Context: an optimization exercise on an open-source flow, tuned for small area, a short achievable clock period and few clock cycles per item. The choices shown serve that exercise and are no tape-out recipe.
Where RTL was checked, it was by simulation tests only, not by an equivalence proof against the original.
Some runs may be left out. An edit can pass the tests and still lose a function that they never use.
No functional check of the RTL was part of run 2.

Run 1, local utilization:
Scale bar: 100 um. 38 x 38 tiles, from black (low) to pale yellow (high), 0 to 100% covered.
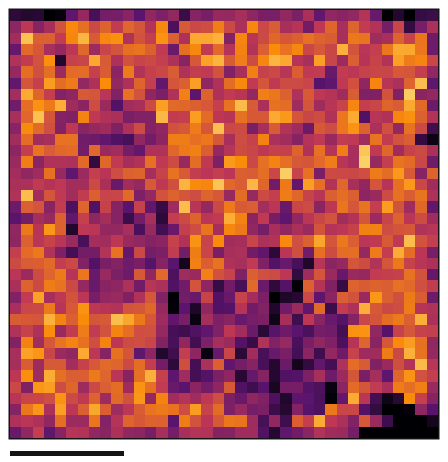
Run 1, wiring by layer:
Scale bar: 100 um.
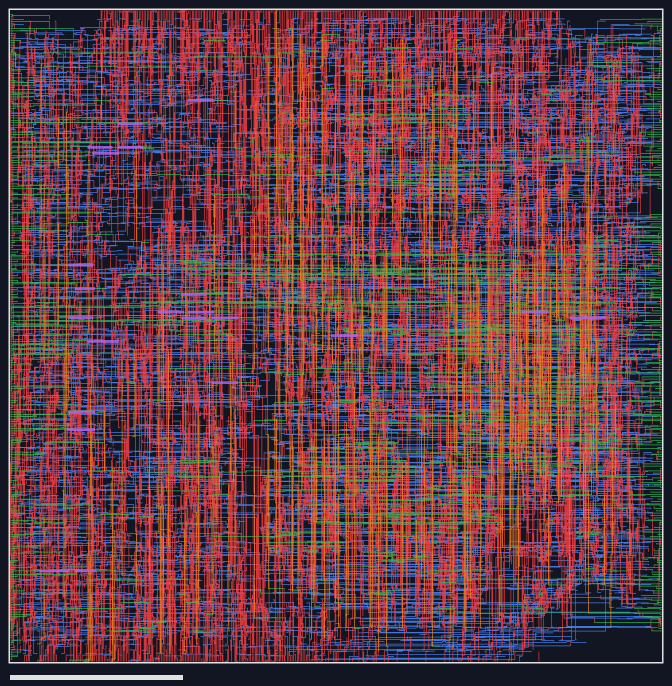
Run 1, signal metal coverage by tile:
Scale bar: 100 um. 38 x 38 tiles, from black (low) to pale yellow (high), scaled to the fullest tile. Values are wire area over tile area, all layers added.
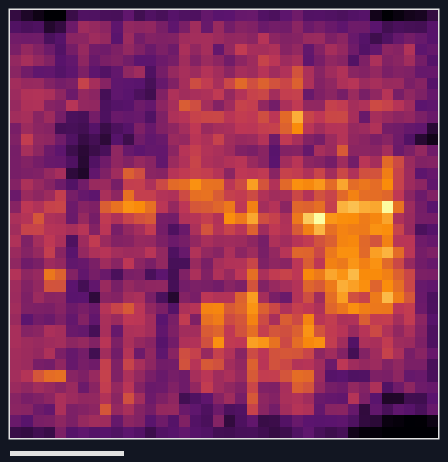
==> design/flow/design.v <==
`timescale 1ns / 1ps
module sha256_chunk(
		input wire clk, input wire rst,
		input wire in_valid, output wire in_ready,
		input wire [511:0] data, input wire [255:0] V_in,
		output wire out_valid, output wire [255:0] hash
	);
	function [31:0] kconst (input [5:0] idx);
		case (idx)
			6'd0: kconst = 32'h428a2f98;
			6'd1: kconst = 32'h71374491;
			6'd2: kconst = 32'hb5c0fbcf;
			6'd3: kconst = 32'he9b5dba5;
			6'd4: kconst = 32'h3956c25b;
			6'd5: kconst = 32'h59f111f1;
			6'd6: kconst = 32'h923f82a4;
			6'd7: kconst = 32'hab1c5ed5;
			6'd8: kconst = 32'hd807aa98;
			6'd9: kconst = 32'h12835b01;
			6'd10: kconst = 32'h243185be;
			6'd11: kconst = 32'h550c7dc3;
			6'd12: kconst = 32'h72be5d74;
			6'd13: kconst = 32'h80deb1fe;
			6'd14: kconst = 32'h9bdc06a7;
			6'd15: kconst = 32'hc19bf174;
			6'd16: kconst = 32'he49b69c1;
			6'd17: kconst = 32'hefbe4786;
			6'd18: kconst = 32'h0fc19dc6;
			6'd19: kconst = 32'h240ca1cc;
			6'd20: kconst = 32'h2de92c6f;
			6'd21: kconst = 32'h4a7484aa;
			6'd22: kconst = 32'h5cb0a9dc;
			6'd23: kconst = 32'h76f988da;
			6'd24: kconst = 32'h983e5152;
			6'd25: kconst = 32'ha831c66d;
			6'd26: kconst = 32'hb00327c8;
			6'd27: kconst = 32'hbf597fc7;
			6'd28: kconst = 32'hc6e00bf3;
			6'd29: kconst = 32'hd5a79147;
			6'd30: kconst = 32'h06ca6351;
			6'd31: kconst = 32'h14292967;
			6'd32: kconst = 32'h27b70a85;
			6'd33: kconst = 32'h2e1b2138;
			6'd34: kconst = 32'h4d2c6dfc;
			6'd35: kconst = 32'h53380d13;
			6'd36: kconst = 32'h650a7354;
			6'd37: kconst = 32'h766a0abb;
			6'd38: kconst = 32'h81c2c92e;
			6'd39: kconst = 32'h92722c85;
			6'd40: kconst = 32'ha2bfe8a1;
			6'd41: kconst = 32'ha81a664b;
			6'd42: kconst = 32'hc24b8b70;
			6'd43: kconst = 32'hc76c51a3;
			6'd44: kconst = 32'hd192e819;
			6'd45: kconst = 32'hd6990624;
			6'd46: kconst = 32'hf40e3585;
			6'd47: kconst = 32'h106aa070;
			6'd48: kconst = 32'h19a4c116;
			6'd49: kconst = 32'h1e376c08;
			6'd50: kconst = 32'h2748774c;
			6'd51: kconst = 32'h34b0bcb5;
			6'd52: kconst = 32'h391c0cb3;
			6'd53: kconst = 32'h4ed8aa4a;
			6'd54: kconst = 32'h5b9cca4f;
			6'd55: kconst = 32'h682e6ff3;
			6'd56: kconst = 32'h748f82ee;
			6'd57: kconst = 32'h78a5636f;
			6'd58: kconst = 32'h84c87814;
			6'd59: kconst = 32'h8cc70208;
			6'd60: kconst = 32'h90befffa;
			6'd61: kconst = 32'ha4506ceb;
			6'd62: kconst = 32'hbef9a3f7;
			default: kconst = 32'hc67178f2;
		endcase
	endfunction
	function [31:0] rotr (input [31:0] x, input integer n);
		rotr = (x >> n) | (x << (32 - n));
	endfunction
	function [31:0] flipbytes (input [31:0] x);
		flipbytes = {x[7:0], x[15:8], x[23:16], x[31:24]};
	endfunction
	function [31:0] csa_s (input [31:0] x, input [31:0] y, input [31:0] z);
		csa_s = x ^ y ^ z;
	endfunction
	function [31:0] csa_c (input [31:0] x, input [31:0] y, input [31:0] z);
		csa_c = {(x[30:0] & y[30:0]) | (x[30:0] & z[30:0]) | (y[30:0] & z[30:0]), 1'b0};
	endfunction
	reg busy;           
	reg [5:0] t;        
	reg ov;             
	wire last = (t == 6'd63);
	assign in_ready = ~busy | last;
	assign out_valid = ov;
	wire load = in_valid & in_ready;
	always @(posedge clk) begin
		if (rst) begin
			busy <= 1'b0;
			ov <= 1'b0;
			t <= 6'd63;
		end else begin
			ov <= busy & last;
			if (load) begin
				busy <= 1'b1;
				t <= 6'd0;
			end else if (busy) begin
				if (last)
					busy <= 1'b0;
				else
					t <= t + 6'd1;
			end
		end
	end
	reg [31:0] a, b, c, d, e, f, g, h;
	reg [31:0] w[15:0];
	reg [31:0] va[3:0], ve[3:0];
	reg [31:0] ka, ke;    
	wire [31:0] S1 = rotr(e, 6) ^ rotr(e, 11) ^ rotr(e, 25);
	wire [31:0] ch = (e & f) ^ (~e & g);
	wire [31:0] S0 = rotr(a, 2) ^ rotr(a, 13) ^ rotr(a, 22);
	wire [31:0] mj = (a & b) ^ (a & c) ^ (b & c);
	wire [31:0] s0 = rotr(w[1], 7) ^ rotr(w[1], 18) ^ (w[1] >> 3);
	wire [31:0] s1 = rotr(w[14], 17) ^ rotr(w[14], 19) ^ (w[14] >> 10);
	wire [31:0] a1s = csa_s(h, ka, w[0]), a1c = csa_c(h, ka, w[0]);
	wire [31:0] a2s = csa_s(S1, ch, a1s), a2c = csa_c(S1, ch, a1s);
	wire [31:0] a3s = csa_s(S0, mj, a1c), a3c = csa_c(S0, mj, a1c);
	wire [31:0] a4s = csa_s(a2s, a2c, a3s), a4c = csa_c(a2s, a2c, a3s);
	wire [31:0] a5s = csa_s(a4s, a4c, a3c), a5c = csa_c(a4s, a4c, a3c);
	wire [31:0] na = a5s + a5c;
	wire [31:0] e1s = csa_s(d, h, ke), e1c = csa_c(d, h, ke);
	wire [31:0] e2s = csa_s(e1s, e1c, w[0]), e2c = csa_c(e1s, e1c, w[0]);
	wire [31:0] e3s = csa_s(S1, ch, e2s), e3c = csa_c(S1, ch, e2s);
	wire [31:0] e4s = csa_s(e3s, e3c, e2c), e4c = csa_c(e3s, e3c, e2c);
	wire [31:0] ne = e4s + e4c;
	wire [31:0] w1s = csa_s(w[0], w[9], s0), w1c = csa_c(w[0], w[9], s0);
	wire [31:0] w2s = csa_s(w1s, w1c, s1), w2c = csa_c(w1s, w1c, s1);
	wire [31:0] nw = w2s + w2c;
	wire cap = (t[5:2] == 4'd0);                  
	wire addk = (t == 6'd60);
	wire adds = (t == 6'd61) | (t == 6'd62) | last;
	wire [31:0] kin = kconst(t + 6'd1);
	always @(posedge clk) begin
		if (in_ready) begin
			a <= V_in[31:0];
			b <= V_in[63:32];
			c <= V_in[95:64];
			d <= V_in[127:96];
			e <= V_in[159:128];
			f <= V_in[191:160];
			g <= V_in[223:192];
			h <= V_in[255:224];
			w[0] <= flipbytes(data[31:0]);
			w[1] <= flipbytes(data[63:32]);
			w[2] <= flipbytes(data[95:64]);
			w[3] <= flipbytes(data[127:96]);
			w[4] <= flipbytes(data[159:128]);
			w[5] <= flipbytes(data[191:160]);
			w[6] <= flipbytes(data[223:192]);
			w[7] <= flipbytes(data[255:224]);
			w[8] <= flipbytes(data[287:256]);
			w[9] <= flipbytes(data[319:288]);
			w[10] <= flipbytes(data[351:320]);
			w[11] <= flipbytes(data[383:352]);
			w[12] <= flipbytes(data[415:384]);
			w[13] <= flipbytes(data[447:416]);
			w[14] <= flipbytes(data[479:448]);
			w[15] <= flipbytes(data[511:480]);
			ka <= kconst(6'd0);
			ke <= kconst(6'd0);
		end else begin
			a <= na;
			b <= a;
			c <= b;
			d <= c;
			e <= ne;
			f <= e;
			g <= f;
			h <= g;
			w[0] <= w[1];
			w[1] <= w[2];
			w[2] <= w[3];
			w[3] <= w[4];
			w[4] <= w[5];
			w[5] <= w[6];
			w[6] <= w[7];
			w[7] <= w[8];
			w[8] <= w[9];
			w[9] <= w[10];
			w[10] <= w[11];
			w[11] <= w[12];
			w[12] <= w[13];
			w[13] <= w[14];
			w[14] <= w[15];
			w[15] <= nw;
			ka <= (t == 6'd62) ? va[1] : kin;
			ke <= (t == 6'd62) ? ve[1] : kin;
		end
	end
	always @(posedge clk) begin
		va[0] <= va[1];
		va[1] <= va[2];
		va[2] <= va[3] + (addk ? 32'hc67178f2 : (adds ? a : 32'd0));
		va[3] <= last ? na : (cap ? d : va[0]);
		ve[0] <= ve[1];
		ve[1] <= ve[2];
		ve[2] <= ve[3] + (addk ? 32'hc67178f2 : (adds ? e : 32'd0));
		ve[3] <= last ? ne : (cap ? h : ve[0]);
	end
	assign hash = {ve[0], ve[1], ve[2], ve[3], va[0], va[1], va[2], va[3]};
endmodule
==> design/flow/run.sh <==
#!/bin/bash
# synth_recipe.tcl (not shown) runs the flow's synth.tcl, then flattens the netlist and writes it again
# the make line also repeats each setting of config.mk as NAME=value (left out here)
make -C /OpenROAD-flow-scripts/flow DESIGN_CONFIG=/design/flow/config.mk WORK_HOME=/design/flow/orfs CLKGATE_MAP_FILE= SYNTH_SCRIPT=/design/flow/synth_recipe.tcl finish
==> design/flow/config.mk <==
export PLATFORM = sky130hd
export DESIGN_NAME = sha256_chunk
export DESIGN_NICKNAME = sha256_chunk
export VERILOG_FILES = /design/flow/design.v
export SDC_FILE = /design/flow/constraint.sdc
export NUM_CORES = 4
export LEC_CHECK = 0
export CAP_MARGIN = 20
export CORE_MARGIN = 2
export CORE_UTILIZATION = 40
export SLEW_MARGIN = 20
==> design/flow/constraint.sdc <==
create_clock -name core_clock -period 12.5 [get_ports {clk}]
set_input_delay 2.5000 -clock core_clock [delete_from_list [all_inputs] [get_ports {clk}]]
set_output_delay 2.5000 -clock core_clock [all_outputs]
set_load 0.01 [all_outputs]
==> impl_metrics.tcl, run 1 <==
set metrics [dict create \
    post-place-cells 9107 \
    multi_input_area_share_pct 43.3 \
    die_area_um2 142000 \
    layout.area.seq_um2 21900 \
    die_w_um 377 \
    drtPass1Iterations 7 \
    wl_met3_mm 22.0 \
    relSlewSlack_pct 9.43 \
    clockBufferDepth 3 \
    top_layer "met5" \
    clk_pin_slew_ns 0.06 \
    met1_usage_pct 42.1 \
    crit_cells 7 \
    first_iter_violations 4969 \
    synth-xor-area-share_pct 6.47 \
    seq_cells 1096 \
    maxCapViolations 0 \
    syn_inst 6606 \
    startpoint_type "flip-flop" \
    cts_tree "yes" \
    cts_resized 0 \
    largest_reg_flops 512 \
    met3_usage_pct 8.64 \
    port_buffers 1028 \
    drt-met1-wl_mm 99.2 \
    grt_pass1_vias 49500 \
    antenna_left 0 \
    gr-total-overflow 0 \
    cp_max_fo 99 \
    synth-seq-cells 1096 \
    wl_met2_mm 129 \
    setup_violations 0 \
    synth_flop_cell "dfxtp_1" \
    grt.busiest_layer "met2" \
    synth_top_area_share_pct 39.4 \
    largest_class "multi-input combinational cells" \
    critPathCaptureType "primary output" \
    syn_area_per_cell_um2 8.42 \
    rows 136 \
    arrival_ns 4.24 \
    min_from "va[2][21]" \
    ios 1029 \
    drc 0 \
    hold_viol 0 \
    cts_made_buffers 120 \
    seq_area_frac_synth_pct 39.4 \
    dp_slack_ns 6.29 \
    path_buf_inv 3 \
    synthMuxAreaShare_pct 1.06 \
    cts_sinks 1096 \
    yosysMostFrequentCell "nand2_1" \
    fin_tns_setup_ns 0 \
    synthTopCellsByCount "nand2_1 (2298), dfxtp_1 (1096), inv_1 (362)" \
    fin_skew_ns 0.0659 \
    cp_slowest_cell "clkdlybuf4s50_1" \
    r2r-end "t[3]" \
    nClkBuffers 167 \
    use_met2_pct 62.6 \
    whs_ns 0.342 \
    nets 8719 \
    status "timing/DRC/antenna clean" \
    async_flop_share_pct 0 \
    synth_compound_area_share_pct 11.9 \
    place_hpwl_mm 218 \
    fin_ws_ns 5.76 \
    detailed_place.area_um2 67200 \
    min_path_cells 0 \
    ys_types 86 \
    min_to "va[1][21]" \
    multi_input_cells 4769 \
]
Testbench counts for the RTL of run 1, summed over its fixed seeds: cycles 20,496, items 320.
Back to the opening pictures, 'local utilization':
fullest tile = 90%
nearly empty tiles = 1.5%
emptiest ninth of the die = bottom centre
mean over tiles = 49%
core area: 138000 um2
final core area utilization: 51.8%
initial core utilization: 40.4%

Back to the opening pictures, 'wiring by layer':
orange -> M4  # wire length 19800 um
red -> M2  # wire length 129 mm
blue -> M1  # wire length 99.2 mm
purple -> M5  # wire length 302 um
green -> M3  # wire length 22.0 mm
vias: 49800
post-DR wirelength/cell: 28.9 um
Total GRT Usage: 37.0%
Total Routed Length: 270 mm

Back to the opening pictures, 'signal metal coverage by tile':
emptiest ninth of the die = upper left
fullest tile = 0.80
mean over tiles = 0.33

==> run 2: changes to the inputs <==
--- a/design/flow/design.v
+++ b/design/flow/design.v
@@ -90,23 +90,36 @@
 	reg ov;             
-	wire last = (t == 6'd63);
-	assign in_ready = ~busy | last;
+	reg rdy;            
+	reg last, cap, addk, adds, pre;   
+	assign in_ready = rdy;
 	assign out_valid = ov;
-	wire load = in_valid & in_ready;
+	wire load = in_valid & rdy;
+	reg busy_n;
+	reg [5:0] t_n;
+	always @(*) begin
+		busy_n = busy;
+		t_n = t;
+		if (load) begin
+			busy_n = 1'b1;
+			t_n = 6'd0;
+		end else if (busy) begin
+			if (last)
+				busy_n = 1'b0;
+			else
+				t_n = t + 6'd1;
+		end
+		if (rst) begin
+			busy_n = 1'b0;
+			t_n = 6'd63;
+		end
+	end
 	always @(posedge clk) begin
-		if (rst) begin
-			busy <= 1'b0;
-			ov <= 1'b0;
-			t <= 6'd63;
-		end else begin
-			ov <= busy & last;
-			if (load) begin
-				busy <= 1'b1;
-				t <= 6'd0;
-			end else if (busy) begin
-				if (last)
-					busy <= 1'b0;
-				else
-					t <= t + 6'd1;
-			end
-		end
+		busy <= busy_n;
+		t <= t_n;
+		ov <= ~rst & busy & last;
+		rdy <= ~busy_n | (t_n == 6'd63);
+		last <= (t_n == 6'd63);
+		cap <= (t_n[5:2] == 4'd0);
+		addk <= (t_n == 6'd60);
+		adds <= (t_n == 6'd61) | (t_n == 6'd62) | (t_n == 6'd63);
+		pre <= (t_n == 6'd62);
 	end
@@ -136,8 +149,5 @@
 	wire [31:0] nw = w2s + w2c;
-	wire cap = (t[5:2] == 4'd0);                  
-	wire addk = (t == 6'd60);
-	wire adds = (t == 6'd61) | (t == 6'd62) | last;
 	wire [31:0] kin = kconst(t + 6'd1);
 	always @(posedge clk) begin
-		if (in_ready) begin
+		if (rdy) begin
 			a <= V_in[31:0];
@@ -193,4 +203,4 @@
 			w[15] <= nw;
-			ka <= (t == 6'd62) ? va[1] : kin;
-			ke <= (t == 6'd62) ? ve[1] : kin;
+			ka <= pre ? va[1] : kin;
+			ke <= pre ? ve[1] : kin;
 		end
--- a/design/flow/config.mk
+++ b/design/flow/config.mk
@@ -10,2 +10,3 @@
 export CORE_UTILIZATION = 40
+export SETUP_SLACK_MARGIN = 5
 export SLEW_MARGIN = 20
Run 2, clock nets:
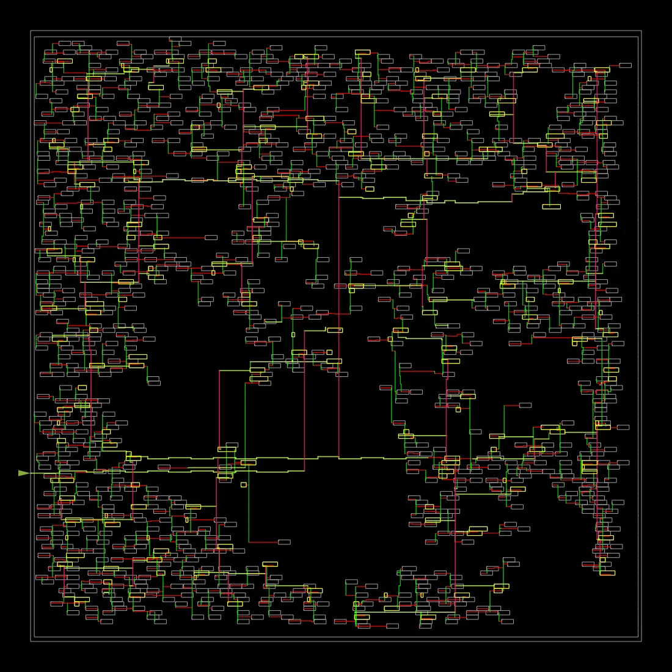
FF+latch count: 1102
CLK BUF: 169

==> run 2 against run 1 <==
Still clean on timing, DRC and antenna. Final area grew 0.50%. Cell count shrank 14%.
==> impl_metrics.tcl, run 2 <==
set metrics [dict create \
    initial_core_util_pct 40.3 \
    met1_usage_pct 39.2 \
    cts_tree "yes" \
    detailed_place.area_um2 67400 \
    dp_slack_ns 6.96 \
    syn_area_per_cell_um2 10.7 \
    drc 0 \
    grt_pass1_vias 44700 \
    hold_viol 0 \
    synth-xor-area-share_pct 6.47 \
    arrival_ns 6.39 \
    min_path_cells 0 \
    layout.area.seq_um2 22100 \
    rsz0062_at_grt "false" \
    routed_via_density 5.48 \
    startpoint_type "flip-flop" \
    maxCapViolations 0 \
    r2r-end "va[3][30]" \
    syn_inst 5199 \
    core-area_um2 138000 \
    met3_usage_pct 9.23 \
    cts_sinks 1102 \
    crit_family "adder cells" \
    wl_met3_mm 20.9 \
    drt-met1-wl_mm 93.2 \
    synthTopCellsByCount "dfxtp_1 (1102), mux2_2 (716), inv_1 (382)" \
    routed_wl_mm 255 \
    die_area_um2 142000 \
    cts_made_buffers 118 \
    synthMuxAreaShare_pct 14.9 \
    crit_top_cell "fa_1" \
    yosysMostFrequentCell "dfxtp_1" \
    whs_ns 0.349 \
    grt.busiest_layer "met2" \
    maxSlewViolCount 0 \
    antenna_left 0 \
    min_to "ve[1][15]" \
    top_layer "met5" \
    gr-total-overflow 0 \
    multi_input_area_share_pct 43.2 \
    async_flop_share_pct 0 \
    synth_fa_ha_area_share_pct 16.2 \
    utilization_pct 52.1 \
    cp_max_fo 7 \
    rows 136 \
    fin_cells 8019 \
    multi_input_cells 3417 \
    n_all_inverters 384 \
    cp_slowest_cell "dfxtp_1" \
    min_from "ve[2][15]" \
    first_iter_violations 3869 \
    synth_compound_area_share_pct 11.9 \
    largest_reg_flops 512 \
    use_met2_pct 60.0 \
    clockBufferDepth 3 \
    ios 1029 \
    clk_pin_slew_ns 0.06 \
    wl_met2_mm 125 \
    post-place-cells 7774 \
    fin_skew_ns 0.0774 \
    crit_cells 17 \
    place_hpwl_mm 209 \
    port_buffers 1028 \
    drive_gt1_share_pct 16.2 \
    status "timing/DRC/antenna clean" \
    fin_tns_setup_ns 0 \
    relSlewSlack_pct 21.4 \
    nets 7386 \
    ys_types 84 \
    synth-seq-cells 1102 \
    syn2layout_area_growth_pct 29.2 \
    synth_fp_nets 6484 \
    path_buf_inv 1 \
    die_w_um 376 \
    critPathCaptureType "flip-flop" \
    cts_resized 0 \
    wire_per_inst_um 31.8 \
    drtPass1Iterations 5 \
    endpoint "va[3][30]" \
    layout_commonest_cell "dfxtp_1" \
    fin_ws_ns 6.73 \
    synth_top_area_share_pct 39.8 \
    setup_violations 0 \
    synth_top_cell_by_area "dfxtp_1" \
    synth_flop_cell "dfxtp_1" \
    seq_area_frac_synth_pct 39.8 \
    synth_edf_count 0 \
    largest_class "multi-input combinational cells" \
]
Run 2, signal metal coverage by tile:
Scale bar: 100 um. 38 x 38 tiles, from black (low) to pale yellow (high), scaled to the fullest tile. Values are wire area over tile area, all layers added.
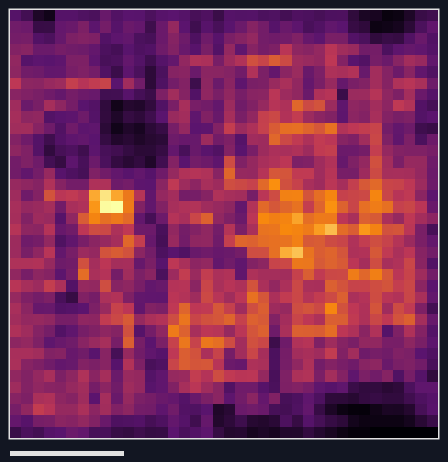
densest ninth of the die = middle right
emptiest ninth of the die = upper left
mean over tiles = 0.31
tiles over half the peak = 19%
fullest tile = 0.83
nearly empty tiles = 0.70%
Total GRT Usage: 35.0%
vias: 44000

==> run 3: changes to the inputs <==
--- a/design/flow/design.v
+++ b/design/flow/design.v
@@ -128,3 +128,4 @@
 	reg [31:0] va[3:0], ve[3:0];
-	reg [31:0] ka, ke;    
+	reg [31:0] p;         
+	reg [31:0] kq;        
 	wire [31:0] S1 = rotr(e, 6) ^ rotr(e, 11) ^ rotr(e, 25);
@@ -135,13 +136,10 @@
 	wire [31:0] s1 = rotr(w[14], 17) ^ rotr(w[14], 19) ^ (w[14] >> 10);
-	wire [31:0] a1s = csa_s(h, ka, w[0]), a1c = csa_c(h, ka, w[0]);
-	wire [31:0] a2s = csa_s(S1, ch, a1s), a2c = csa_c(S1, ch, a1s);
-	wire [31:0] a3s = csa_s(S0, mj, a1c), a3c = csa_c(S0, mj, a1c);
-	wire [31:0] a4s = csa_s(a2s, a2c, a3s), a4c = csa_c(a2s, a2c, a3s);
-	wire [31:0] a5s = csa_s(a4s, a4c, a3c), a5c = csa_c(a4s, a4c, a3c);
-	wire [31:0] na = a5s + a5c;
-	wire [31:0] e1s = csa_s(d, h, ke), e1c = csa_c(d, h, ke);
-	wire [31:0] e2s = csa_s(e1s, e1c, w[0]), e2c = csa_c(e1s, e1c, w[0]);
-	wire [31:0] e3s = csa_s(S1, ch, e2s), e3c = csa_c(S1, ch, e2s);
-	wire [31:0] e4s = csa_s(e3s, e3c, e2c), e4c = csa_c(e3s, e3c, e2c);
-	wire [31:0] ne = e4s + e4c;
+	wire [31:0] a1s = csa_s(p, ch, mj), a1c = csa_c(p, ch, mj);
+	wire [31:0] a2s = csa_s(S0, S1, a1s), a2c = csa_c(S0, S1, a1s);
+	wire [31:0] a3s = csa_s(a2s, a2c, a1c), a3c = csa_c(a2s, a2c, a1c);
+	wire [31:0] na = a3s + a3c;
+	wire [31:0] dd = last ? ve[0] : d;
+	wire [31:0] e1s = csa_s(dd, p, ch), e1c = csa_c(dd, p, ch);
+	wire [31:0] e2s = csa_s(S1, e1s, e1c), e2c = csa_c(S1, e1s, e1c);
+	wire [31:0] ne = e2s + e2c;
 	wire [31:0] w1s = csa_s(w[0], w[9], s0), w1c = csa_c(w[0], w[9], s0);
@@ -149,3 +147,7 @@
 	wire [31:0] nw = w2s + w2c;
-	wire [31:0] kin = kconst(t + 6'd1);
+	wire [31:0] pk = pre ? va[1] : kq;
+	wire [31:0] np_r = csa_s(g, w[1], pk) + csa_c(g, w[1], pk);
+	wire [31:0] k0 = kconst(6'd0);
+	wire [31:0] ph = V_in[255:224], pw = flipbytes(data[31:0]);
+	wire [31:0] np_i = csa_s(ph, pw, k0) + csa_c(ph, pw, k0);
 	always @(posedge clk) begin
@@ -176,4 +178,2 @@
 			w[15] <= flipbytes(data[511:480]);
-			ka <= kconst(6'd0);
-			ke <= kconst(6'd0);
 		end else begin
@@ -203,6 +203,11 @@
 			w[15] <= nw;
-			ka <= pre ? va[1] : kin;
-			ke <= pre ? ve[1] : kin;
 		end
 	end
+	always @(posedge clk) begin
+		p <= rdy ? np_i : np_r;
+		kq <= rdy ? kconst(6'd1) : kconst(t + 6'd2);
+	end
+	wire [31:0] l1 = addk ? ~va[3] : (adds ? e : 32'd0);
+	wire [31:0] l2 = addk ? a : 32'd0;
+	wire [31:0] lks = csa_s(ve[3], l1, l2), lkc = csa_c(ve[3], l1, l2);
 	always @(posedge clk) begin
@@ -214,3 +219,3 @@
 		ve[1] <= ve[2];
-		ve[2] <= ve[3] + (addk ? 32'hc67178f2 : (adds ? e : 32'd0));
+		ve[2] <= lks + {lkc[31:1], addk};
 		ve[3] <= last ? ne : (cap ? h : ve[0]);
==> design/flow/flow/run.sh (new file) <==
#!/bin/bash
# The standard layout (standard.sh), with two changes: ports get plain
# buf_1 cells as their buffers, and repair_timing aims for 8.5 ns of setup
# slack. ORFS writes each step's full log under orfs/logs; standard.sh's own
# output goes to standard.log here.
export BUFFER_PORTS_ARGS="-buffer_cell sky130_fd_sc_hd__buf_1"
export SETUP_SLACK_MARGIN=8.5
bash standard.sh > standard.log 2>&1
==> design/flow/standard.sh (new file) <==
#!/bin/bash
# synth_recipe.tcl (not shown) runs the flow's synth.tcl, then flattens the netlist and writes it again
# the make line also repeats each setting of config.mk as NAME=value (left out here)
make -C /OpenROAD-flow-scripts/flow DESIGN_CONFIG=/design/flow/config.mk WORK_HOME=/design/flow/orfs CLKGATE_MAP_FILE= SYNTH_SCRIPT=/design/flow/synth_recipe.tcl "${@:-finish}"
--- a/design/flow/config.mk
+++ b/design/flow/config.mk
@@ -7,2 +7,3 @@
 export LEC_CHECK = 0
+export ABC_AREA = 1
 export CAP_MARGIN = 20
@@ -10,3 +11,4 @@
 export CORE_UTILIZATION = 40
-export SETUP_SLACK_MARGIN = 5
+export CTS_CLUSTER_DIAMETER = 90
+export CTS_CLUSTER_SIZE = 30
 export SLEW_MARGIN = 20
removed: design/flow/run.sh
Run 3, signal metal coverage by tile:
Scale bar: 100 um. 40 x 40 tiles, from black (low) to pale yellow (high), scaled to the fullest tile. Values are wire area over tile area, all layers added.
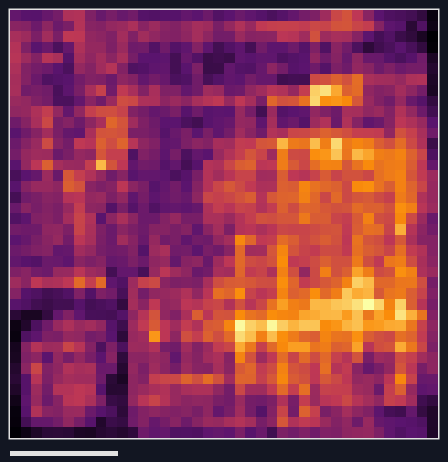
nearly empty tiles = 0.30%
densest ninth of the die = middle right
tiles over half the peak = 32%
mean over tiles = 0.39
fullest tile = 0.92
emptiest ninth of the die = lower left

==> run 3 against run 2 <==
Largest cell class unchanged. Setup slack improved by 1.6 ns. Via count up 44%. Hold slack worse by 0.00070 ns. Highest routed layer unchanged.
==> impl_metrics.tcl, run 3 <==
set metrics [dict create \
    status "timing/DRC/antenna clean" \
    largest_class "multi-input combinational cells" \
    fin_cells 11600 \
    drc 0 \
    dp_slack_ns 7.29 \
    gr-total-overflow 0 \
    synth_flop_cell "dfxtp_1" \
    ios 1029 \
    crit_cells 12 \
    met1_usage_pct 52.2 \
    rsz0062_at_grt "true" \
    min_from "va[2][19]" \
    detailed_place.area_um2 67800 \
    port_buffers 1028 \
    place_hpwl_mm 295 \
    drtPass1Iterations 9 \
    cts_sinks 1102 \
    largest_reg_flops 512 \
    cts_made_buffers 60 \
    post-place-cells 11400 \
    maxCapViolations 0 \
    initial_core_util_pct 40.2 \
    met3_usage_pct 9.88 \
    synth_fa_ha_area_share_pct 14.4 \
    synth_edf_count 0 \
    die_area_um2 158000 \
    setup_violations 0 \
    maxSlewViolCount 0 \
    endpoint "va[2][19]" \
    drt-met1-wl_mm 134 \
    n_all_inverters 1108 \
    use_met2_pct 65.9 \
    cp_max_fo 16 \
    layout.area.seq_um2 22500 \
    path_buf_inv 2 \
    synth-xor-area-share_pct 4.76 \
    synth_fp_nets 9906 \
    fin_tns_setup_ns 0 \
    utilization_pct 48.0 \
    fin_ws_ns 8.31 \
    cts_tree "yes" \
    min_to "va[1][19]" \
    hold_viol 0 \
]
Testbench counts for the RTL of run 3, summed over its fixed seeds: cycles 20,496, items 320.
Run 3, wiring by layer:
Scale bar: 100 um.
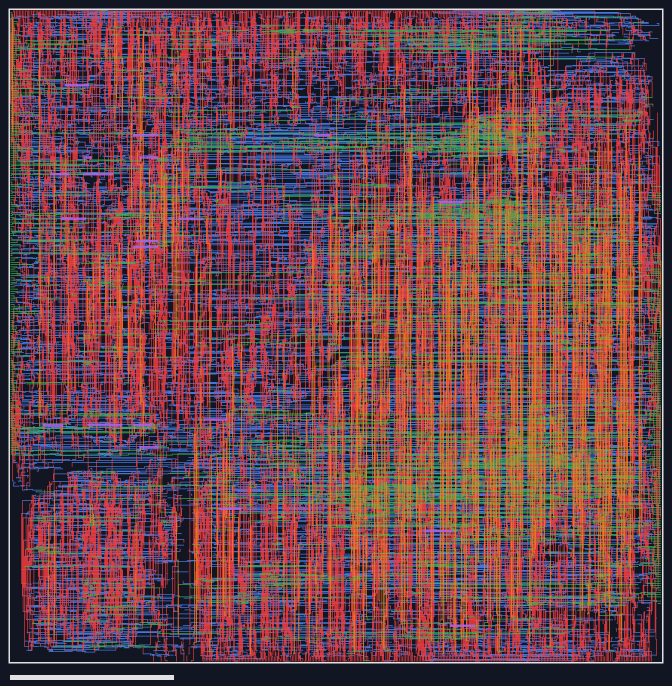
green -> M3  # wire length 32.8 mm
orange -> M4  # wire length 31.1 mm
purple -> M5  # wire length 248 um
blue -> M1  # wire length 134 mm
red -> M2  # wire length 154 mm
vias: 63300
post-DR wirelength/cell: 30.3 um
Total Routed Length: 352 mm
Total GRT Usage: 42.6%

==> run 4: changes to the inputs <==
--- a/design/flow/config.mk
+++ b/design/flow/config.mk
@@ -11,4 +11,4 @@
 export CORE_UTILIZATION = 40
-export CTS_CLUSTER_DIAMETER = 90
-export CTS_CLUSTER_SIZE = 30
+export CTS_CLUSTER_DIAMETER = 100
+export CTS_CLUSTER_SIZE = 25
 export SLEW_MARGIN = 20
Run 4, local utilization:
Scale bar: 100 um. 40 x 40 tiles, from black (low) to pale yellow (high), 0 to 100% covered.
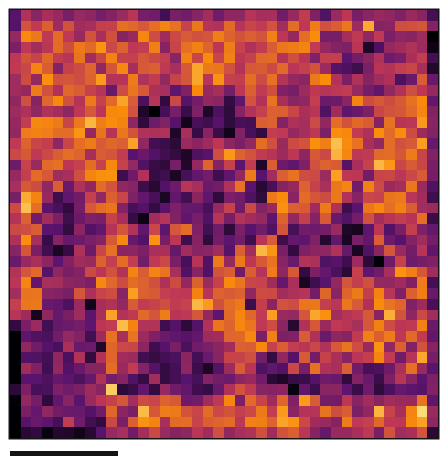
mean over tiles = 45%
emptiest ninth of the die = lower left
nearly empty tiles = 0.70%

==> run 4 against run 3 <==
Area after synthesis unchanged. Hold slack lost 0.023 ns. First-iteration DRC count is essentially flat. Critical path type unchanged. Largest cell class unchanged.
==> impl_metrics.tcl, run 4 <==
set metrics [dict create \
    drc 0 \
    critPathCaptureType "flip-flop" \
    largest_reg_flops 512 \
    synth_top_area_share_pct 35.6 \
    utilization_pct 47.5 \
    grt_pass1_vias 59200 \
    use_met2_pct 66.0 \
    die_area_um2 158000 \
    endpoint "va[2][19]" \
    place_hpwl_mm 295 \
    fin_ws_ns 8.38 \
    rows 144 \
    ys_types 52 \
    n_all_inverters 1108 \
    wire_per_inst_um 30.3 \
    syn2layout_area_growth_pct 17.9 \
    synth_fp_nets 9906 \
    layout_common_cells "nand2_1 (3004), inv_1 (1072), buf_1 (996), dfxtp_1 (890), o21ai_0 (538)" \
    cts_tree "yes" \
    grt.busiest_layer "met2" \
    syn_inst 8592 \
    seq_cells 1102 \
    drt-met1-wl_mm 134 \
    detailed_place.area_um2 67800 \
    cts_sinks 1102 \
    track_usage_pct 42.6 \
    clockBufferDepth 3 \
    setup_violations 0 \
    relSlewSlack_pct 16.6 \
    layout.area.seq_um2 22500 \
    synth_top_family_by_area "simple AND/OR/NAND/NOR gates" \
    synth_top_cell_by_area "dfxtp_1" \
    h-tree-depth 2 \
    max_stage_delay_ns 1.11 \
    wl_met3_mm 32.5 \
    min_path_cells 0 \
    status "timing/DRC/antenna clean" \
    yosysMostFrequentCell "nand2_1" \
    grt_pass1_wl_mm 465 \
    min_from "va[2][20]" \
    crit_cells 12 \
    fin_skew_ns 0.0650 \
    seq_area_frac_synth_pct 35.6 \
    post_cts_buffers 39 \
    arrival_ns 4.72 \
    multi_input_cells 6055 \
    async_flop_share_pct 0 \
    clk_pin_slew_ns 0.10 \
    fin_cells 11600 \
    synth_compound_area_share_pct 9.79 \
    buf_share_pct 7.26 \
    maxSlewViolCount 0 \
    vias 63200 \
    core-area_um2 154000 \
    whs_ns 0.326 \
    reg.largest.list "w: 512 flops, va: 128 flops, ve: 128 flops" \
    routed_via_density 5.45 \
    synth-xor-area-share_pct 4.76 \
    rsz0062_at_grt "true" \
    synth_fa_ha_area_share_pct 14.4 \
    cp_slowest_cell "o21ai_0" \
    cp-startpoint "adds" \
    largest_class "multi-input combinational cells" \
    nClkBuffers 63 \
    min_to "va[1][20]" \
    nets 10800 \
    post-place-cells 11400 \
    place.gp.congestion 1.11 \
    port_buffers 1028 \
    cts_resized 527 \
    top_layer "met5" \
    startpoint_type "flip-flop" \
    wl_met2_mm 154 \
    antenna_left 0 \
    met3_usage_pct 9.59 \
    met1_usage_pct 52.5 \
    crit_family "compound AO/OA/AOI/OAI gates" \
    maxCapViolations 0 \
    synth_edf_count 0 \
    path_buf_inv 2 \
    syn_area_per_cell_um2 7.22 \
    first_iter_violations 7622 \
    cp_max_fo 16 \
    drive_gt1_share_pct 9.85 \
    ios 1029 \
    gr-total-overflow 0 \
    synthTopCellsByCount "nand2_1 (3086), dfxtp_1 (1102), inv_1 (1100)" \
    routed_wl_mm 352 \
    cts_made_buffers 58 \
    r2r-end "va[2][19]" \
    layout_commonest_cell "nand2_1" \
    die_w_um 398 \
    multi_input_area_share_pct 50.1 \
    hold_viol 0 \
    synthMuxAreaShare_pct 0.979 \
]
Run 4, wiring by layer:
Scale bar: 100 um.
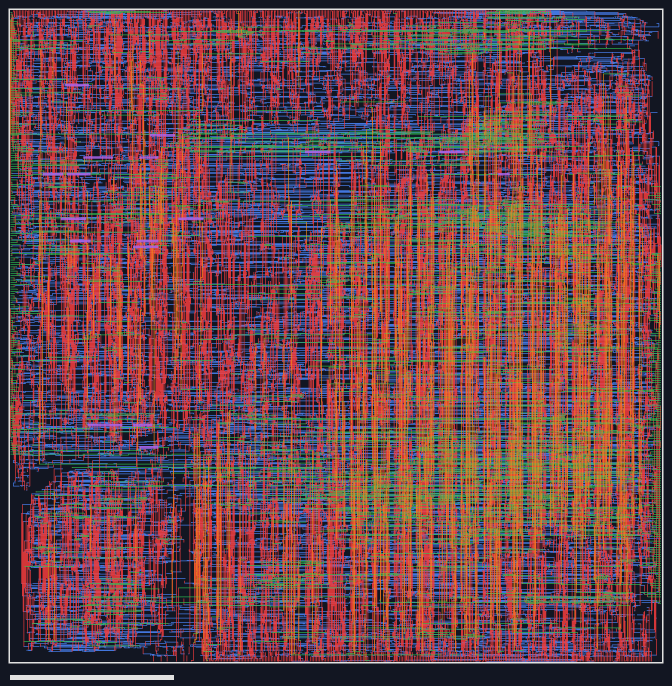
green -> M3  # wire length 32.5 mm
blue -> M1  # wire length 134 mm
red -> M2  # wire length 154 mm
orange -> M4  # wire length 30.6 mm
purple -> M5  # wire length 214 um

==> run 5: changes to the inputs <==
--- a/design/flow/config.mk
+++ b/design/flow/config.mk
@@ -10,3 +10,3 @@
 export CORE_MARGIN = 2
-export CORE_UTILIZATION = 40
+export CORE_UTILIZATION = 50
 export CTS_CLUSTER_DIAMETER = 100
Run 5, clock nets:
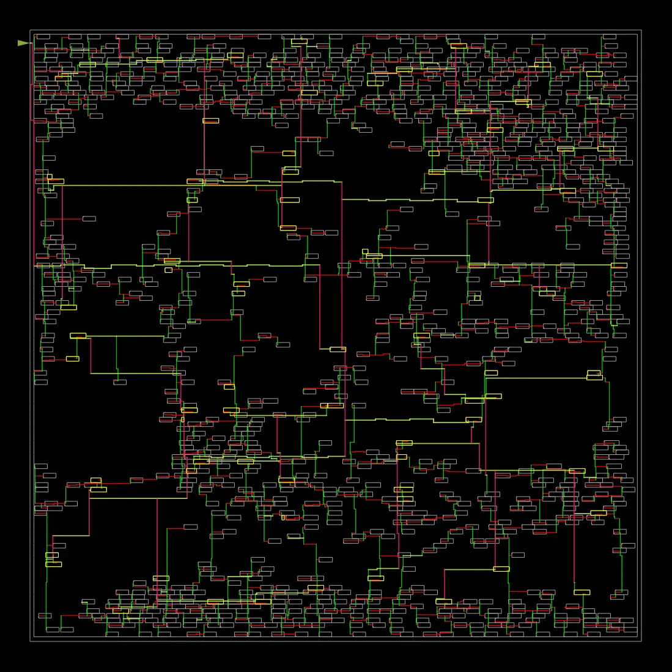
Worst Skew: 0.0324 ns
CLK BUF: 60
clk sinks: 1102
worst skew pair latency: 0.77 ns

==> run 5 against run 4 <==
Critical path depth down 1. Flip-flop and latch count unchanged. Final area down 1.6%.
==> impl_metrics.tcl, run 5 <==
set metrics [dict create \
    synth_fa_ha_area_share_pct 14.4 \
    fin_ws_ns 8.36 \
    port_buffers 1028 \
    multiInputGateArea_um2 36300 \
    whs_ns 0.346 \
    drc 0 \
    maxSlewViolCount 0 \
    endpoint "va[2][28]" \
    min_to "ve[0][0]" \
    syn_area_per_cell_um2 7.22 \
    multi_input_area_share_pct 50.5 \
    max_stage_delay_ns 1.19 \
    largest_class "multi-input combinational cells" \
    die_w_um 356 \
    cp_max_fo 16 \
    met3_usage_pct 15.6 \
    grt_pass1_wl_mm 422 \
    routed_via_density 5.80 \
    initial_core_util_pct 50.3 \
    detailed_place.area_um2 67000 \
    synth_edf_count 0 \
    multi_input_cells 6055 \
    worst_pin_slew_ns 1.34 \
    min_path_cells 0 \
    drive_gt1_share_pct 8.99 \
    h-tree-depth 2 \
    clk_share_pct 2.52 \
    cts_hold_buffers 0 \
    cp_slowest_cell "o21ai_0" \
    async_flop_share_pct 0 \
    min_from "ve[1][0]" \
    seq_area_frac_synth_pct 35.6 \
    min_period_ns 4.14 \
    drt-met1-wl_mm 121 \
    die_area_um2 127000 \
    crit_cells 11 \
    fin_tns_setup_ns 0 \
    synth_top_cell_by_area "dfxtp_1" \
    syn2layout_area_growth_pct 16.0 \
    ys_types 52 \
    crit_top_cell "nand2_1" \
    utilization_pct 58.3 \
    antenna_left 0 \
    first_iter_violations 9847 \
    synth_compound_area_share_pct 9.79 \
    seq_cells 1102 \
    dp_slack_ns 7.37 \
    clk_pin_slew_ns 0.10 \
    startpoint_type "flip-flop" \
    grt_pass1_vias 58000 \
    n_all_inverters 1108 \
    post_cts_buffers 28 \
    cts_resized 440 \
    layout_commonest_cell "nand2_1" \
    r2r-end "va[2][28]" \
    synth-seq-cells 1102 \
    place_hpwl_mm 260 \
    wl_met3_mm 42.7 \
    wl_met2_mm 127 \
    crit_family "compound AO/OA/AOI/OAI gates" \
    path_buf_inv 2 \
    drtPass1Iterations 7 \
    synth_fp_nets 9906 \
    grt.busiest_layer "met2" \
    synth_top_family_by_area "simple AND/OR/NAND/NOR gates" \
    core-area_um2 123000 \
    antennaDiodeCount 25 \
    buf_share_pct 6.88 \
    relSlewSlack_pct 9.69 \
    critPathCaptureType "flip-flop" \
    yosysMostFrequentCell "nand2_1" \
    synth_top_area_share_pct 35.6 \
    use_met2_pct 66.7 \
    synthMuxAreaShare_pct 0.979 \
    met1_usage_pct 62.8 \
    post-place-cells 11000 \
    maxCapViolations 0 \
    hold_viol 0 \
    arrival_ns 4.78 \
    fin_cells 11100 \
    synthTopCellsByCount "nand2_1 (3086), dfxtp_1 (1102), inv_1 (1100)" \
    top_layer "met5" \
    rows 129 \
    ios 1029 \
    rsz0062_at_grt "true" \
    gr-total-overflow 0 \
    syn_inst 8592 \
    cp-startpoint "adds" \
    cts_made_buffers 58 \
    largest_reg_flops 512 \
    status "timing/DRC/antenna clean" \
    synth-xor-area-share_pct 4.76 \
    place.gp.congestion 1.14 \
    layout.area.seq_um2 22500 \
    layout_common_cells "nand2_1 (3018), inv_1 (1074), buf_1 (1017), dfxtp_1 (861), o21ai_0 (548)" \
    clockBufferDepth 3 \
    nets 10800 \
]
Run 5, signal metal coverage by tile:
Scale bar: 100 um. 36 x 36 tiles, from black (low) to pale yellow (high), scaled to the fullest tile. Values are wire area over tile area, all layers added.
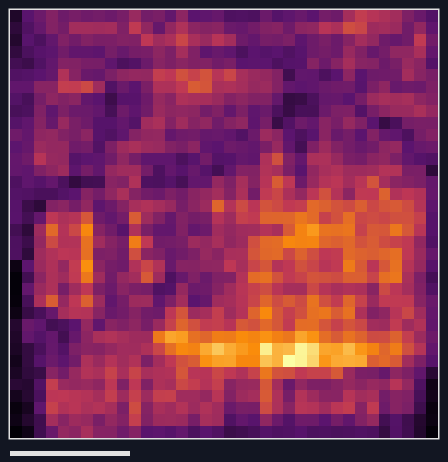
mean over tiles = 0.45
nearly empty tiles = 0.40%
tiles over half the peak = 22%
fullest tile = 1.2
post-DR wirelength/cell: 28.3 um
Total GRT Usage: 47.3%
Total Routed Length: 316 mm
vias: 64600

==> run 6: changes to the inputs <==
==> design/flow/flow/run.sh (replaced) <==
#!/bin/bash
# The standard layout (standard.sh), with two changes: ports get plain
# buf_1 cells as their buffers, and repair_timing aims for 8.75 ns of setup
# slack. ORFS writes each step's full log under orfs/logs; standard.sh's own
# output goes to standard.log here.
export BUFFER_PORTS_ARGS="-buffer_cell sky130_fd_sc_hd__buf_1"
export SETUP_SLACK_MARGIN=8.75
bash standard.sh > standard.log 2>&1
Run 6, the metal 3 layer:
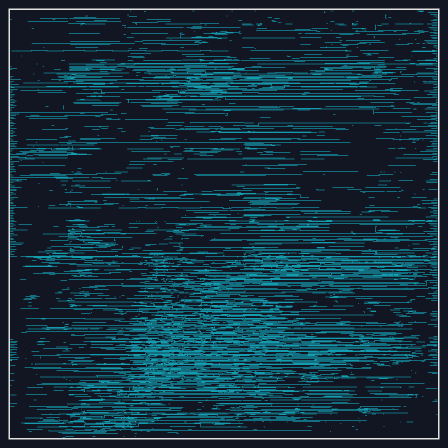
wire length on this layer = 48.4 mm
longest straight run = 242 um
share of all routed wire = 15%
main direction = horizontal

==> run 6 against run 5 <==
Area after synthesis is the same. Critical path type unchanged. Setup slack gained 0.12 ns. First-iteration DRC count shrank 0.18%. Routed wire length grew 1.4%.
==> impl_metrics.tcl, run 6 <==
set metrics [dict create \
    status "timing/DRC/antenna clean" \
    nets 11000 \
    ys_types 52 \
    min_from "ve[1][9]" \
    drc 0 \
    largest_class "multi-input combinational cells" \
    synth_flop_cell "dfxtp_1" \
    layout_commonest_cell "nand2_1" \
    cts_tree "yes" \
    grt.busiest_layer "met2" \
    place_hpwl_mm 253 \
    synth-seq-cells 1102 \
    clk_pin_slew_ns 0.11 \
    utilization_pct 63.4 \
    gr-total-overflow 0 \
    synth-xor-area-share_pct 4.76 \
    die_area_um2 127000 \
    synth_fa_ha_area_share_pct 14.4 \
    synth_compound_area_share_pct 9.79 \
    synth_edf_count 0 \
    detailed_place.area_um2 67700 \
    rows 129 \
    die_w_um 356 \
    nClkBuffers 61 \
    synthMuxAreaShare_pct 0.979 \
    synth_top_area_share_pct 35.6 \
    routed_via_density 5.78 \
    multiInputGateArea_um2 39000 \
    wl_met3_mm 48.4 \
    wire_per_inst_um 28.1 \
    buf_share_pct 10.3 \
    drt-met1-wl_mm 123 \
    endpoint "a[31]" \
    synth_top_cell_by_area "dfxtp_1" \
    whs_ns 0.331 \
    cts_sinks 1102 \
    multi_input_cells 6055 \
    crit_family "adder cells" \
    port_buffers 1028 \
    path_buf_inv 2 \
    async_flop_share_pct 0 \
    n_all_inverters 1108 \
    layout.area.seq_um2 23000 \
    setup_violations 0 \
    place.gp.congestion 1.10 \
    fin_tns_setup_ns 0 \
    ios 1029 \
    met1_usage_pct 63.8 \
    hold_viol 0 \
    drtPass1Iterations 10 \
    dp_slack_ns 7.41 \
    startpoint_type "flip-flop" \
    maxSlewViolCount 0 \
    initial_core_util_pct 50.3 \
    grt_pass1_vias 59700 \
    track_usage_pct 47.7 \
    clk_share_pct 2.19 \
    min_path_cells 0 \
    maxCapViolations 0 \
]
Run 6, clock nets:
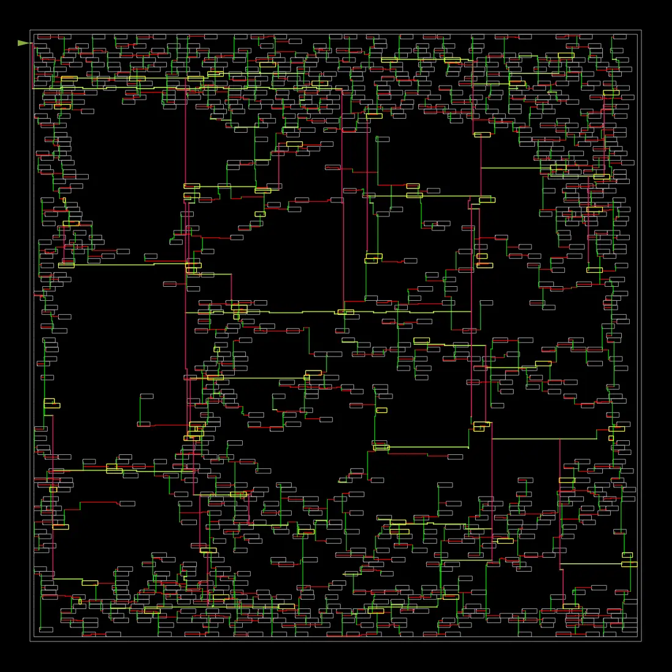
TritonCTS Buffers: 56
Worst Skew: 0.0543 ns

==> run 7: changes to the inputs <==
==> design/flow/flow/run.sh (replaced) <==
#!/bin/bash
# The standard layout (standard.sh), with two changes: ports get plain
# buf_1 cells as their buffers, and repair_timing aims for 8.25 ns of setup
# slack. ORFS writes each step's full log under orfs/logs; standard.sh's own
# output goes to standard.log here.
export BUFFER_PORTS_ARGS="-buffer_cell sky130_fd_sc_hd__buf_1"
export SETUP_SLACK_MARGIN=8.25
bash standard.sh > standard.log 2>&1
--- a/design/flow/config.mk
+++ b/design/flow/config.mk
@@ -10,3 +10,3 @@
 export CORE_MARGIN = 2
-export CORE_UTILIZATION = 50
+export CORE_UTILIZATION = 40
 export CTS_CLUSTER_DIAMETER = 100
Run 7, wiring by layer:
Scale bar: 100 um.
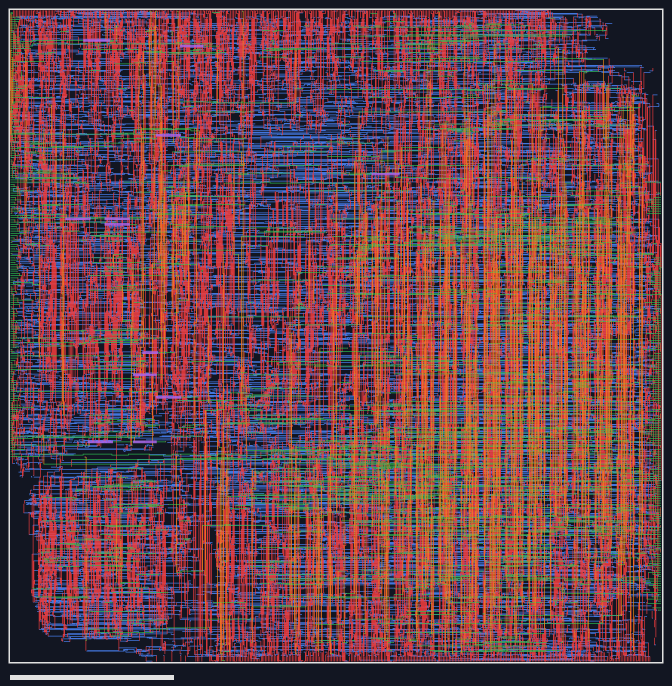
blue -> M1  # wire length 134 mm
orange -> M4  # wire length 30.7 mm
purple -> M5  # wire length 160 um
green -> M3  # wire length 27.2 mm
red -> M2  # wire length 149 mm

==> run 7 against run 6 <==
Still clean on timing, DRC and antenna. Cell count rose by 1.3%. Synthesized cell count did not move. Critical path depth shrank 17. Non-clock buffer count down 248. Largest cell class unchanged.
==> impl_metrics.tcl, run 7 <==
set metrics [dict create \
    status "timing/DRC/antenna clean" \
    port_buffers 1028 \
    cp_max_fo 2 \
    synth_fp_nets 9906 \
    antenna_left 0 \
    n_all_inverters 1108 \
    fin_tns_setup_ns 0 \
    ys_types 52 \
    h-tree-depth 2 \
    cts_sinks 1102 \
    rsz0062_at_grt "true" \
    cts_resized 249 \
    drt-met1-wl_mm 134 \
    cts_hold_buffers 0 \
    drive_gt1_share_pct 5.86 \
    relSlewSlack_pct 26.8 \
    arrival_ns 1.76 \
    critPathCaptureType "primary output" \
    multiInputGateArea_um2 35400 \
    met1_usage_pct 52.8 \
    core-area_um2 154000 \
    synth_top_family_by_area "simple AND/OR/NAND/NOR gates" \
    synth-seq-cells 1102 \
    setup_violations 0 \
    min_to "va[1][21]" \
    place_hpwl_mm 288 \
    antennaDiodeCount 16 \
    layout_common_cells "nand2_1 (3050), inv_1 (1079), dfxtp_1 (1018), buf_1 (1012), o21ai_0 (576)" \
    utilization_pct 46.3 \
    synth_fa_ha_area_share_pct 14.4 \
    reg.largest.list "w: 512 flops, va: 128 flops, ve: 128 flops" \
    syn_inst 8592 \
    met3_usage_pct 6.06 \
    path_buf_inv 1 \
    seq_cells 1102 \
    synth_top_area_share_pct 35.6 \
    endpoint "hash[144]" \
    drtPass1Iterations 6 \
    cts_made_buffers 59 \
    min_from "va[2][21]" \
    min_path_cells 0 \
    hold_viol 0 \
    layout_commonest_cell "nand2_1" \
    grt.busiest_layer "met2" \
    post-place-cells 11400 \
    synth_compound_area_share_pct 9.79 \
    place.gp.congestion 1.12 \
    syn2layout_area_growth_pct 14.9 \
    crit_cells 1 \
    async_flop_share_pct 0 \
    clockBufferDepth 3 \
    buf_share_pct 6.88 \
    cts_tree "yes" \
]
Run 7, signal metal coverage by tile:
Scale bar: 100 um. 40 x 40 tiles, from black (low) to pale yellow (high), scaled to the fullest tile. Values are wire area over tile area, all layers added.
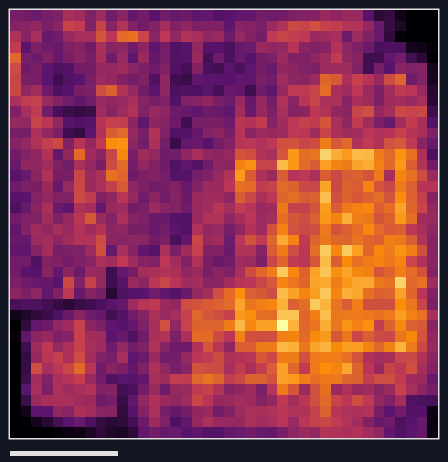
fullest tile = 0.86
densest ninth of the die = middle right
nearly empty tiles = 1.8%
tiles over half the peak = 31%
Total Routed Length: 341 mm
Total GRT Usage: 41.4%
vias: 62300
post-DR wirelength/cell: 29.5 um

==> run 8: changes to the inputs <==
--- a/design/flow/config.mk
+++ b/design/flow/config.mk
@@ -10,5 +10,5 @@
 export CORE_MARGIN = 2
-export CORE_UTILIZATION = 40
+export CORE_UTILIZATION = 45
 export CTS_CLUSTER_DIAMETER = 100
-export CTS_CLUSTER_SIZE = 25
+export CTS_CLUSTER_SIZE = 20
 export SLEW_MARGIN = 20
Run 8, signal metal coverage by tile:
Scale bar: 100 um. 38 x 38 tiles, from black (low) to pale yellow (high), scaled to the fullest tile. Values are wire area over tile area, all layers added.
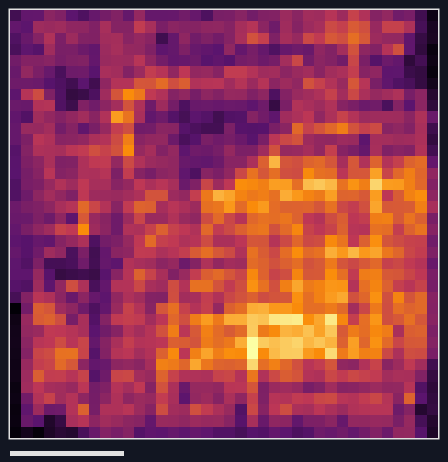
nearly empty tiles = 0.20%
tiles over half the peak = 36%
fullest tile = 0.90

==> run 8 against run 7 <==
Utilization grew 4.9 points. Via count grew 0.74%. Global-route usage grew 3.1 points. Critical path type unchanged. Register-to-register slack lost 0.03 ns. Routed wire length shrank 4.6%. Sequential share of layout area grew 0.47 points. Largest cell class unchanged. Final area shrank 1.6%. Clock-buffer cell count grew 15. Still clean on timing, DRC and antenna.
==> impl_metrics.tcl, run 8 <==
set metrics [dict create \
    status "timing/DRC/antenna clean" \
    gr-total-overflow 0 \
    synth_area_um2 62000 \
    drive_gt1_share_pct 4.53 \
    cp-startpoint "va[3][29]" \
    cts_tree "yes" \
    fin_tns_setup_ns 0 \
    initial_core_util_pct 45.2 \
    multi_input_area_share_pct 49.8 \
    synth_compound_area_share_pct 9.79 \
    fin_ws_ns 8.19 \
    synth_flop_cell "dfxtp_1" \
    antennaDiodeCount 12 \
    wire_per_inst_um 28.9 \
    synthMuxAreaShare_pct 0.979 \
    synth-seq-cells 1102 \
    async_flop_share_pct 0 \
    whs_ns 0.349 \
    cts_made_buffers 69 \
    n_all_inverters 1108 \
    fin_cells 11300 \
    clk_share_pct 2.86 \
    met3_usage_pct 10.7 \
    antenna_left 0 \
    post-place-cells 11100 \
    dp_slack_ns 7.38 \
    port_buffers 1028 \
    yosysMostFrequentCell "nand2_1" \
    grt_pass1_wl_mm 437 \
    post_cts_buffers 4 \
    ys_types 52 \
    clock_latency_ns 0.74 \
    utilization_pct 51.1 \
    ios 1029 \
    nClkBuffers 75 \
    track_usage_pct 44.5 \
    place_hpwl_mm 271 \
    routed_via_density 5.57 \
    synth-xor-area-share_pct 4.76 \
    layout.area.seq_um2 22200 \
    layout_commonest_cell "nand2_1" \
    routed_wl_mm 325 \
    drtPass1Iterations 8 \
    cts_sinks 1102 \
    syn_inst 8592 \
    fin_skew_ns 0.0598 \
    endpoint "hash[29]" \
    cp_slowest_cell "dfxtp_1" \
    min_from "ve[1][13]" \
    critPathCaptureType "primary output" \
    multiInputGateArea_um2 35000 \
    synth_edf_count 0 \
    grt_pass1_vias 58400 \
    nets 10700 \
    first_iter_violations 8036 \
    reg.largest.list "w: 512 flops, va: 128 flops, ve: 128 flops" \
    startpoint_type "flip-flop" \
    die_w_um 375 \
    clockBufferDepth 3 \
    crit_family "flip-flops" \
    synth_top_area_share_pct 35.6 \
    syn2layout_area_growth_pct 13.1 \
    synth_top_cell_by_area "dfxtp_1" \
    top_layer "met5" \
    synth_fa_ha_area_share_pct 14.4 \
    wl_met3_mm 35.0 \
    path_buf_inv 1 \
    maxSlewViolCount 0 \
    rsz0062_at_grt "true" \
    crit_cells 1 \
    min_period_ns 4.31 \
    setup_violations 0 \
    detailed_place.area_um2 67100 \
    r2r-end "va[3][21]" \
    use_met2_pct 65.6 \
    multi_input_cells 6055 \
    relSlewSlack_pct 11.4 \
    cts_resized 117 \
    drc 0 \
    largest_reg_flops 512 \
    h-tree-depth 3 \
    seq_area_frac_synth_pct 35.6 \
    wl_met2_mm 137 \
    min_path_cells 0 \
    rows 136 \
    worst_pin_slew_ns 1.32 \
    cts_hold_buffers 0 \
    buf_share_pct 6.40 \
    die_area_um2 141000 \
    drt-met1-wl_mm 125 \
    met1_usage_pct 56.9 \
    largest_class "multi-input combinational cells" \
    grt.busiest_layer "met2" \
    seq_cells 1102 \
]
Run 8, wiring by layer:
Scale bar: 100 um.
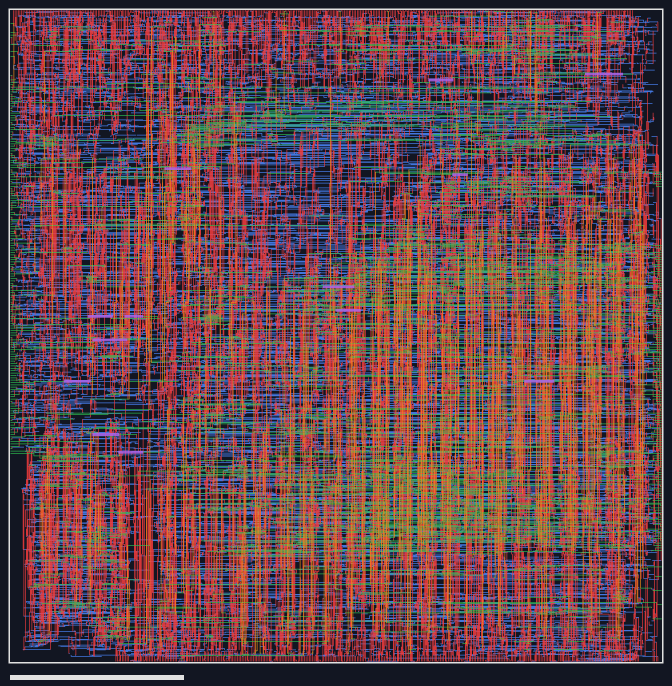
orange -> M4  # wire length 28.1 mm
purple -> M5  # wire length 180 um
blue -> M1  # wire length 125 mm
green -> M3  # wire length 35.0 mm
red -> M2  # wire length 137 mm

==> run 9: changes to the inputs <==
==> design/flow/flow/run.sh (replaced) <==
#!/bin/bash
# The standard layout (standard.sh), with two changes: ports get plain
# buf_1 cells as their buffers, and repair_timing aims for 8.5 ns of setup
# slack. ORFS writes each step's full log under orfs/logs; standard.sh's own
# output goes to standard.log here.
export BUFFER_PORTS_ARGS="-buffer_cell sky130_fd_sc_hd__buf_1"
export SETUP_SLACK_MARGIN=8.5
bash standard.sh > standard.log 2>&1
Run 9, the metal 3 layer:
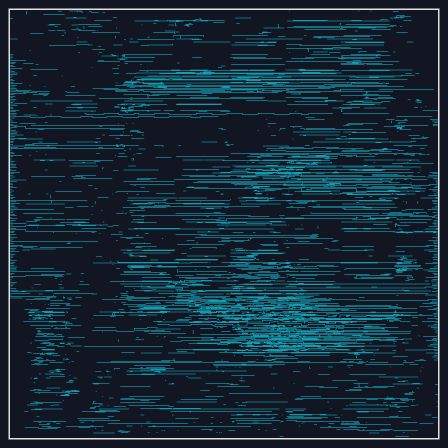
nets with wire on the layer = 1495
share of all routed wire = 11%

==> run 9 against run 8 <==
Still clean on timing, DRC and antenna. Via count up 1.2%. First-iteration DRC count grew 4.2%. Cell count is 0.65% higher. Maximum frequency is 5.6% higher. Utilization rose by 2.1 points. Die area did not move. Synthesized cell count unchanged. Highest routed layer unchanged.
==> impl_metrics.tcl, run 9 <==
set metrics [dict create \
    post-place-cells 11100 \
    multiInputGateArea_um2 36700 \
    setup_violations 0 \
    cts_made_buffers 69 \
    fin_ws_ns 8.42 \
    synth_compound_area_share_pct 9.79 \
    wl_met3_mm 36.9 \
    status "timing/DRC/antenna clean" \
    min_path_cells 0 \
    cp-startpoint "va[3][31]" \
    clk_share_pct 2.74 \
    synthTopCellsByCount "nand2_1 (3086), dfxtp_1 (1102), inv_1 (1100)" \
    routed_via_density 5.60 \
    antenna_left 0 \
    min_period_ns 4.08 \
    path_buf_inv 1 \
    synth_area_um2 62000 \
    r2r-end "va[3][21]" \
    synth_top_family_by_area "simple AND/OR/NAND/NOR gates" \
    drive_gt1_share_pct 9.40 \
    met1_usage_pct 57.6 \
    die_w_um 375 \
    whs_ns 0.348 \
    grt.busiest_layer "met2" \
    min_to "ve[0][28]" \
    fin_tns_setup_ns 0 \
    synth-xor-area-share_pct 4.76 \
    multi_input_cells 6055 \
    cts_tree "yes" \
    cp_slowest_cell "dfxtp_1" \
    dp_slack_ns 7.23 \
    cp_max_fo 3 \
    largest_reg_flops 512 \
    use_met2_pct 66.3 \
    initial_core_util_pct 45.2 \
    rsz0062_at_grt "true" \
    cts_resized 489 \
    n_all_inverters 1108 \
    detailed_place.area_um2 67300 \
    maxCapViolations 0 \
    nets 10800 \
    gr-total-overflow 0 \
    wire_per_inst_um 29.5 \
]
Run 9, local utilization:
Scale bar: 100 um. 38 x 38 tiles, from black (low) to pale yellow (high), 0 to 100% covered.
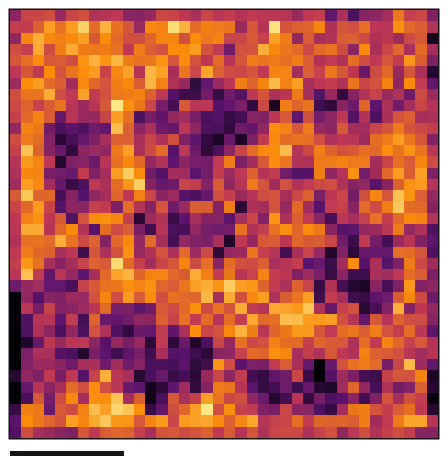
fullest tile = 95%
emptiest ninth of the die = lower left
tiles over 75% full = 9.8%
nearly empty tiles = 0.80%
densest ninth of the die = upper left
mean over tiles = 50%

==> run 10: changes to the inputs <==
--- a/design/flow/config.mk
+++ b/design/flow/config.mk
@@ -11,3 +11,3 @@
 export CORE_UTILIZATION = 45
-export CTS_CLUSTER_DIAMETER = 100
+export CTS_CLUSTER_DIAMETER = 80
 export CTS_CLUSTER_SIZE = 20
Run 10, the metal 3 layer:
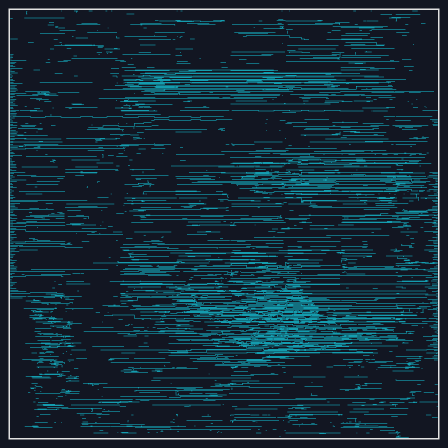
longest straight run = 172 um
main direction = horizontal
share of all routed wire = 11%

==> run 10 against run 9 <==
Still clean. Non-clock buffer count decreased by 13. Sequential share of layout area decreased by 0.20 points. Register-to-register slack got worse by 0.02 ns. Flip-flop and latch count unchanged. Largest cell class unchanged. Clock skew increased by 0.0034 ns. Area after synthesis unchanged. Critical endpoint is now ve[2][27]. Utilization increased by 0.34 points.
==> impl_metrics.tcl, run 10 <==
set metrics [dict create \
    status "timing/DRC/antenna clean" \
    clockBufferDepth 3 \
    layout_commonest_cell "nand2_1" \
    nets 10800 \
    synth_top_family_by_area "simple AND/OR/NAND/NOR gates" \
    seq_area_frac_synth_pct 35.6 \
    fin_skew_ns 0.0368 \
    cts_made_buffers 78 \
    die_w_um 375 \
    drc 0 \
    maxCapViolations 0 \
    synth_top_cell_by_area "dfxtp_1" \
    cts_resized 455 \
    cp_max_fo 14 \
    synthTopCellsByCount "nand2_1 (3086), dfxtp_1 (1102), inv_1 (1100)" \
    min_from "ve[1][16]" \
    place_hpwl_mm 274 \
    min_period_ns 4.09 \
    seq_cells 1102 \
    yosysMostFrequentCell "nand2_1" \
    n_all_inverters 1108 \
    layout.area.seq_um2 22400 \
    synth_top_area_share_pct 35.6 \
    grt_pass1_vias 59000 \
    ys_types 52 \
    syn2layout_area_growth_pct 18.5 \
    met3_usage_pct 12.8 \
    cp-startpoint "adds" \
    h-tree-depth 3 \
    gr-total-overflow 0 \
    dp_slack_ns 7.23 \
    first_iter_violations 8668 \
    multiInputGateArea_um2 36800 \
    initial_core_util_pct 45.2 \
    fin_ws_ns 8.41 \
    synth_fa_ha_area_share_pct 14.4 \
    utilization_pct 53.6 \
    use_met2_pct 67.1 \
    setup_violations 0 \
    async_flop_share_pct 0 \
    cts_tree "yes" \
    clk_pin_slew_ns 0.08 \
    routed_wl_mm 335 \
    post_cts_buffers 24 \
    hold_viol 0 \
    cp_slowest_cell "dfxtp_1" \
    arrival_ns 4.72 \
    synth_fp_nets 9906 \
    synth_area_um2 62000 \
    max_stage_delay_ns 0.86 \
    antenna_left 0 \
    ios 1029 \
    synth_compound_area_share_pct 9.79 \
    reg.largest.list "w: 512 flops, va: 128 flops, ve: 128 flops" \
    synth_flop_cell "dfxtp_1" \
    drtPass1Iterations 9 \
    synth-seq-cells 1102 \
]
Run 10, signal metal coverage by tile:
Scale bar: 100 um. 38 x 38 tiles, from black (low) to pale yellow (high), scaled to the fullest tile. Values are wire area over tile area, all layers added.
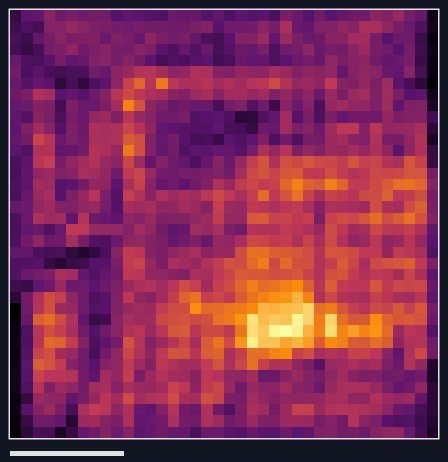
mean over tiles = 0.42
fullest tile = 1.1
nearly empty tiles = 0.30%
tiles over half the peak = 23%


==> notes/layouts.md <==
Pictures saved along the way, in no particular order.

Wiring by layer.
Scale bar: 100 um.
shot_01.png
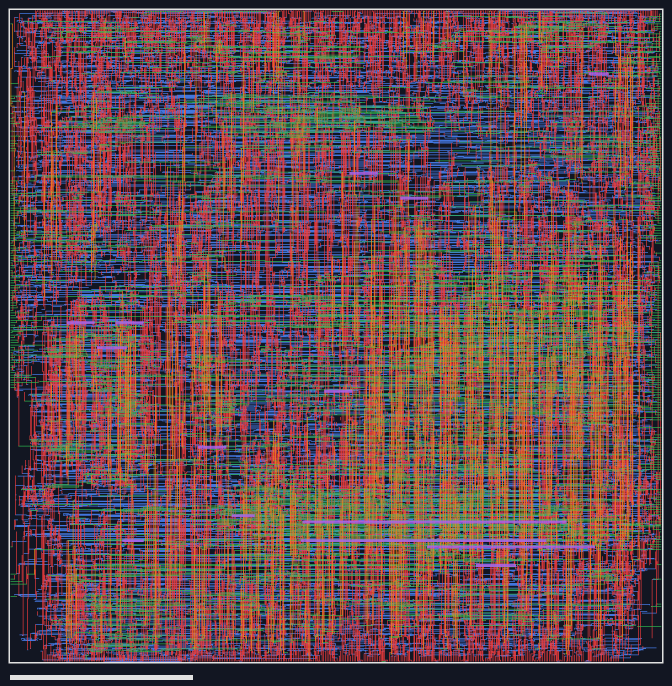
shot_02.png
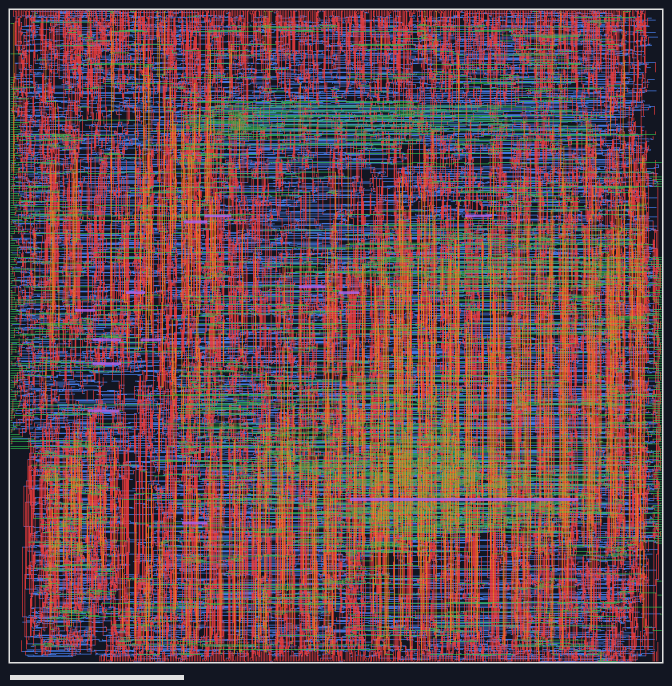
shot_03.png
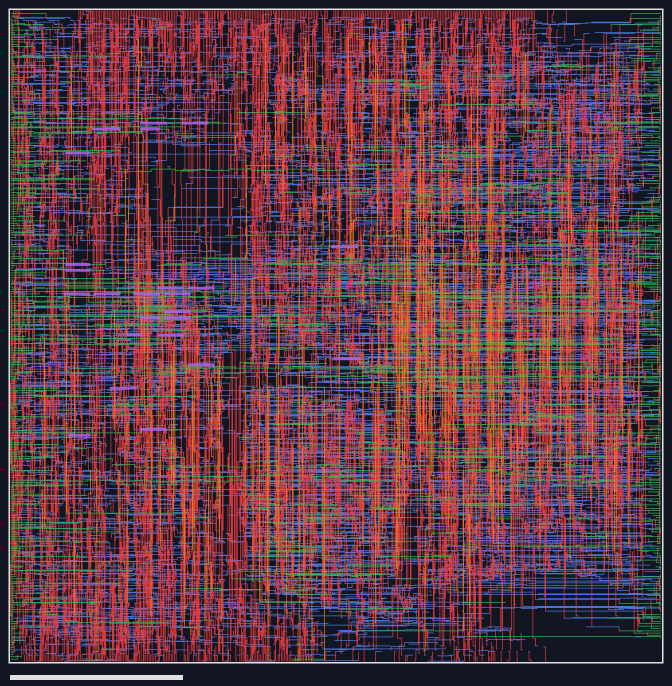
shot_04.png
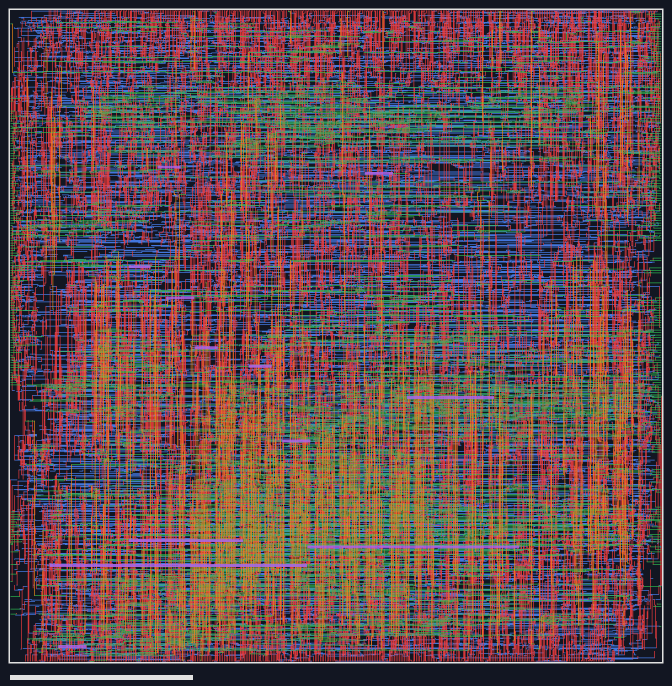
For run 10, see shot_02.png.
For run 5, see shot_01.png.
For run 2, see shot_03.png.
For run 6, see shot_04.png.
- least wire: shot_03.png


==> screenshots <==
Local utilization.
Plate I
Scale bar: 100 um. 38 x 38 tiles, from black (low) to pale yellow (high), 0 to 100% covered.
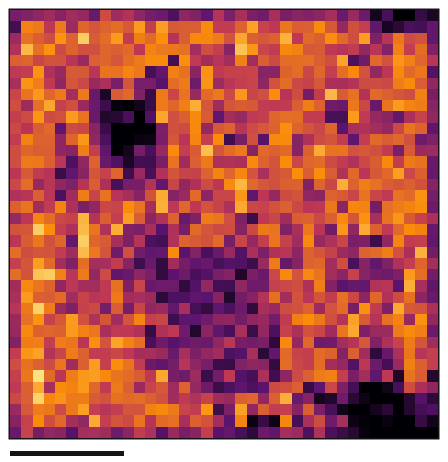
Plate II
Scale bar: 100 um. 38 x 38 tiles, from black (low) to pale yellow (high), 0 to 100% covered.
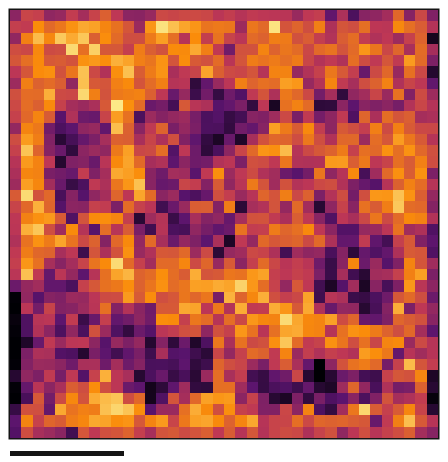
Plate III
Scale bar: 100 um. 40 x 40 tiles, from black (low) to pale yellow (high), 0 to 100% covered.
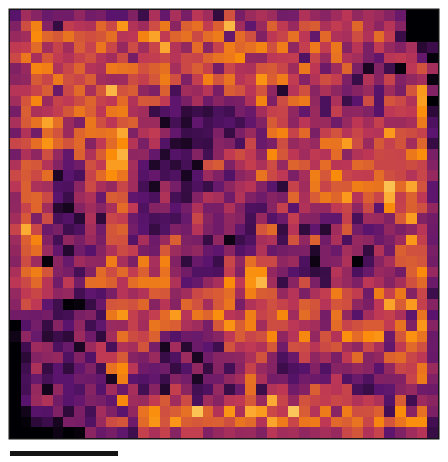
Plate IV
Scale bar: 100 um. 36 x 36 tiles, from black (low) to pale yellow (high), 0 to 100% covered.
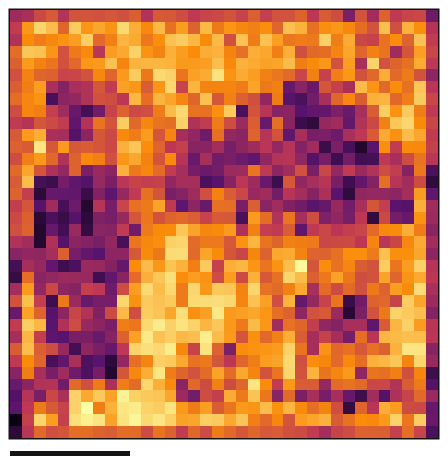
Plate I -> run 2
Plate IV -> run 6
Plate II -> run 10
Plate III -> run 7
The one with the highest utilization is Plate IV.

## what the ideal ports hide
Ports are ideal in the flow. The routed layouts listed here were re-timed in OpenROAD.
Step 1, drivers: a clkbuf_16 drives clk and a buf_2 each remaining input, both assumed.
Step 2, shift: input delay + t, output delay - t, t = (earliest + latest rising clock arrival at the registers) / 2. This alone moves slack from input paths to output paths.
a / b / c = no drivers / after step 1 / after step 2; a / b = the first two.
run	t (ns)	setup slack, ns	worst setup path at the end
run 1	0.828	5.755 / 5.670 / 6.087	register to register
run 2	0.809	6.728 / 6.728 / 6.728	register to register
run 3	0.811	8.308 / 8.308 / 7.694	input to register
run 4	0.805	8.385 / 8.385 / 7.724	input to register
run 5	0.838	8.363 / 8.350 / 7.738	input to register
run 6	0.809	8.480 / 8.480 / 7.956	input to register
run 7	0.800	8.235 / 8.168 / 7.582	input to register
run 8	0.802	8.193 / 8.105 / 7.574	input to register
run 9	0.782	8.421 / 8.332 / 7.783	input to register
run 10	0.803	8.413 / 8.336 / 7.741	input to register
After both steps setup and hold are still met in every run listed. The setup slack of run 10, which loses most, moves by -0.077 ns with the drivers and by -0.672 ns with both steps.
